What follows belongs to an exercise in optimizing a design on an open flow for small area; a production flow would make more cautious choices.
In this exercise RTL edits were held to simulation tests only and were not proved equivalent to the original.
Some runs may be left out. An edit can pass the tests and still lose a function that they never use.

**Run 1: wires at chosen ports, followed through buffers**

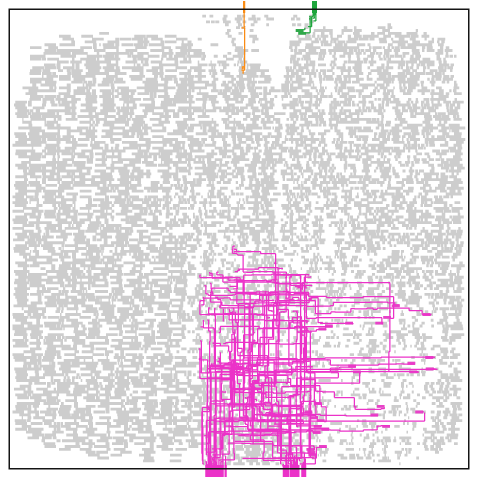
**Run 1: metal layers overlaid**

Scale bar: 100 um. Only two layers are drawn.
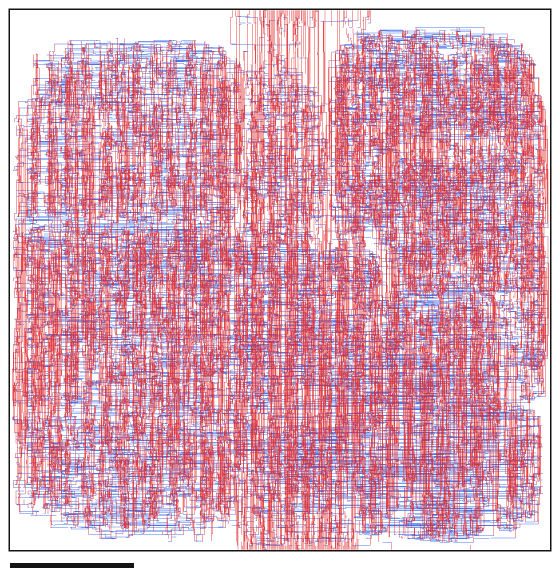
**Run 1: final layout**

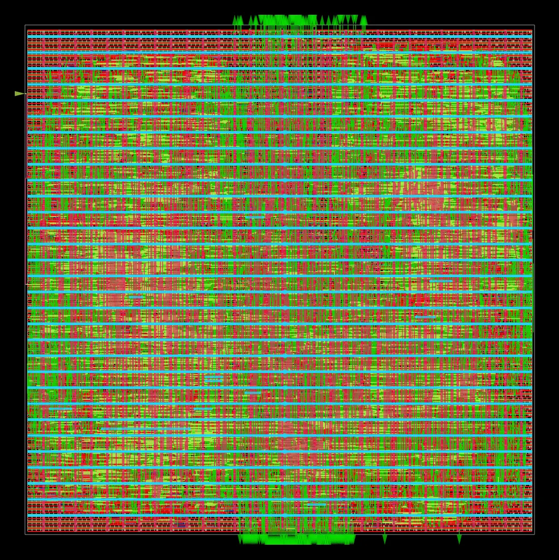
**Run 1: sequential cells colored by netlist name**

Scale bar: 100 um. Other sequential cells in the stronger gray, the rest of the logic in the fainter gray.
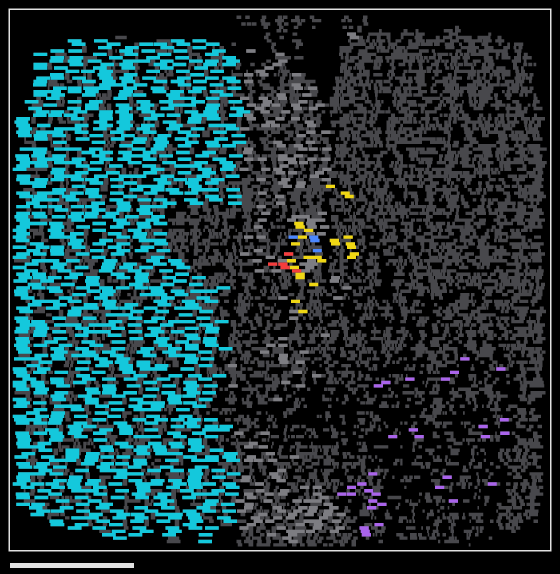
==> flow/design.v, too long to show whole: its modules and the start of the top module <==
// module cpu: 418 lines
// module rf_read_bit: 20 lines
// module rf_read: 16 lines
// module add_ripple: 17 lines
// module add_ripple0: 16 lines
// module add_ripple1: 17 lines
// module add_cs: 22 lines
// module inc_ha: 16 lines
// module rot32n: 17 lines
// module c_fa: 4 lines
// module c_ha: 4 lines
// module c_and: 3 lines
// module c_or: 3 lines
// module c_nand: 3 lines
// module c_xor: 3 lines
// module c_xnor: 3 lines
// module c_oai22: 3 lines
// module c_nor: 3 lines
// module c_or4: 3 lines
// module c_mux2i: 3 lines
// module c_inv: 3 lines
// module c_nor4: 3 lines
// module c_aoi22: 3 lines
// module c_aoi222: 3 lines
// module c_nand4: 3 lines
// module c_nand3: 3 lines
// module c_or3: 3 lines
// module c_mux: 3 lines
// module c_gp: 4 lines
// module c_g: 3 lines
// module mul_enc0: 5 lines
// module mul_enc: 5 lines
// module signed_mul: 4218 lines
// module cpop_module: 109 lines
module cpu(
    input wire clk,
    input wire reset,
    output wire overflow_o,
    output wire zero_o,
    output wire if_id_flush_o,
    output wire stop_flag_o,
    output wire [31:0] instr_mem_address_o,
    output wire if_id_en_o,
    input wire [31:0] instr_mem_read_i,
    output wire [3:0] data_mem_we_o,
    output wire [31:0] data_mem_address_o,
    output wire [31:0] data_mem_write_o,
    input wire [31:0] data_mem_read_i
);
  // ...
==> flow/run.sh <==
#!/bin/bash
# synth_recipe.tcl (not shown) runs the flow's synth.tcl, then flattens the netlist and writes it again
# the make line also repeats each setting of config.mk as NAME=value (left out here)
make -C /OpenROAD-flow-scripts/flow DESIGN_CONFIG=/design/flow/config.mk WORK_HOME=/design/flow/orfs CLKGATE_MAP_FILE= SYNTH_SCRIPT=/design/flow/synth_recipe.tcl finish
==> flow/config.mk <==
export PLATFORM = sky130hd
export DESIGN_NAME = cpu
export DESIGN_NICKNAME = cpu
export VERILOG_FILES = /design/flow/design.v
export SDC_FILE = /design/flow/constraint.sdc
export NUM_CORES = 4
export LEC_CHECK = 0
export CAP_MARGIN = 35
export CORE_MARGIN = 2
export CORE_UTILIZATION = 45
export SLEW_MARGIN = 35
export SYNTH_HIERARCHICAL = 1
export SYNTH_MINIMUM_KEEP_SIZE = 0
==> flow/constraint.sdc <==
create_clock -name core_clock -period 30.0 [get_ports {clk}]
set_input_delay 6.0000 -clock core_clock [delete_from_list [all_inputs] [get_ports {clk}]]
set_output_delay 6.0000 -clock core_clock [all_outputs]
set_load 0.01 [all_outputs]
==> out/qor.txt, run 1 <==
worst path arrival time = 21.88 ns
GPL Wtd Cong = 0.993
Critical Path RT = 24.00 ns
count of state elements after synthesis = 1268
Layout Cells excl Fill = 9889
Crit path max-delay family = adder cells
max reg flops = 992
Final Cycle Share = 0.929
worst hold path class = flip-flop to flip-flop
Area Overhead vs Synth = 14.8%
M3 GR Usage = 0.125
Pins Over Slew Limit = 0
Final nets = 8058
Synth Net Count = 7593
root buf cell = clkbuf_16
Overflow after GRT = 0
fillers = 16.1k
Syn Area/Cell = 12.2 um2
post-synthesis xor/xnor area fraction = 0.0739
EDFF count, synth = 992
Critical Path Stages = 40
busiest layer in global routing = met2
crit path kind = input pin to output port
Max-Cap Viols = 0
H-tree depth = 4
setup ws final = 2.12 ns
CTS Buffer Depth = 3
share of layout cells above drive strength 1 = 0.135
Placed Cells incl. Taps = 9604
compound-gate portion of the synthesized area = 0.191
later-pin clock latency in the skew report = 0.82 ns
status = finished clean
Core Footprint = 183000 um2
CTS Sinks = 1268
Buf+Inv Stages, Crit Path = 3
clk slew on worst S/H paths = 0.06 ns
M1 GR Usage = 0.473
slew at the pin closest to its max-slew limit = 1.10 ns
drt first pass iters = 13
global-route wire length before repair = 564 mm
sequential area share after synthesis = 0.424
hold depth = 0
number of cell rows = 157
placed cell area = 90800 um2
TritonCTS clock tree = built
antenna viol nets, final = 0
final instance area = 95600 um2
Initial Util = 0.454
commonest non-fill, non-tap cell in the layout = edfxtp_1
RSZ-0062 raised after global routing = false
hold buffer count at CTS = 0
Startpoint Class = input pin
Synth Area in Simple Gates = 0.0841
Max Freq = 35.9 MHz
Worst R2R Setup Slack = 10.69 ns
ys async rst share = 0
worst slack, placed = 2.47 ns
vias in the first global route = 71.6k
main combinational cell family by area after synthesis = compound AO/OA/AOI/OAI gates
Inserted Clock Buffers = 138
mux contribution to synthesized area = 0.0561
synthesized cell area = 83300 um2
hold_ws = 0.326 ns
post-layout min period = 27.88 ns
1st-iter DRT viols = 14.0k
CP Capture Type = output port
post_cts resized = 0
adder-cell share of the synthesized area = 0.153
Multi-input gate area = 47700 um2
Post-route DRC = 0
Setup Buffers After CTS = 0
met2 usage = 0.663
Max-Slew Margin vs Limit = 0.248
Setup Total Neg Slack = 0 ns
clock skew = 0.0416 ns
Syn. warnings = 7
setup violators final = 0
pin count of the biggest net entering global routing = 73
Slowest cell on crit path = and3_2
drt via density = 7.42
count of different cell masters after synthesis = 108
Synth Flop Type = edfxtp_1
Final Hold Vio Count = 0
Gate Count Post-Synth = 6821
largest fanout on the critical path = 30
most frequent cells in the layout = 992 x edfxtp_1, 645 x a222oi_1, 612 x xor2_1, 573 x o22ai_1, 522 x fa_1
most frequent CP cell = fa_1
cell depth of the worst flop-to-flop path = 46
dpl hpwl = 270 mm
initial antenna violation count = 40
Max stage delay on crit path = 0.84 ns
About 'wires at chosen ports, followed through buffers':
Key: if_id_en_o = orange [bits 1, direction output, end cells 1, wire 67.1 um]; data_mem_address_o = magenta [bits 32, direction output, end cells 32, wire 12800 um]; data_mem_we_o = green [bits 4, direction output, end cells 2, wire 73.1 um]
Ports: 171
I/O Buffers: 169

About 'metal layers overlaid':
Key: M1 = blue [wire length 131 mm]; M2 = red [wire length 184 mm]
DR WL/cell: 41.7 um
DR vias: 73.4k
final wirelength: 412 mm
GRT Total Usage: 0.429

About 'final layout':
Die Wd: 434 um
die area: 189000 um2

About 'sequential cells colored by netlist name':
Key: ex_cls = blue [sequential cells 4, where center]; rf.q = cyan [sequential cells 992]; mem_alu = purple [sequential cells 32]; wb_rd = red [sequential cells 5, where center]; ex_ins = yellow [sequential cells 25, where center]
register area: 35300 um2
post-layout util: 0.521
fraction of area in registers: 0.369

[run 1: worst reg2reg max path: cells and delay by family (launching register included)]
family / cells / cell delay, ns
AO/OA/AOI/OAI: 3 / 0.72
adder cells (fa/ha/maj): 32 / 12.76
buffers and inverters: 2 / 0.53
flip-flops: 1 / 0.80
multiplexers: 2 / 0.52
AND/OR/NAND/NOR: 7 / 3.84
[run 1: synthesized netlist by cell type, drive strengths merged (143+ instances only)]
master,n,area [um2]
inv,143,537
fa,522,10500
a222oi,645,6460
a21oi,159,811
mux2i,275,2750
dfxtp,276,5530
nand4,184,1150
mux2,166,1920
o22ai,574,3600
ha,184,2300
nor2,282,1060
nand2,279,1050
xor2,620,5430
edfxtp,992,29800
[run 1: kinds of logic after synthesis]
kind of cell,Yosys count
fa+ha+maj,706
mux,441
simple gates,1312
other cells,3
xor+xnor,703
flops,1268
buf+inv,341
compound gates,2047
[run 1: per-layer routing]
metal  vias up  share of wire
met5         -        0.00052
met4        22           0.12
met3      1763           0.12
met2      6231           0.45
met1     36400           0.32
li1      29000              -
[run 1: final cells by class]
| cell class | count | area share |
|---|---|---|
| antenna | 32 | 0.000838 |
| clock buffer | 174 | 0.0390 |
| clock inverter | 73 | 0.00843 |
| inverter | 143 | 0.00567 |
| multi-input combinational | 5212 | 0.499 |
| sequential | 1268 | 0.369 |
| tap | 2464 | 0.0322 |
| timing repair buffer | 523 | 0.0459 |
==> run 1 -> run 2 <==
--- a/flow/config.mk
+++ b/flow/config.mk
@@ -9,3 +9,4 @@
 export CORE_MARGIN = 2
-export CORE_UTILIZATION = 45
+export CORE_UTILIZATION = 50
+export CTS_BUF_LIST = sky130_fd_sc_hd__clkbuf_4 sky130_fd_sc_hd__clkbuf_8
 export SLEW_MARGIN = 35
**Run 2: final layout**

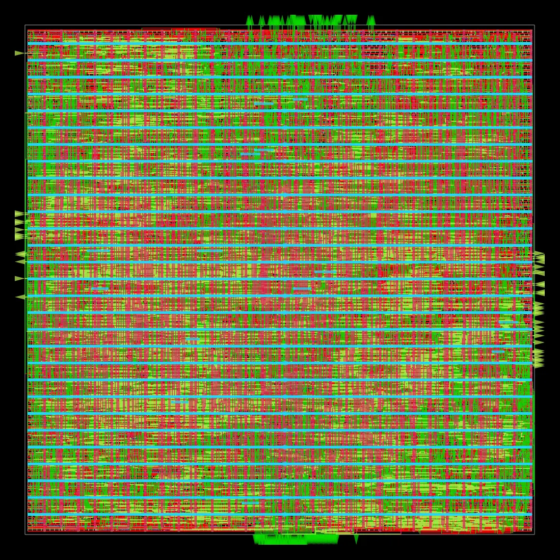
die area: 170000 um2
Layout Cells excl Fill: 9750
final wirelength: 422 mm
Die Wd: 412 um

**Run 2: metal layers overlaid**

Scale bar: 100 um. Only two layers are drawn.
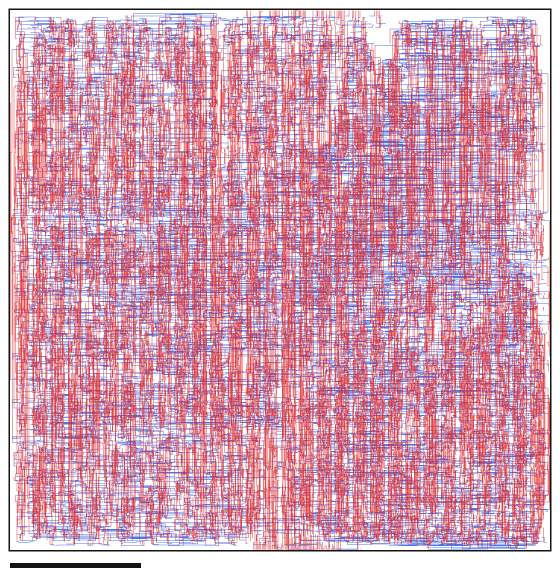
Key: M1 = blue [wire length 136 mm]; M2 = red [wire length 179 mm]
DR WL/cell: 43.3 um
DR vias: 74.6k
GRT Total Usage: 0.486

==> out/qor.txt, run 2 <==
Commonest cells post-synth = 992 x edfxtp_1, 645 x a222oi_1, 620 x xor2_1
Area Overhead vs Synth = 14.3%
Pins Over Slew Limit = 0
clock skew = 0.109 ns
Startpoint Class = input pin
RSZ-0062 raised after global routing = false
placed cell area = 90600 um2
CTS Sinks = 1268
Max-Slew Margin vs Limit = 0.282
Synth Area in Simple Gates = 0.0841
count of state elements after synthesis = 1268
post-layout util = 0.576
Core Footprint = 165000 um2
Synth Net Count = 7593
Inserted Clock Buffers = 206
top cell type by total area after synthesis = edfxtp_1
GPL Wtd Cong = 1.04
Gate Count Post-Synth = 6821
H-tree depth = 4
Final Cycle Share = 0.955
Synth Flop Type = edfxtp_1
commonest non-fill, non-tap cell in the layout = edfxtp_1
Max stage delay on crit path = 0.96 ns
register area = 35300 um2
EDFF count, synth = 992
slew at the pin closest to its max-slew limit = 1.08 ns
Syn Area/Cell = 12.2 um2
post-layout min period = 28.64 ns
Critical Path RT = 24.00 ns
post-synthesis xor/xnor area fraction = 0.0739
I/O Buffers = 169
drt first pass iters = 11
worst hold path class = flip-flop to flip-flop
most frequent CP cell = fa_1
setup ws final = 1.36 ns
cell depth of the worst flop-to-flop path = 44
Max Freq = 34.9 MHz
Setup Buffers After CTS = 0
top cell type's share of synthesized area = 0.358
clk slew on worst S/H paths = 0.07 ns
antenna viol nets, final = 0
status = finished clean
main combinational cell family by area after synthesis = compound AO/OA/AOI/OAI gates
later-pin clock latency in the skew report = 1.04 ns
adder-cell share of the synthesized area = 0.153
drt via density = 7.65
most frequent cells in the layout = 992 x edfxtp_1, 645 x a222oi_1, 618 x xor2_1, 573 x o22ai_1, 522 x fa_1
Syn. warnings = 7
Final Hold Vio Count = 0
max reg flops = 992
final instance area = 95200 um2
sequential area share after synthesis = 0.424
TritonCTS clock tree = built
CTS Buffer Depth = 3
Initial Util = 0.504
synthesized cell area = 83300 um2
setup violators final = 0
number of cell rows = 149
Multi-input gate area = 47700 um2
mux contribution to synthesized area = 0.0561
post_cts resized = 0
hold buffer count at CTS = 0
Ports = 171
largest fanout on the critical path = 15
dpl hpwl = 273 mm
vias in the first global route = 71.6k
ys async rst share = 0
Placed Cells incl. Taps = 9343
pin count of the biggest net entering global routing = 75
Slowest cell on crit path = clkdlybuf4s50_1
leading cell type by number of instances after synthesis = edfxtp_1
worst slack, placed = 1.76 ns
Final nets = 8138
Max-Cap Viols = 0
Post-route DRC = 0
CP Capture Type = output port
compound-gate portion of the synthesized area = 0.191
Setup Total Neg Slack = 0 ns
fillers = 13.8k
share of layout cells above drive strength 1 = 0.152
Worst R2R Setup Slack = 11.08 ns
count of different cell masters after synthesis = 108
synth top area cells = edfxtp_1 36%, fa_1 13%, a222oi_1 7.8%
1st-iter DRT viols = 15.2k
root buf cell = clkbuf_8
initial antenna violation count = 45
global-route wire length before repair = 572 mm
crit path kind = input pin to output port
hold_ws = 0.299 ns
Overflow after GRT = 0
worst path arrival time = 22.64 ns
hold depth = 0
run 2: cell types whose count changed in the layout (fill, tap and decap cells not counted), moves of 5 or more:
| cell | previous run | this run |
|---|---|---|
| clkbuf_8 | 5 | 225 |
| clkbuf_16 | 142 | 0 |
| clkbuf_4 | 0 | 66 |
| clkbuf_1 | 27 | 0 |
| clkinv_1 | 27 | 47 |
| buf_4 | 346 | 361 |
| diode_2 | 32 | 23 |
| xor2_1 | 612 | 618 |
| xor2_2 | 8 | 2 |
| mux2i_1 | 274 | 269 |
run 2: critical path: cells and delay by family:
kind,cells,cell delay [ns]
compound gates,5,1.58
simple gates,6,2.66
buf+inv,2,1.54
fa+ha+maj,22,9.39
mux,3,1.27
xor+xnor,1,0.17
run 2: kinds of logic (layout without fill, tap and decap cells):
group                    Yosys count  count (layout)
adder cells (fa/ha/maj)          706             706
buffers and inverters            341            1058
multiplexers                     441             441
other                              3              26
AND/OR/NAND/NOR                 1312            1312
XOR/XNOR                         703             703
AO/OA/AOI/OAI                   2047            2047
flip-flops                      1268            1268
run 2: area by class of cell:
cell class                 count  share of cell area
antenna                       23            0.000605
clock buffer                 291              0.0377
clock inverter                89             0.00848
inverter                     143             0.00564
multi-input combinational   5212               0.501
sequential                  1268               0.371
tap                         2189              0.0288
timing repair buffer         535              0.0468
run 2: per-layer routing:
layer	track usage	wire [um]	vias up
met5	0	182	-
met4	0.430	47500	28
met3	0.173	59000	1857
met2	0.719	179000	6675
met1	0.555	136000	36800
li1	-	-	29200
==> run 2 -> run 3 <==
--- a/flow/design.v
+++ b/flow/design.v
@@ -42,3 +42,10 @@
     reg         wb_m2r, wb_rdwe, wb_stop;
-    wire [31:0] wd = wb_m2r ? data_mem_read_i : wb_alu;
+    wire [31:0] wdn;    
+    genvar g;
+    generate
+        for (g = 0; g < 32; g = g + 1) begin : wdm
+            c_mux2i u (.a0(wb_alu[g]), .a1(data_mem_read_i[g]), .s(wb_m2r), .y(wdn[g]));
+        end
+    endgenerate
+    wire [31:0] wd = ~wdn;
     wire        wb_wr = wb_rdwe & (wb_rd != 5'd0);
@@ -73,6 +80,5 @@
     wire byp2 = wb_wr & (wb_rd == ra2);
-    wire [31:0] wdr = wd & {32{~reset}};
+    wire [31:0] wdr = ~(wdn | {32{reset}});
     wire [32*32-1:0] rfq;
-    assign rfq[32*31 +: 32] = ~wd;
-    genvar g;
+    assign rfq[32*31 +: 32] = wdn;
     generate
@@ -108,5 +114,14 @@
     wire mem_fw_ok = mem_rdwe & (mem_rd != 5'd0);
-    wire [31:0] bra = (mem_fw_ok && m1) ? mem_alu : rs1d;
-    wire [31:0] brb = (mem_fw_ok && m2) ? mem_alu : rs2d;
-    wire b_eq  = bra == brb;
+    wire fw1 = mem_fw_ok & m1;
+    wire fw2 = mem_fw_ok & m2;
+    wire [31:0] bra_n, brb_n;    
+    generate
+        for (g = 0; g < 32; g = g + 1) begin : brm
+            c_mux2i ua (.a0(rs1d[g]), .a1(mem_alu[g]), .s(fw1), .y(bra_n[g]));
+            c_mux2i ub (.a0(rs2d[g]), .a1(mem_alu[g]), .s(fw2), .y(brb_n[g]));
+        end
+    endgenerate
+    wire [31:0] bra = ~bra_n;
+    wire [31:0] brb = ~brb_n;
+    wire b_eq  = bra_n == brb_n;
     reg [32:0] ltc;
@@ -115,7 +130,7 @@
         for (k = 0; k < 31; k = k + 1)
-            ltc[k+1] = (~bra[k] & brb[k]) | (~bra[k] & ltc[k]) | (brb[k] & ltc[k]);
-        ltc[32] = (bra[31] & ~brb[31]) | (bra[31] & ltc[31]) | (~brb[31] & ltc[31]);
+            ltc[k+1] = (bra_n[k] & ~brb_n[k]) | (bra_n[k] & ltc[k]) | (~brb_n[k] & ltc[k]);
+        ltc[32] = (~bra_n[31] & brb_n[31]) | (~bra_n[31] & ltc[31]) | (brb_n[31] & ltc[31]);
     end
     wire b_lt  = ltc[32];
-    wire brb_hi_nz = |brb[31:1];
+    wire brb_hi_nz = ~&brb_n[31:1];
     reg  bcond_b;
@@ -127,4 +142,4 @@
             3'b101: bcond_b = ~b_lt;
-            3'b110: bcond_b = brb_hi_nz | (brb[0] & ~bra[0]);    
-            3'b111: bcond_b = bra[0] & ~brb_hi_nz & ~brb[0];     
+            3'b110: bcond_b = brb_hi_nz | (~brb_n[0] & bra_n[0]);    
+            3'b111: bcond_b = ~bra_n[0] & ~brb_hi_nz & brb_n[0];     
             default: bcond_b = 1'b0;
@@ -197,4 +212,12 @@
     wire fb_wb  = ex_valid & wb_fw_ok & (era2 == wb_rd);
-    wire [31:0] a_op  = fa_mem ? mem_alu : (fa_wb ? wd : ex_a);
-    wire [31:0] b_tmp = fb_mem ? mem_alu : (fb_wb ? wd : ex_b);
+    wire sa_mem = fa_mem;
+    wire sa_wb  = ~fa_mem & fa_wb;
+    wire sa_ex  = ~fa_mem & ~fa_wb;
+    wire [31:0] a_op_n;
+    generate
+        for (g = 0; g < 32; g = g + 1) begin : am
+            c_aoi222 u (.a0(sa_mem), .b0(mem_alu[g]), .a1(sa_wb), .b1(wd[g]), .a2(sa_ex), .b2(ex_a[g]), .y(a_op_n[g]));
+        end
+    endgenerate
+    wire [31:0] a_op = ~a_op_n;
     wire es = ex_ins[31];
@@ -211,3 +234,15 @@
     end
-    wire [31:0] b_op = ex_srcb ? imm : b_tmp;
+    wire sb_imm = ex_srcb;
+    wire sb_mem = ~ex_srcb & fb_mem;
+    wire sb_wb  = ~ex_srcb & ~fb_mem & fb_wb;
+    wire sb_ex  = ~ex_srcb & ~fb_mem & ~fb_wb;
+    wire [31:0] b_op;
+    generate
+        for (g = 0; g < 32; g = g + 1) begin : bm
+            wire t3, t1;
+            c_aoi222 u3 (.a0(sb_imm), .b0(imm[g]), .a1(sb_mem), .b1(mem_alu[g]), .a2(sb_wb), .b2(wd[g]), .y(t3));
+            c_nand u1 (.a(sb_ex), .b(ex_b[g]), .y(t1));
+            c_nand uo (.a(t3), .b(t1), .y(b_op[g]));
+        end
+    endgenerate
     localparam [4:0] O_ADD = 5'd0, O_SUB = 5'd1, O_SLL = 5'd2, O_SLT = 5'd3, O_SLTU = 5'd4,
@@ -315,3 +350,4 @@
         for (k = 0; k < 32; k = k + 1) begin
-            logic_r[k] = tt[{a_op[k], b_op[k]}];
+            logic_r[k] = (tt[3] & a_op[k] & b_op[k]) | (tt[2] & a_op[k] & ~b_op[k]) |
+                         (tt[1] & ~a_op[k] & b_op[k]) | (tt[0] & ~a_op[k] & ~b_op[k]);
             if (k < 8)
@@ -346,3 +382,3 @@
     wire [63:0] prod;
-    signed_mul mul_u (.a(a_op), .b(b_tmp), .p(prod));
+    signed_mul mul_u (.a(a_op), .b(b_op), .p(prod));
     wire [31:0] mul_r = (op == O_MUL) ? prod[31:0] : ((op == O_MULH) ? prod[63:32] : 32'b0);
--- a/flow/config.mk
+++ b/flow/config.mk
@@ -9,4 +9,5 @@
 export CORE_MARGIN = 2
-export CORE_UTILIZATION = 50
-export CTS_BUF_LIST = sky130_fd_sc_hd__clkbuf_4 sky130_fd_sc_hd__clkbuf_8
+export CORE_UTILIZATION = 45
+export CTS_CLUSTER_DIAMETER = 100
+export CTS_CLUSTER_SIZE = 24
 export SLEW_MARGIN = 35
**Run 3: metal layers overlaid**

Scale bar: 100 um. Only two layers are drawn.
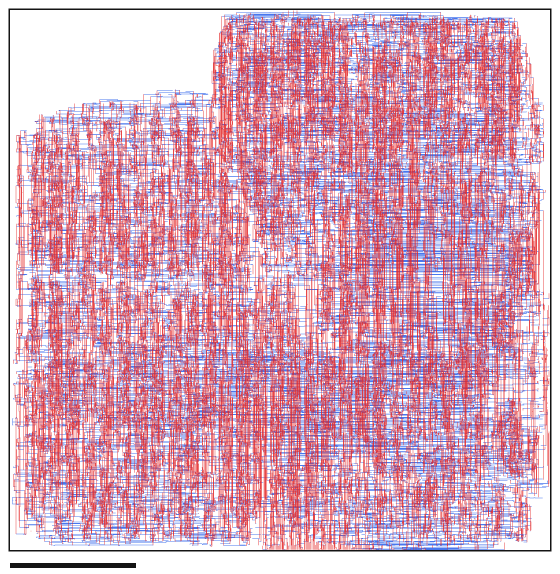
Key: M1 = blue [wire length 137 mm]; M2 = red [wire length 168 mm]
DR vias: 70.7k
GRT Total Usage: 0.400

**Run 3: final layout**

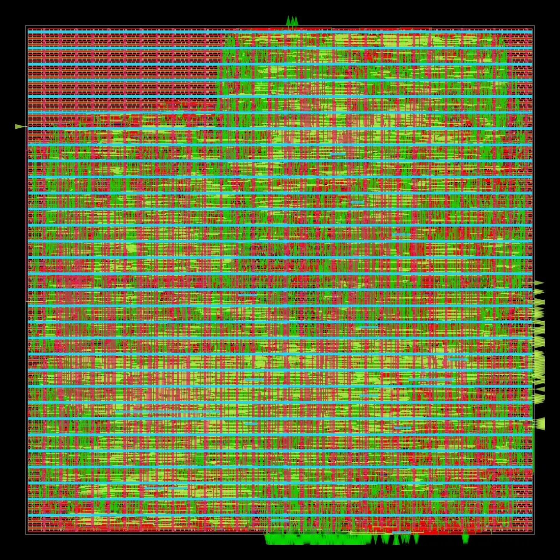
die area: 185000 um2
Layout Cells excl Fill: 9534
final wirelength: 382 mm

==> out/qor.txt, run 3 <==
CP Capture Type = output port
worst path arrival time = 21.47 ns
setup violators final = 0
status = finished clean
Syn Area/Cell = 12.1 um2
Worst R2R Setup Slack = 11.14 ns
initial antenna violation count = 24
Setup Buffers After CTS = 0
Ports = 171
clock skew = 0.0598 ns
Syn. warnings = 7
cell depth of the worst flop-to-flop path = 49
number of cell rows = 156
leading cell type by number of instances after synthesis = edfxtp_1
crit path kind = input pin to output port
Pins Over Slew Limit = 0
sequential area share after synthesis = 0.433
share of layout cells above drive strength 1 = 0.104
count of different cell masters after synthesis = 98
most frequent CP cell = fa_1
TritonCTS clock tree = built
Area Overhead vs Synth = 11.9%
later-pin clock latency in the skew report = 0.75 ns
Max-Cap Viols = 0
hold buffer count at CTS = 0
Commonest cells post-synth = 992 x edfxtp_1, 706 x a222oi_1, 619 x xor2_1
RSZ-0062 raised after global routing = false
GPL Wtd Cong = 1.03
I/O Buffers = 169
hold_ws = 0.326 ns
Die Span Y = 430 um
post-layout min period = 27.47 ns
ys async rst share = 0
hold depth = 0
H-tree depth = 3
Overflow after GRT = 0
Initial Util = 0.452
synth top area cells = edfxtp_1 37%, fa_1 13%, a222oi_1 8.7%
commonest non-fill, non-tap cell in the layout = edfxtp_1
synthesized cell area = 81600 um2
worst hold path class = flip-flop to flip-flop
Startpoint Class = input pin
Gate Count Post-Synth = 6719
DR WL/cell = 40.0 um
root buf cell = clkbuf_16
Die Wd = 430 um
largest fanout on the critical path = 11
most frequent cells in the layout = 992 x edfxtp_1, 706 x a222oi_1, 619 x xor2_1, 571 x o22ai_1, 522 x fa_1
EDFF count, synth = 992
Max-Slew Margin vs Limit = 0.293
Slowest cell on crit path = fa_1
antenna viol nets, final = 0
Synth Net Count = 7491
count of state elements after synthesis = 1268
Final nets = 7899
Max Freq = 36.4 MHz
Setup Total Neg Slack = 0 ns
slew at the pin closest to its max-slew limit = 1.03 ns
drt first pass iters = 13
dpl hpwl = 255 mm
post_cts resized = 0
Post-route DRC = 0
Final Cycle Share = 0.916
top cell type by total area after synthesis = edfxtp_1
Final Hold Vio Count = 0
Max stage delay on crit path = 0.68 ns
Synth Flop Type = edfxtp_1
1st-iter DRT viols = 14.2k
global-route wire length before repair = 527 mm
pin count of the biggest net entering global routing = 65
vias in the first global route = 67.4k
CTS Sinks = 1268
CTS Buffer Depth = 3
Inserted Clock Buffers = 66
clk slew on worst S/H paths = 0.09 ns
top cell type's share of synthesized area = 0.365
drt via density = 7.41
Critical Path RT = 24.00 ns
Core Footprint = 181000 um2
max reg flops = 992
==> run 3: kinds of logic (layout without fill, tap and decap cells) <==
group           count (synthesis)  count (layout)  synth area share
compound gates               1934            1934             0.187
xor+xnor                      705             705            0.0757
fa+ha+maj                     706             706             0.156
buf+inv                       376             804            0.0179
flops                        1268            1268             0.433
mux                           360             360            0.0457
other cells                     3              20          0.000138
simple gates                 1367            1367            0.0845
==> run 3: stage by stage <==
step           worst slack [ns]  instances  utilization  instance area (um2)
6_report                   2.53       9534        0.506                91300
5_1_grt                    2.14       9517        0.506                91300
4_1_cts                    2.60       9516        0.505                91200
3_5_place_dp               2.61       9428        0.495                89300
3_3_place_gp               2.54       9427        0.494                89100
2_1_floorplan              4.13       6719            -                81600
==> run 3: cell type report <==
type                    instances  area (um2)
diodes                         17        42.5
multi-input cells            5075       46000
clock inverters                15         275
flip-flops and latches       1268       35300
inverters                     207         779
fillers                     15900       89200
clock buffers                  73        1680
well taps                    2370        2970
repair buffers                509        4240
==> run 3: critical path, delay by kind of cell <==
| kind | cells | cell delay (ns) |
|---|---|---|
| adders and majority gates | 22 | 9.13 |
| and+or+nand+nor | 7 | 2.29 |
| buffers and inverters | 7 | 1.90 |
| muxes | 3 | 1.41 |
| AOI/OAI and AO/OA | 3 | 0.74 |
==> run 3: per-layer routing <==
layer | vias up | routed length [um] | GRT usage
met1 | 35600 | 137000 | 0.510
li1 | 28200 | - | -
met3 | 1117 | 51400 | 0.122
met2 | 5698 | 168000 | 0.610
met5 | - | 301 | 0
met4 | 33 | 25800 | 0.217
==> run 3 -> run 4 <==
--- a/flow/config.mk
+++ b/flow/config.mk
@@ -7,8 +7,8 @@
 export LEC_CHECK = 0
-export CAP_MARGIN = 35
+export CAP_MARGIN = 25
 export CORE_MARGIN = 2
 export CORE_UTILIZATION = 45
-export CTS_CLUSTER_DIAMETER = 100
-export CTS_CLUSTER_SIZE = 24
-export SLEW_MARGIN = 35
+export CTS_CLUSTER_DIAMETER = 120
+export CTS_CLUSTER_SIZE = 20
+export SLEW_MARGIN = 25
 export SYNTH_HIERARCHICAL = 1
**Run 4: metal layers overlaid**

Scale bar: 100 um. Only two layers are drawn.
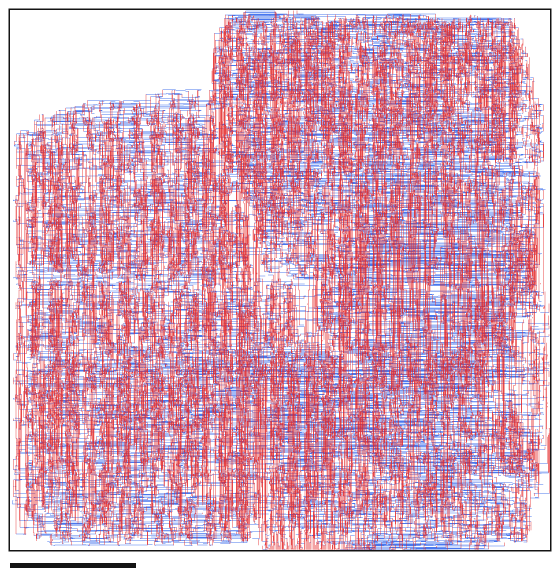
Key: M2 = red [wire length 167 mm]; M1 = blue [wire length 139 mm]
GRT Total Usage: 0.400
final wirelength: 381 mm
DR vias: 70.9k

**Run 4: ports around the boundary**

Pins as bars across the die edge, other pins in gray.
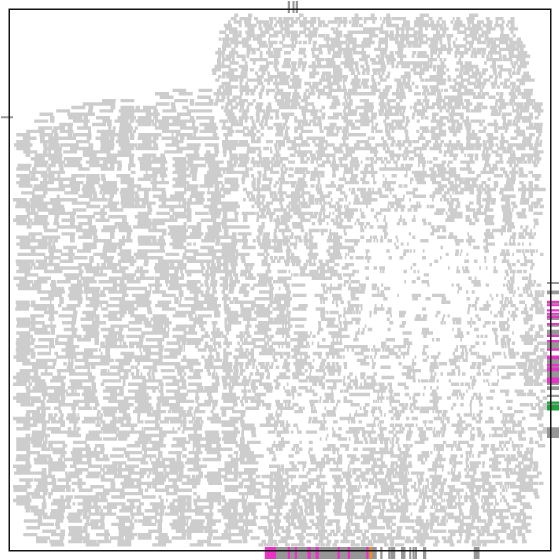
Key: data_mem_we_o = green [pins 4, direction output, edge east]; data_mem_address_o = magenta [pins 32, direction output, edge 17 east, 15 south]; if_id_en_o = orange [pins 1, direction output, edge south]
Die Span Y: 430 um
Die Wd: 430 um

==> out/qor.txt, run 4 <==
max reg flops = 992
setup violators final = 0
Syn Area/Cell = 12.1 um2
Max Freq = 35.9 MHz
most frequent CP cell = fa_1
Worst R2R Setup Slack = 11.12 ns
Overflow after GRT = 0
ys async rst share = 0
Post-route DRC = 0
Gate Count Post-Synth = 6719
Max-Slew Margin vs Limit = 0.157
CP Capture Type = output port
GPL Wtd Cong = 1.03
RSZ-0062 raised after global routing = false
post_cts resized = 0
Pins Over Slew Limit = 0
1st-iter DRT viols = 14.5k
Max stage delay on crit path = 0.92 ns
clock skew = 0.0397 ns
cell depth of the worst flop-to-flop path = 46
share of layout cells above drive strength 1 = 0.102
Setup Buffers After CTS = 0
initial antenna violation count = 18
worst path arrival time = 21.85 ns
slew at the pin closest to its max-slew limit = 1.25 ns
count of different cell masters after synthesis = 98
Syn. warnings = 7
count of state elements after synthesis = 1268
clk slew on worst S/H paths = 0.08 ns
hold_ws = 0.333 ns
I/O Buffers = 169
Slowest cell on crit path = mux2i_1
commonest non-fill, non-tap cell in the layout = edfxtp_1
setup ws final = 2.15 ns
Critical Path RT = 24.00 ns
H-tree depth = 3
Synth Flop Type = edfxtp_1
Setup Total Neg Slack = 0 ns
TritonCTS clock tree = built
CTS Sinks = 1268
EDFF count, synth = 992
Area Overhead vs Synth = 12.0%
worst slack, placed = 2.61 ns
drt via density = 7.43
fillers = 15.8k
dpl hpwl = 255 mm
worst hold path class = flip-flop to flip-flop
Core Footprint = 181000 um2
Final nets = 7908
pin count of the biggest net entering global routing = 65
synth top area cells = edfxtp_1 37%, fa_1 13%, a222oi_1 8.7%
antenna viol nets, final = 0
status = finished clean
vias in the first global route = 67.4k
CTS Buffer Depth = 3
number of cell rows = 156
Max-Cap Viols = 0
global-route wire length before repair = 526 mm
Ports = 171
Commonest cells post-synth = 992 x edfxtp_1, 706 x a222oi_1, 619 x xor2_1
die area = 185000 um2
sequential area share after synthesis = 0.433
top cell type's share of synthesized area = 0.365
Startpoint Class = input pin
-- run 4: cell counts after synthesis --
Identical to the previous run, type by type.
-- run 4: kinds of logic after synthesis --
kind of cell             share of synthesized area
AO/OA/AOI/OAI                                0.187
other                                     0.000138
adder cells (fa/ha/maj)                      0.156
buffers and inverters                       0.0179
XOR/XNOR                                    0.0757
AND/OR/NAND/NOR                             0.0845
flip-flops                                   0.433
multiplexers                                0.0457
-- run 4: cell type report --
| type | instances | area (um2) | share of cell area |
|---|---|---|---|
| Inverter | 207 | 777 | 0.00850 |
| Multi-Input combinational cell | 5075 | 45900 | 0.502 |
| Antenna cell | 8 | 20.0 | 0.000219 |
| Clock buffer | 96 | 1970 | 0.0215 |
| Sequential cell | 1268 | 35300 | 0.386 |
| Timing Repair Buffer | 511 | 4280 | 0.0468 |
| Clock inverter | 8 | 166 | 0.00182 |
| Tap cell | 2370 | 2970 | 0.0324 |
-- run 4: per-stage QoR --
| step | utilization | std cells | instance area (um2) |
|---|---|---|---|
| floorplan | - | 6719 | 81600 |
| global placement | 0.494 | 9427 | 89100 |
| detailed placement | 0.494 | 9428 | 89200 |
| CTS | 0.506 | 9532 | 91300 |
| global route | 0.506 | 9536 | 91400 |
| finish | 0.506 | 9543 | 91400 |
-- run 4: worst max-delay path: cells and delay by family --
family                     cells  cell delay (ns)
adders and majority gates     22             9.15
muxes                          2             1.35
AOI/OAI and AO/OA              4             0.92
buffers and inverters          6             1.86
and+or+nand+nor                7             2.55
-- run 4: per-layer routing --
metal	global-route usage	share of wire
met1	0.516	0.36
met2	0.605	0.44
met3	0.115	0.13
met4	0.220	0.070
met5	0.00755	0.0010
==> run 4 -> run 5 <==
--- a/flow/design.v
+++ b/flow/design.v
@@ -28,3 +28,4 @@
     reg  [31:0] pc;
-    reg  [31:0] if_id;
+    reg         if_z, if_eq;
+    wire [31:0] if_id;
     reg         stop_seen;
@@ -157,2 +158,12 @@
     add_ripple0 #(.N(32)) jadd (.a(jbase), .b(imm_j), .s(jump), .co(jump_co));
+    reg [31:2] pc_dec;
+    reg nb;
+    always @* begin
+        nb = 1'b0;                       
+        for (k = 2; k < 32; k = k + 1) begin
+            pc_dec[k] = ~(pc[k] ^ nb);
+            nb = pc[k] | nb;
+        end
+    end
+    assign if_id = if_z ? 32'b0 : (if_eq ? pc : {pc_dec, pc[1:0]});
     wire [31:2] pc_inc;
@@ -175,3 +186,4 @@
             pc <= 32'b0;
-            if_id <= 32'b0;
+            if_z <= 1'b1;
+            if_eq <= 1'b0;
             stop_seen <= 1'b0;
@@ -181,3 +193,6 @@
             if (pass)
-                if_id <= bcond ? 32'b0 : pc;
+            begin
+                if_z <= bcond;
+                if_eq <= ~bcond & wb_stop;
+            end
             if (op_sys)
--- a/flow/config.mk
+++ b/flow/config.mk
@@ -7,8 +7,8 @@
 export LEC_CHECK = 0
-export CAP_MARGIN = 25
+export CAP_MARGIN = 35
 export CORE_MARGIN = 2
 export CORE_UTILIZATION = 45
-export CTS_CLUSTER_DIAMETER = 120
-export CTS_CLUSTER_SIZE = 20
-export SLEW_MARGIN = 25
+export CTS_CLUSTER_DIAMETER = 100
+export CTS_CLUSTER_SIZE = 24
+export SLEW_MARGIN = 35
 export SYNTH_HIERARCHICAL = 1
**Run 5: final layout**

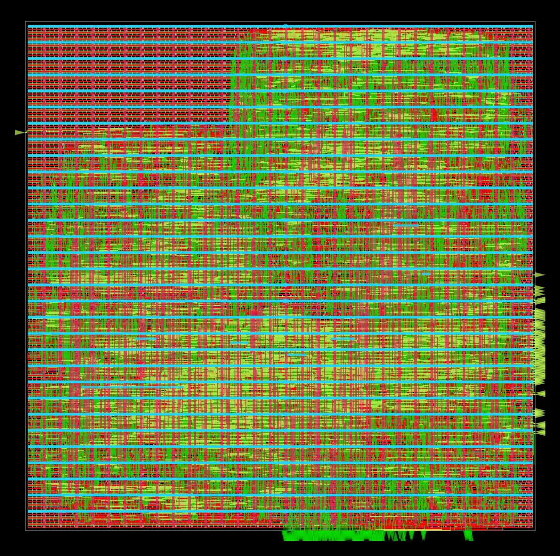
Die Span Y: 428 um
Die Wd: 428 um

**Run 5: metal layers overlaid**

Scale bar: 100 um. Only two layers are drawn.
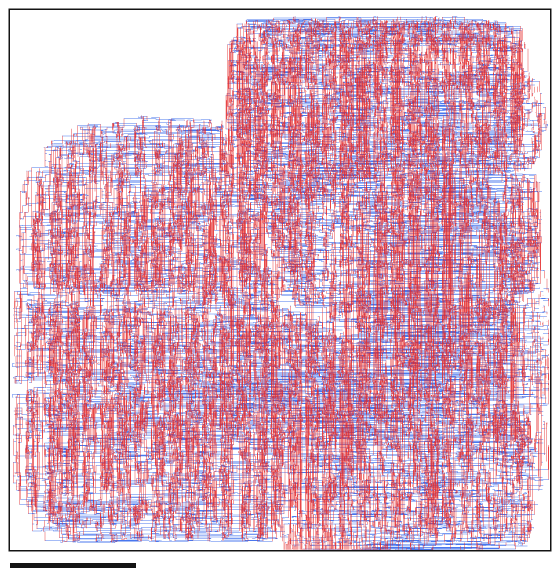
Key: M1 = blue [wire length 129 mm]; M2 = red [wire length 156 mm]
DR vias: 70.0k
GRT Total Usage: 0.377
DR WL/cell: 38.1 um
final wirelength: 359 mm

==> out/qor.txt, run 5 <==
1st-iter DRT viols = 13.4k
Slowest cell on crit path = mux2i_1
status = finished clean
sequential area share after synthesis = 0.428
I/O Buffers = 169
worst path arrival time = 21.57 ns
synth top area cells = edfxtp_1 37%, fa_1 13%, a222oi_1 8.7%
Layout Cells excl Fill = 9441
slew at the pin closest to its max-slew limit = 1.11 ns
Max stage delay on crit path = 0.80 ns
Post-route DRC = 0
count of state elements after synthesis = 1238
Crit path max-delay family = adder cells
commonest non-fill, non-tap cell in the layout = edfxtp_1
Initial Util = 0.453
ys async rst share = 0
Ports = 171
clock skew = 0.0527 ns
fillers = 15.7k
die area = 184000 um2
post-layout min period = 27.57 ns
Inserted Clock Buffers = 61
number of cell rows = 155
Final Hold Vio Count = 0
largest fanout on the critical path = 26
Gate Count Post-Synth = 6669
Final nets = 7850
Core Footprint = 179000 um2
Overflow after GRT = 0
hold depth = 0
root buf cell = clkbuf_16
top cell type's share of synthesized area = 0.367
register area = 34700 um2
pin count of the biggest net entering global routing = 64
hold buffer count at CTS = 0
global-route wire length before repair = 501 mm
H-tree depth = 2
Syn. warnings = 7
cell depth of the worst flop-to-flop path = 50
final instance area = 90500 um2
Setup Buffers After CTS = 0
RSZ-0062 raised after global routing = false
run 5: final cells by class:
| type | count | area share |
|---|---|---|
| clock buffers | 73 | 0.0174 |
| well taps | 2355 | 0.0326 |
| diodes | 12 | 0.000332 |
| multi-input cells | 5046 | 0.510 |
| repair buffers | 472 | 0.0441 |
| clock inverters | 14 | 0.00253 |
| inverters | 231 | 0.00961 |
| flip-flops and latches | 1238 | 0.384 |
run 5: cells by family (layout without fill, tap and decap cells):
kind of cell	after synthesis	in the layout	share of synthesized area
mux	351	351	0.0461
buf+inv	385	790	0.0183
fa+ha+maj	734	734	0.162
simple gates	1322	1322	0.0822
other cells	3	15	0.000139
compound gates	1930	1930	0.187
flops	1238	1238	0.428
xor+xnor	706	706	0.0763
run 5: routing by layer:
layer	part of all wire	vias up	GRT usage	wire, um
li1	-	27900	-	-
met1	0.36	35200	0.478	129000
met2	0.44	5777	0.569	156000
met3	0.14	1066	0.127	50000
met4	0.065	14	0.199	23500
met5	0.00046	-	0.00520	167
run 5: metrics by stage:
stage / hold slack [ns] / util / setup WS (ns)
floorplan: 0.310 / - / 4.53
global placement: 0.311 / 0.494 / 2.91
detailed placement: 0.318 / 0.495 / 2.74
CTS: 0.343 / 0.506 / 2.75
global route: 0.358 / 0.506 / 2.26
finish: 0.340 / 0.506 / 2.43
==> run 5 -> run 6 <==
==> flow/flow/run.sh (new file) <==
#!/bin/bash
# The standard layout, with the ports buffered by the smallest buffer
# (sky130_fd_sc_hd__buf_1) instead of sky130_fd_sc_hd__clkdlybuf4s50_1.
# Every input and output port still gets its own buffer.
set -e
export BUFFER_PORTS_ARGS="-buffer_cell sky130_fd_sc_hd__buf_1"
bash standard.sh > standard.log 2>&1
==> flow/standard.sh (new file) <==
#!/bin/bash
# synth_recipe.tcl (not shown) runs the flow's synth.tcl, then flattens the netlist and writes it again
# the make line also repeats each setting of config.mk as NAME=value (left out here)
make -C /OpenROAD-flow-scripts/flow DESIGN_CONFIG=/design/flow/config.mk WORK_HOME=/design/flow/orfs CLKGATE_MAP_FILE= SYNTH_SCRIPT=/design/flow/synth_recipe.tcl "${@:-finish}"
removed: flow/run.sh
**Run 6: ports around the boundary**

Pins as bars across the die edge, other pins in gray.
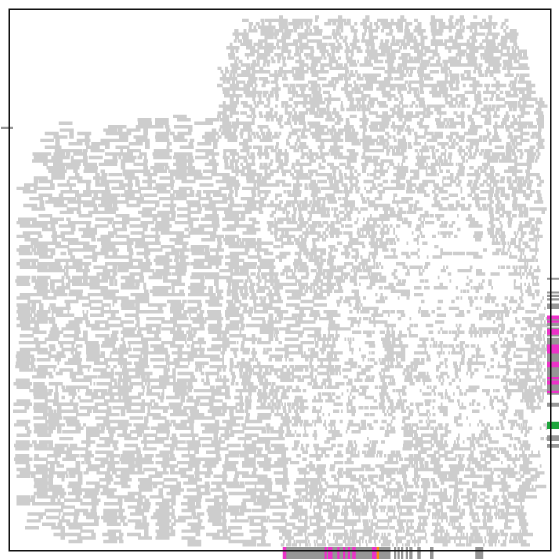
Key: if_id_en_o = orange [pins 1, direction output, edge south]; data_mem_we_o = green [pins 4, direction output, edge east]; data_mem_address_o = magenta [pins 32, direction output, edge 18 east, 14 south]

**Run 6: wires at chosen ports, followed through buffers**

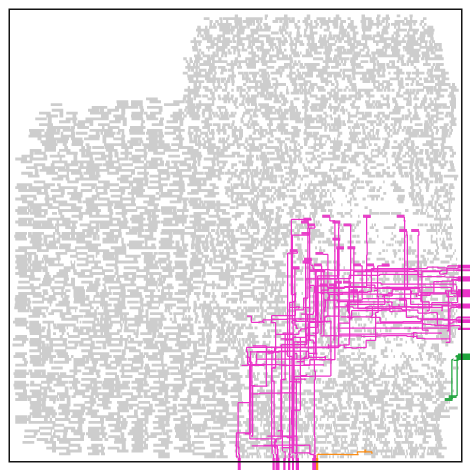
Key: if_id_en_o = orange [bits 1, direction output, end cells 1, wire 62.6 um]; data_mem_we_o = green [bits 4, direction output, end cells 2, wire 101 um]; data_mem_address_o = magenta [bits 32, direction output, end cells 32, wire 8340 um]

==> out/qor.txt, run 6 <==
status = finished clean
Setup Buffers After CTS = 0
worst path arrival time = 21.04 ns
pin count of the biggest net entering global routing = 67
max reg flops = 992
DR vias = 69.8k
Overflow after GRT = 0
H-tree depth = 2
Final Hold Vio Count = 0
M3 GR Usage = 0.124
sequential area share after synthesis = 0.428
most frequent cells in the layout = 992 x edfxtp_1, 704 x a222oi_1, 620 x xor2_1, 569 x o22ai_1, 522 x fa_1
post-layout min period = 27.04 ns
Post-route DRC = 0
largest fanout on the critical path = 39
hold buffer count at CTS = 0
top cell type's share of synthesized area = 0.367
GRT Total Usage = 0.379
Max-Cap Viols = 0
drt first pass iters = 13
Commonest cells post-synth = 992 x edfxtp_1, 704 x a222oi_1, 621 x xor2_1
vias in the first global route = 67.1k
Synth Flop Type = edfxtp_1
TritonCTS clock tree = built
synth top area cells = edfxtp_1 37%, fa_1 13%, a222oi_1 8.7%
EDFF count, synth = 992
cell depth of the worst flop-to-flop path = 50
Synth Net Count = 7469
Max stage delay on crit path = 0.69 ns
fillers = 15.9k
commonest non-fill, non-tap cell in the layout = edfxtp_1
worst hold path class = flip-flop to flip-flop
count of state elements after synthesis = 1238
CTS Buffer Depth = 3
hold_ws = 0.345 ns
Die Span Y = 428 um
later-pin clock latency in the skew report = 0.79 ns
antenna viol nets, final = 0
final wirelength = 362 mm
Max Freq = 37.0 MHz
setup violators final = 0
Core Footprint = 179000 um2
clock skew = 0.114 ns
count of different cell masters after synthesis = 93
DR WL/cell = 38.2 um
Syn. warnings = 7
slew at the pin closest to its max-slew limit = 1.01 ns
Critical Path RT = 24.00 ns
Ports = 171
top cell type by total area after synthesis = edfxtp_1
root buf cell = clkbuf_16
post_cts resized = 0
Setup Total Neg Slack = 0 ns
Gate Count Post-Synth = 6669
busiest layer in global routing = met2
die area = 184000 um2
initial antenna violation count = 32
Worst R2R Setup Slack = 11.66 ns
met2 usage = 0.578
Syn Area/Cell = 12.2 um2
global-route wire length before repair = 504 mm
synthesized cell area = 81100 um2
M1 GR Usage = 0.477
CP Capture Type = output port
most frequent CP cell = fa_1
RSZ-0062 raised after global routing = false
worst slack, placed = 3.01 ns
CTS Sinks = 1238
1st-iter DRT viols = 13.7k
hold depth = 0
crit path kind = input pin to output port
Pins Over Slew Limit = 0
Initial Util = 0.453
clk slew on worst S/H paths = 0.10 ns
Die Wd = 428 um
drt via density = 7.37
Final nets = 7870
I/O Buffers = 169
==> run 6: kinds of logic after synthesis <==
logic type	count (synthesis)	share of synthesized area
flops	1238	0.428
mux	351	0.0461
buf+inv	385	0.0183
simple gates	1322	0.0822
xor+xnor	706	0.0763
other cells	3	0.000139
compound gates	1930	0.187
fa+ha+maj	734	0.162
==> run 6: final cells by class <==
class	instances	area, um2	area share
multi-input cells	5046	46100	0.515
flip-flops and latches	1238	34700	0.387
repair buffers	492	3160	0.0352
well taps	2355	2950	0.0329
clock buffers	72	1580	0.0176
inverters	231	870	0.00970
clock inverters	12	214	0.00239
diodes	25	62.6	0.000698
==> run 6: routing by layer <==
| layer | share of wire | wire length [um] |
|---|---|---|
| met1 | 0.36 | 129000 |
| met2 | 0.44 | 159000 |
| met3 | 0.13 | 48600 |
| met4 | 0.067 | 24200 |
| met5 | 0.00083 | 299 |
==> run 6: metrics by stage <==
stage               instance area, um2  std cells  utilization
CTS                              89500       9442        0.500
global placement                 87400       9356        0.489
finish                           89700       9471        0.502
global route                     89600       9447        0.501
detailed placement               87700       9358        0.490
floorplan                        81100       6669            -
==> run 6: worst max-delay path: cells and delay by family <==
family                     cells  cell delay, ns
adders and majority gates     22            8.95
and+or+nand+nor                7            2.03
muxes                          3            1.64
buffers and inverters          6            1.42
AOI/OAI and AO/OA              4            0.68
xor gates and xnor gates       1            0.23
==> run 6 -> run 7 <==
--- a/flow/config.mk
+++ b/flow/config.mk
@@ -12,2 +12,3 @@
 export CTS_CLUSTER_SIZE = 24
+export PLACE_DENSITY = 0.75
 export SLEW_MARGIN = 35
**Run 7: final layout**

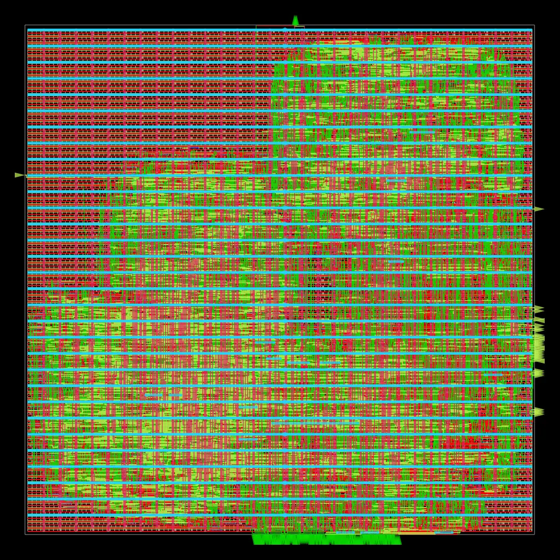
final instance area: 89600 um2
post-layout util: 0.501
final wirelength: 362 mm
Layout Cells excl Fill: 9501

**Run 7: wires at chosen ports, followed through buffers**

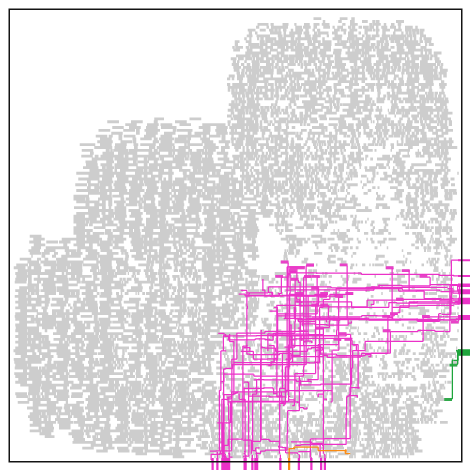
Key: data_mem_we_o = green [bits 4, direction output, end cells 2, wire 73.1 um]; if_id_en_o = orange [bits 1, direction output, end cells 1, wire 77.9 um]; data_mem_address_o = magenta [bits 32, direction output, end cells 32, wire 8350 um]

==> out/qor.txt, run 7 <==
Slowest cell on crit path = mux2i_1
CP Capture Type = output port
Max-Cap Viols = 0
GPL Wtd Cong = 1.05
Die Wd = 428 um
TritonCTS clock tree = built
synth top area cells = edfxtp_1 37%, fa_1 13%, a222oi_1 8.7%
Worst R2R Setup Slack = 11.09 ns
dpl hpwl = 242 mm
Synth Flop Type = edfxtp_1
EDFF count, synth = 992
Final Cycle Share = 0.908
1st-iter DRT viols = 16.1k
RSZ-0062 raised after global routing = false
cell depth of the worst flop-to-flop path = 48
initial antenna violation count = 44
number of cell rows = 155
drt via density = 7.57
clk slew on worst S/H paths = 0.10 ns
die area = 184000 um2
Critical Path RT = 24.00 ns
Ports = 171
Final Hold Vio Count = 0
CTS Buffer Depth = 3
antenna viol nets, final = 0
Syn. warnings = 7
Inserted Clock Buffers = 61
most frequent CP cell = fa_1
hold depth = 0
share of layout cells above drive strength 1 = 0.104
fillers = 15.6k
hold buffer count at CTS = 0
Area Overhead vs Synth = 10.5%
GRT Total Usage = 0.379
crit path kind = input pin to output port
Setup Total Neg Slack = 0 ns
Max-Slew Margin vs Limit = 0.269
most frequent cells in the layout = 992 x edfxtp_1, 704 x a222oi_1, 619 x xor2_1, 569 x o22ai_1, 522 x fa_1
Setup Buffers After CTS = 0
slew at the pin closest to its max-slew limit = 1.07 ns
Max stage delay on crit path = 0.76 ns
Post-route DRC = 0
Initial Util = 0.453
post-layout min period = 27.24 ns
Final nets = 7891
commonest non-fill, non-tap cell in the layout = edfxtp_1
Die Span Y = 428 um
Overflow after GRT = 0
Max Freq = 36.7 MHz
CTS Sinks = 1238
status = finished clean
sequential area share after synthesis = 0.428
Gate Count Post-Synth = 6669
Placed Cells incl. Taps = 9383
## run 7: area by class of cell
type,count,area (um2),area share
Clock buffer,89,1640,0.0183
Inverter,231,867,0.00968
Multi-Input combinational cell,5046,45900,0.513
Sequential cell,1238,34700,0.387
Tap cell,2355,2950,0.0329
Clock inverter,11,221,0.00247
Antenna cell,18,45.0,0.000503
Timing Repair Buffer,513,3220,0.0359
## run 7: worst max-delay path, delay by kind of cell
kind	cells	cell delay, ns
buffers and inverters	7	1.38
AND/OR/NAND/NOR	6	2.33
AO/OA/AOI/OAI	4	0.65
adder cells (fa/ha/maj)	22	9.14
multiplexers	3	1.71
## run 7: logic make-up (layout without fill, tap and decap cells)
group                      Yosys count  in the layout  synth area share
AOI/OAI and AO/OA                 1930           1930             0.187
and+or+nand+nor                   1322           1322            0.0822
DFF                               1238           1238             0.428
adders and majority gates          734            734             0.162
xor gates and xnor gates           706            706            0.0763
buffers and inverters              385            844            0.0183
muxes                              351            351            0.0461
other                                3             21          0.000139
## run 7: layer usage
layer | GRT usage | routed length [um] | up-vias
li1 | - | - | 28000
met1 | 0.476 | 121000 | 35200
met2 | 0.565 | 154000 | 7083
met3 | 0.116 | 54700 | 1541
met4 | 0.253 | 31800 | 32
met5 | 0.00286 | 280 | -
## run 7: stage by stage
stage | hold slack, ns | utilization
after floorplan | 0.310 | -
after global placement | 0.312 | 0.489
after detailed placement | 0.314 | 0.490
after CTS | 0.334 | 0.501
after global routing | 0.347 | 0.501
final | 0.333 | 0.501
==> run 7 -> run 8 <==
--- a/flow/config.mk
+++ b/flow/config.mk
@@ -12,3 +12,3 @@
 export CTS_CLUSTER_SIZE = 24
-export PLACE_DENSITY = 0.75
+export PLACE_DENSITY = 0.68
 export SLEW_MARGIN = 35
**Run 8: metal layers overlaid**

Scale bar: 100 um. Only two layers are drawn.
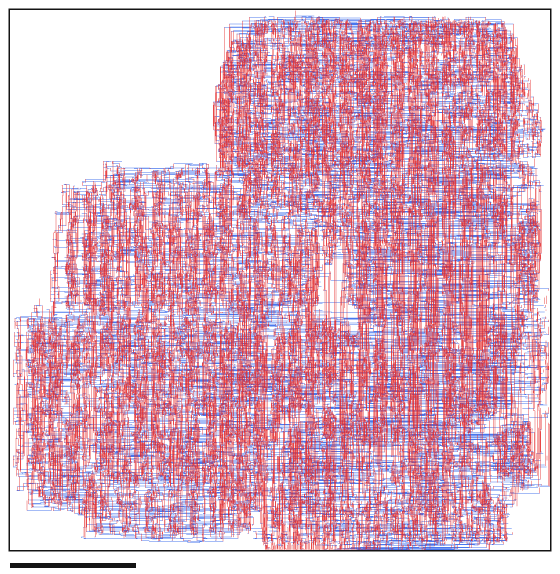
Key: M1 = blue [wire length 126 mm]; M2 = red [wire length 154 mm]
DR WL/cell: 38.2 um
GRT Total Usage: 0.377

**Run 8: sequential cells colored by netlist name**

Scale bar: 100 um. Other sequential cells in the stronger gray, the rest of the logic in the fainter gray.
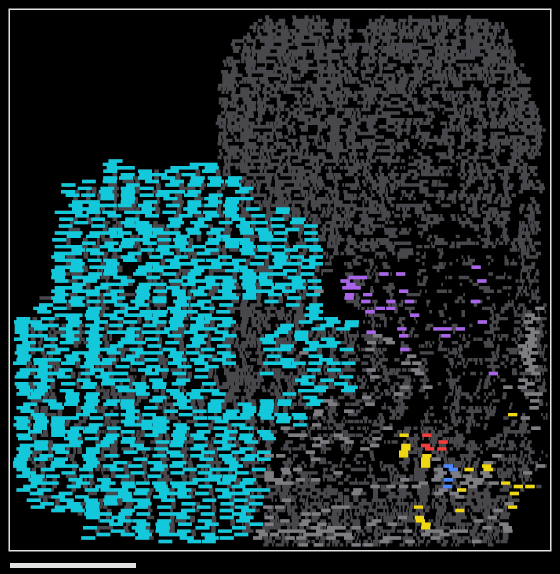
Key: ex_cls = blue [sequential cells 4, where south-east]; rf.q = cyan [sequential cells 992]; mem_alu = purple [sequential cells 32]; ex_ins = yellow [sequential cells 25, where south-east]; wb_rd = red [sequential cells 5, where south-east]
Another 180 sequential cells are not colored.
register area: 34700 um2

==> out/qor.txt, run 8 <==
initial antenna violation count = 27
EDFF count, synth = 992
later-pin clock latency in the skew report = 0.75 ns
sequential area share after synthesis = 0.428
slew at the pin closest to its max-slew limit = 1.06 ns
max reg flops = 992
TritonCTS clock tree = built
Synth Net Count = 7469
M1 GR Usage = 0.485
DR vias = 71.1k
Die Wd = 428 um
Area Overhead vs Synth = 10.1%
clk slew on worst S/H paths = 0.10 ns
GPL Wtd Cong = 1.03
Inserted Clock Buffers = 59
Placed Cells incl. Taps = 9347
top cell type's share of synthesized area = 0.367
H-tree depth = 2
CP Capture Type = output port
Overflow after GRT = 0
share of layout cells above drive strength 1 = 0.0997
worst path arrival time = 21.15 ns
Startpoint Class = input pin
worst hold path class = flip-flop to flip-flop
hold buffer count at CTS = 0
Pins Over Slew Limit = 0
Syn. warnings = 7
crit path kind = input pin to output port
Max-Cap Viols = 0
Critical Path RT = 24.00 ns
1st-iter DRT viols = 15.4k
commonest non-fill, non-tap cell in the layout = edfxtp_1
Final nets = 7853
die area = 184000 um2
Post-route DRC = 0
status = finished clean
I/O Buffers = 169
M3 GR Usage = 0.128
synth top area cells = edfxtp_1 37%, fa_1 13%, a222oi_1 8.7%
Max stage delay on crit path = 0.72 ns
Die Span Y = 428 um
most frequent CP cell = fa_1
Gate Count Post-Synth = 6669
vias in the first global route = 67.7k
pin count of the biggest net entering global routing = 64
leading cell type by number of instances after synthesis = edfxtp_1
most frequent cells in the layout = 992 x edfxtp_1, 704 x a222oi_1, 620 x xor2_1, 569 x o22ai_1, 522 x fa_1
Slowest cell on crit path = mux2i_1
post-layout min period = 27.15 ns
Core Footprint = 179000 um2
dpl hpwl = 240 mm
Max-Slew Margin vs Limit = 0.276
cell depth of the worst flop-to-flop path = 49
post_cts resized = 0
setup ws final = 2.85 ns
drt first pass iters = 12
top cell type by total area after synthesis = edfxtp_1
CTS Sinks = 1238
synthesized cell area = 81100 um2
global-route wire length before repair = 504 mm
count of different cell masters after synthesis = 93
RSZ-0062 raised after global routing = false
Syn Area/Cell = 12.2 um2
setup violators final = 0
Initial Util = 0.453
Layout Cells excl Fill = 9442
Final Hold Vio Count = 0
CTS Buffer Depth = 3
final instance area = 89200 um2
fillers = 15.7k
Final Cycle Share = 0.905
Worst R2R Setup Slack = 11.34 ns
Setup Total Neg Slack = 0 ns
Ports = 171
Max Freq = 36.8 MHz
count of state elements after synthesis = 1238
clock skew = 0.0518 ns
number of cell rows = 155
placed cell area = 87500 um2
hold depth = 0
drt via density = 7.53
final wirelength = 360 mm
largest fanout on the critical path = 21
Setup Buffers After CTS = 0
ys async rst share = 0
Commonest cells post-synth = 992 x edfxtp_1, 704 x a222oi_1, 621 x xor2_1
antenna viol nets, final = 0
root buf cell = clkbuf_16
met2 usage = 0.558
Synth Flop Type = edfxtp_1
worst slack, placed = 3.03 ns
busiest layer in global routing = met2
-- run 8: cells by family (layout without fill, tap and decap cells) --
| group | after synthesis | after routing | share of synthesized area |
|---|---|---|---|
| AOI/OAI and AO/OA | 1930 | 1930 | 0.187 |
| xor gates and xnor gates | 706 | 706 | 0.0763 |
| adders and majority gates | 734 | 734 | 0.162 |
| buffers and inverters | 385 | 788 | 0.0183 |
| DFF | 1238 | 1238 | 0.428 |
| muxes | 351 | 351 | 0.0461 |
| other | 3 | 18 | 0.000139 |
| and+or+nand+nor | 1322 | 1322 | 0.0822 |
-- run 8: critical path: cells and delay by family --
| kind | cells | cell delay [ns] |
|---|---|---|
| xor+xnor | 1 | 0.36 |
| fa+ha+maj | 21 | 8.61 |
| buf+inv | 5 | 1.09 |
| mux | 3 | 1.78 |
| compound gates | 4 | 0.68 |
| simple gates | 7 | 2.57 |
-- run 8: per-stage QoR --
step,hold WS [ns],util
after global routing,0.359,0.499
after detailed placement,0.324,0.489
final,0.355,0.499
after global placement,0.313,0.488
after floorplan,0.310,-
after CTS,0.353,0.499
-- run 8: layout make-up --
type / count / area [um2] / area share
antenna: 15 / 37.5 / 0.000421
clock buffer: 71 / 1520 / 0.0170
clock inverter: 9 / 140 / 0.00157
inverter: 231 / 868 / 0.00973
multi-input combinational: 5046 / 46100 / 0.516
sequential: 1238 / 34700 / 0.389
tap: 2355 / 2950 / 0.0330
timing repair buffer: 477 / 2960 / 0.0332
-- run 8: metal layers --
metal	wire, um	vias up
met1	126000	35400
met4	25400	22
met5	149	-
met3	55300	1299
li1	-	27900
met2	154000	6432
==> run 8 -> run 9 <==
==> flow/flow/run.sh (replaced) <==
#!/bin/bash
# The standard layout, with two changes:
# - the ports are buffered by the smallest buffer (sky130_fd_sc_hd__buf_1)
#   instead of sky130_fd_sc_hd__clkdlybuf4s50_1; every input and output port
#   still gets its own buffer;
# - after global routing, gates on paths with positive slack are downsized
#   (ORFS RECOVER_POWER).
set -e
export BUFFER_PORTS_ARGS="-buffer_cell sky130_fd_sc_hd__buf_1"
export RECOVER_POWER=100
bash standard.sh > standard.log 2>&1
--- a/flow/config.mk
+++ b/flow/config.mk
@@ -12,3 +12,2 @@
 export CTS_CLUSTER_SIZE = 24
-export PLACE_DENSITY = 0.68
 export SLEW_MARGIN = 35
**Run 9: sequential cells colored by netlist name**

Scale bar: 100 um. Other sequential cells in the stronger gray, the rest of the logic in the fainter gray.
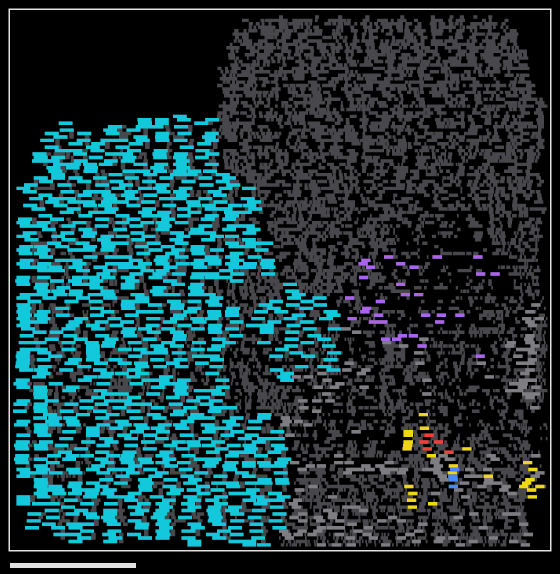
Key: mem_alu = purple [sequential cells 32, where east]; ex_ins = yellow [sequential cells 25, where south-east]; rf.q = cyan [sequential cells 992]; ex_cls = blue [sequential cells 4, where south-east]; wb_rd = red [sequential cells 5, where south-east]
Another 180 sequential cells are not colored.
post-layout util: 0.499
fraction of area in registers: 0.389

**Run 9: final layout**

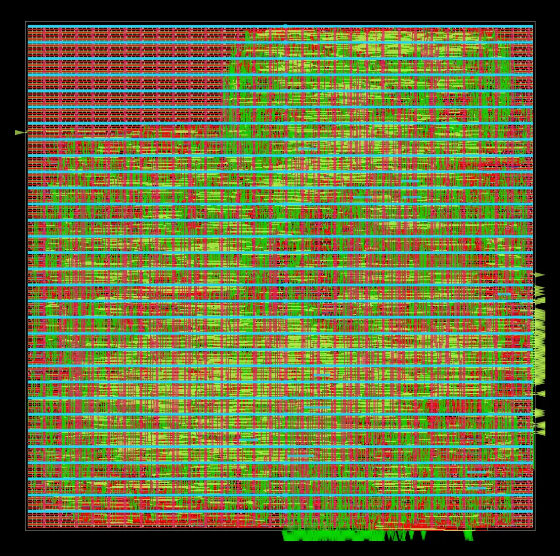
die area: 184000 um2
final instance area: 89200 um2
Layout Cells excl Fill: 9474
final wirelength: 362 mm
number of cell rows: 155

==> out/qor.txt, run 9 <==
busiest layer in global routing = met2
M1 GR Usage = 0.477
slew at the pin closest to its max-slew limit = 4.27 ns
Pins Over Slew Limit = 1955
later-pin clock latency in the skew report = 0.78 ns
Critical Path RT = 24.00 ns
Startpoint Class = input pin
hold buffer count at CTS = 0
setup violators final = 0
M3 GR Usage = 0.124
leading cell type by number of instances after synthesis = edfxtp_1
drt via density = 7.33
commonest non-fill, non-tap cell in the layout = edfxtp_1
Die Wd = 428 um
CP Capture Type = output port
synth top area cells = edfxtp_1 37%, fa_1 13%, a222oi_1 8.7%
Inserted Clock Buffers = 61
top cell type's share of synthesized area = 0.367
Multi-input gate area = 45900 um2
I/O Buffers = 169
max reg flops = 992
register area = 34700 um2
count of state elements after synthesis = 1238
cell depth of the worst flop-to-flop path = 50
failed layout checks = capacitance limit, slew limit
post_cts resized = 0
Max-Slew Margin vs Limit = -1.85
Synth Net Count = 7469
Max-Cap Viols = 63
ys async rst share = 0
root buf cell = clkbuf_16
vias in the first global route = 67.1k
fillers = 16.1k
GPL Wtd Cong = 1.04
1st-iter DRT viols = 13.6k
synthesized cell area = 81100 um2
Syn Area/Cell = 12.2 um2
Final Hold Vio Count = 0
Buf+Inv Stages, Crit Path = 5
H-tree depth = 2
DR WL/cell = 38.2 um
count of different cell masters after synthesis = 93
hold_ws = 0.342 ns
pin count of the biggest net entering global routing = 67
Setup Total Neg Slack = 0 ns
Placed Cells incl. Taps = 9358
most frequent CP cell = fa_1
EDFF count, synth = 992
Crit path max-delay family = adder cells
largest fanout on the critical path = 39
RSZ-0062 raised after global routing = false
clock skew = 0.112 ns
Ports = 171
crit path kind = input pin to output port
Final nets = 7870
post-layout min period = 27.65 ns
Critical Path Stages = 42
GRT Total Usage = 0.379
Worst R2R Setup Slack = 9.91 ns
met2 usage = 0.578
Overflow after GRT = 0
TritonCTS clock tree = built
Post-route DRC = 0
Syn. warnings = 7
hold depth = 0
status = failed layout checks
drt first pass iters = 15
Setup Buffers After CTS = 0
Initial Util = 0.453
Commonest cells post-synth = 992 x edfxtp_1, 704 x a222oi_1, 621 x xor2_1
worst hold path class = flip-flop to flip-flop
Synth Flop Type = edfxtp_1
share of layout cells above drive strength 1 = 0.0904
CTS Buffer Depth = 3
Slowest cell on crit path = mux2i_1
initial antenna violation count = 34
top cell type by total area after synthesis = edfxtp_1
antenna viol nets, final = 0
Die Span Y = 428 um
Core Footprint = 179000 um2
==> run 9: cell counts after synthesis <==
Identical to the previous run, type by type.
==> run 9: cell families (layout without fill, tap and decap cells) <==
kind of cell	count (synthesis)	count (layout)	synth area share
adder cells (fa/ha/maj)	734	734	0.162
AO/OA/AOI/OAI	1930	1930	0.187
other	3	31	0.000139
buffers and inverters	385	807	0.0183
multiplexers	351	351	0.0461
XOR/XNOR	706	706	0.0763
flip-flops	1238	1238	0.428
AND/OR/NAND/NOR	1322	1322	0.0822
==> run 9: area by class of cell <==
| cell class | count | share of cell area |
|---|---|---|
| clock buffers | 72 | 0.0177 |
| flip-flops and latches | 1238 | 0.389 |
| multi-input cells | 5046 | 0.515 |
| diodes | 28 | 0.000786 |
| inverters | 231 | 0.00975 |
| clock inverters | 12 | 0.00240 |
| repair buffers | 492 | 0.0324 |
| well taps | 2355 | 0.0330 |
==> run 9: routing by layer <==
metal	up-vias	wire length, um	share of wire
li1	28000	-	-
met1	34900	130000	0.36
met2	5387	159000	0.44
met3	1115	48100	0.13
met4	22	24400	0.067
met5	-	157	0.00043
==> run 9: worst reg2reg max path: cells and delay by family, from the launching register on <==
family | cells | cell delay (ns)
fa+ha+maj | 32 | 12.75
buf+inv | 6 | 2.49
simple gates | 8 | 3.24
compound gates | 4 | 1.18
flops | 1 | 0.32

separate check: timing with driven ports:
Ports are ideal in the flow. The routed layouts listed here were re-timed in OpenROAD. Step 1 assumes that a clkbuf_16 drives the clock port and a buf_2 every other input. Step 2 moves the port delays by t, midway between the first and last clock arrival at a register: inputs arrive t later, outputs are due t later. That takes back most of the time a late clock gives input paths. Slacks: ideal ports / drivers / drivers and shift; pairs: ideal ports / drivers.
run	t (ns)	slack for setup (ns)	cell pins on the clock port's net
run 1	0.882	2.119 / 2.095 / 2.095	1
run 2	1.089	1.361 / 1.333 / 1.333	1
run 3	0.797	2.529 / 2.505 / 2.505	1
run 4	0.798	2.151 / 2.128 / 2.128	1
run 5	0.841	2.430 / 2.400 / 2.400	1
run 6	0.818	2.964 / 2.936 / 2.936	1
run 7	0.814	2.759 / 2.734 / 2.734	1
run 8	0.799	2.852 / 2.828 / 2.828	1
run 9	0.815	2.352 / 2.325 / 2.325	1
The setup slack of run 5, which loses most, moves by -0.030 ns with the drivers and by -0.030 ns with both steps.
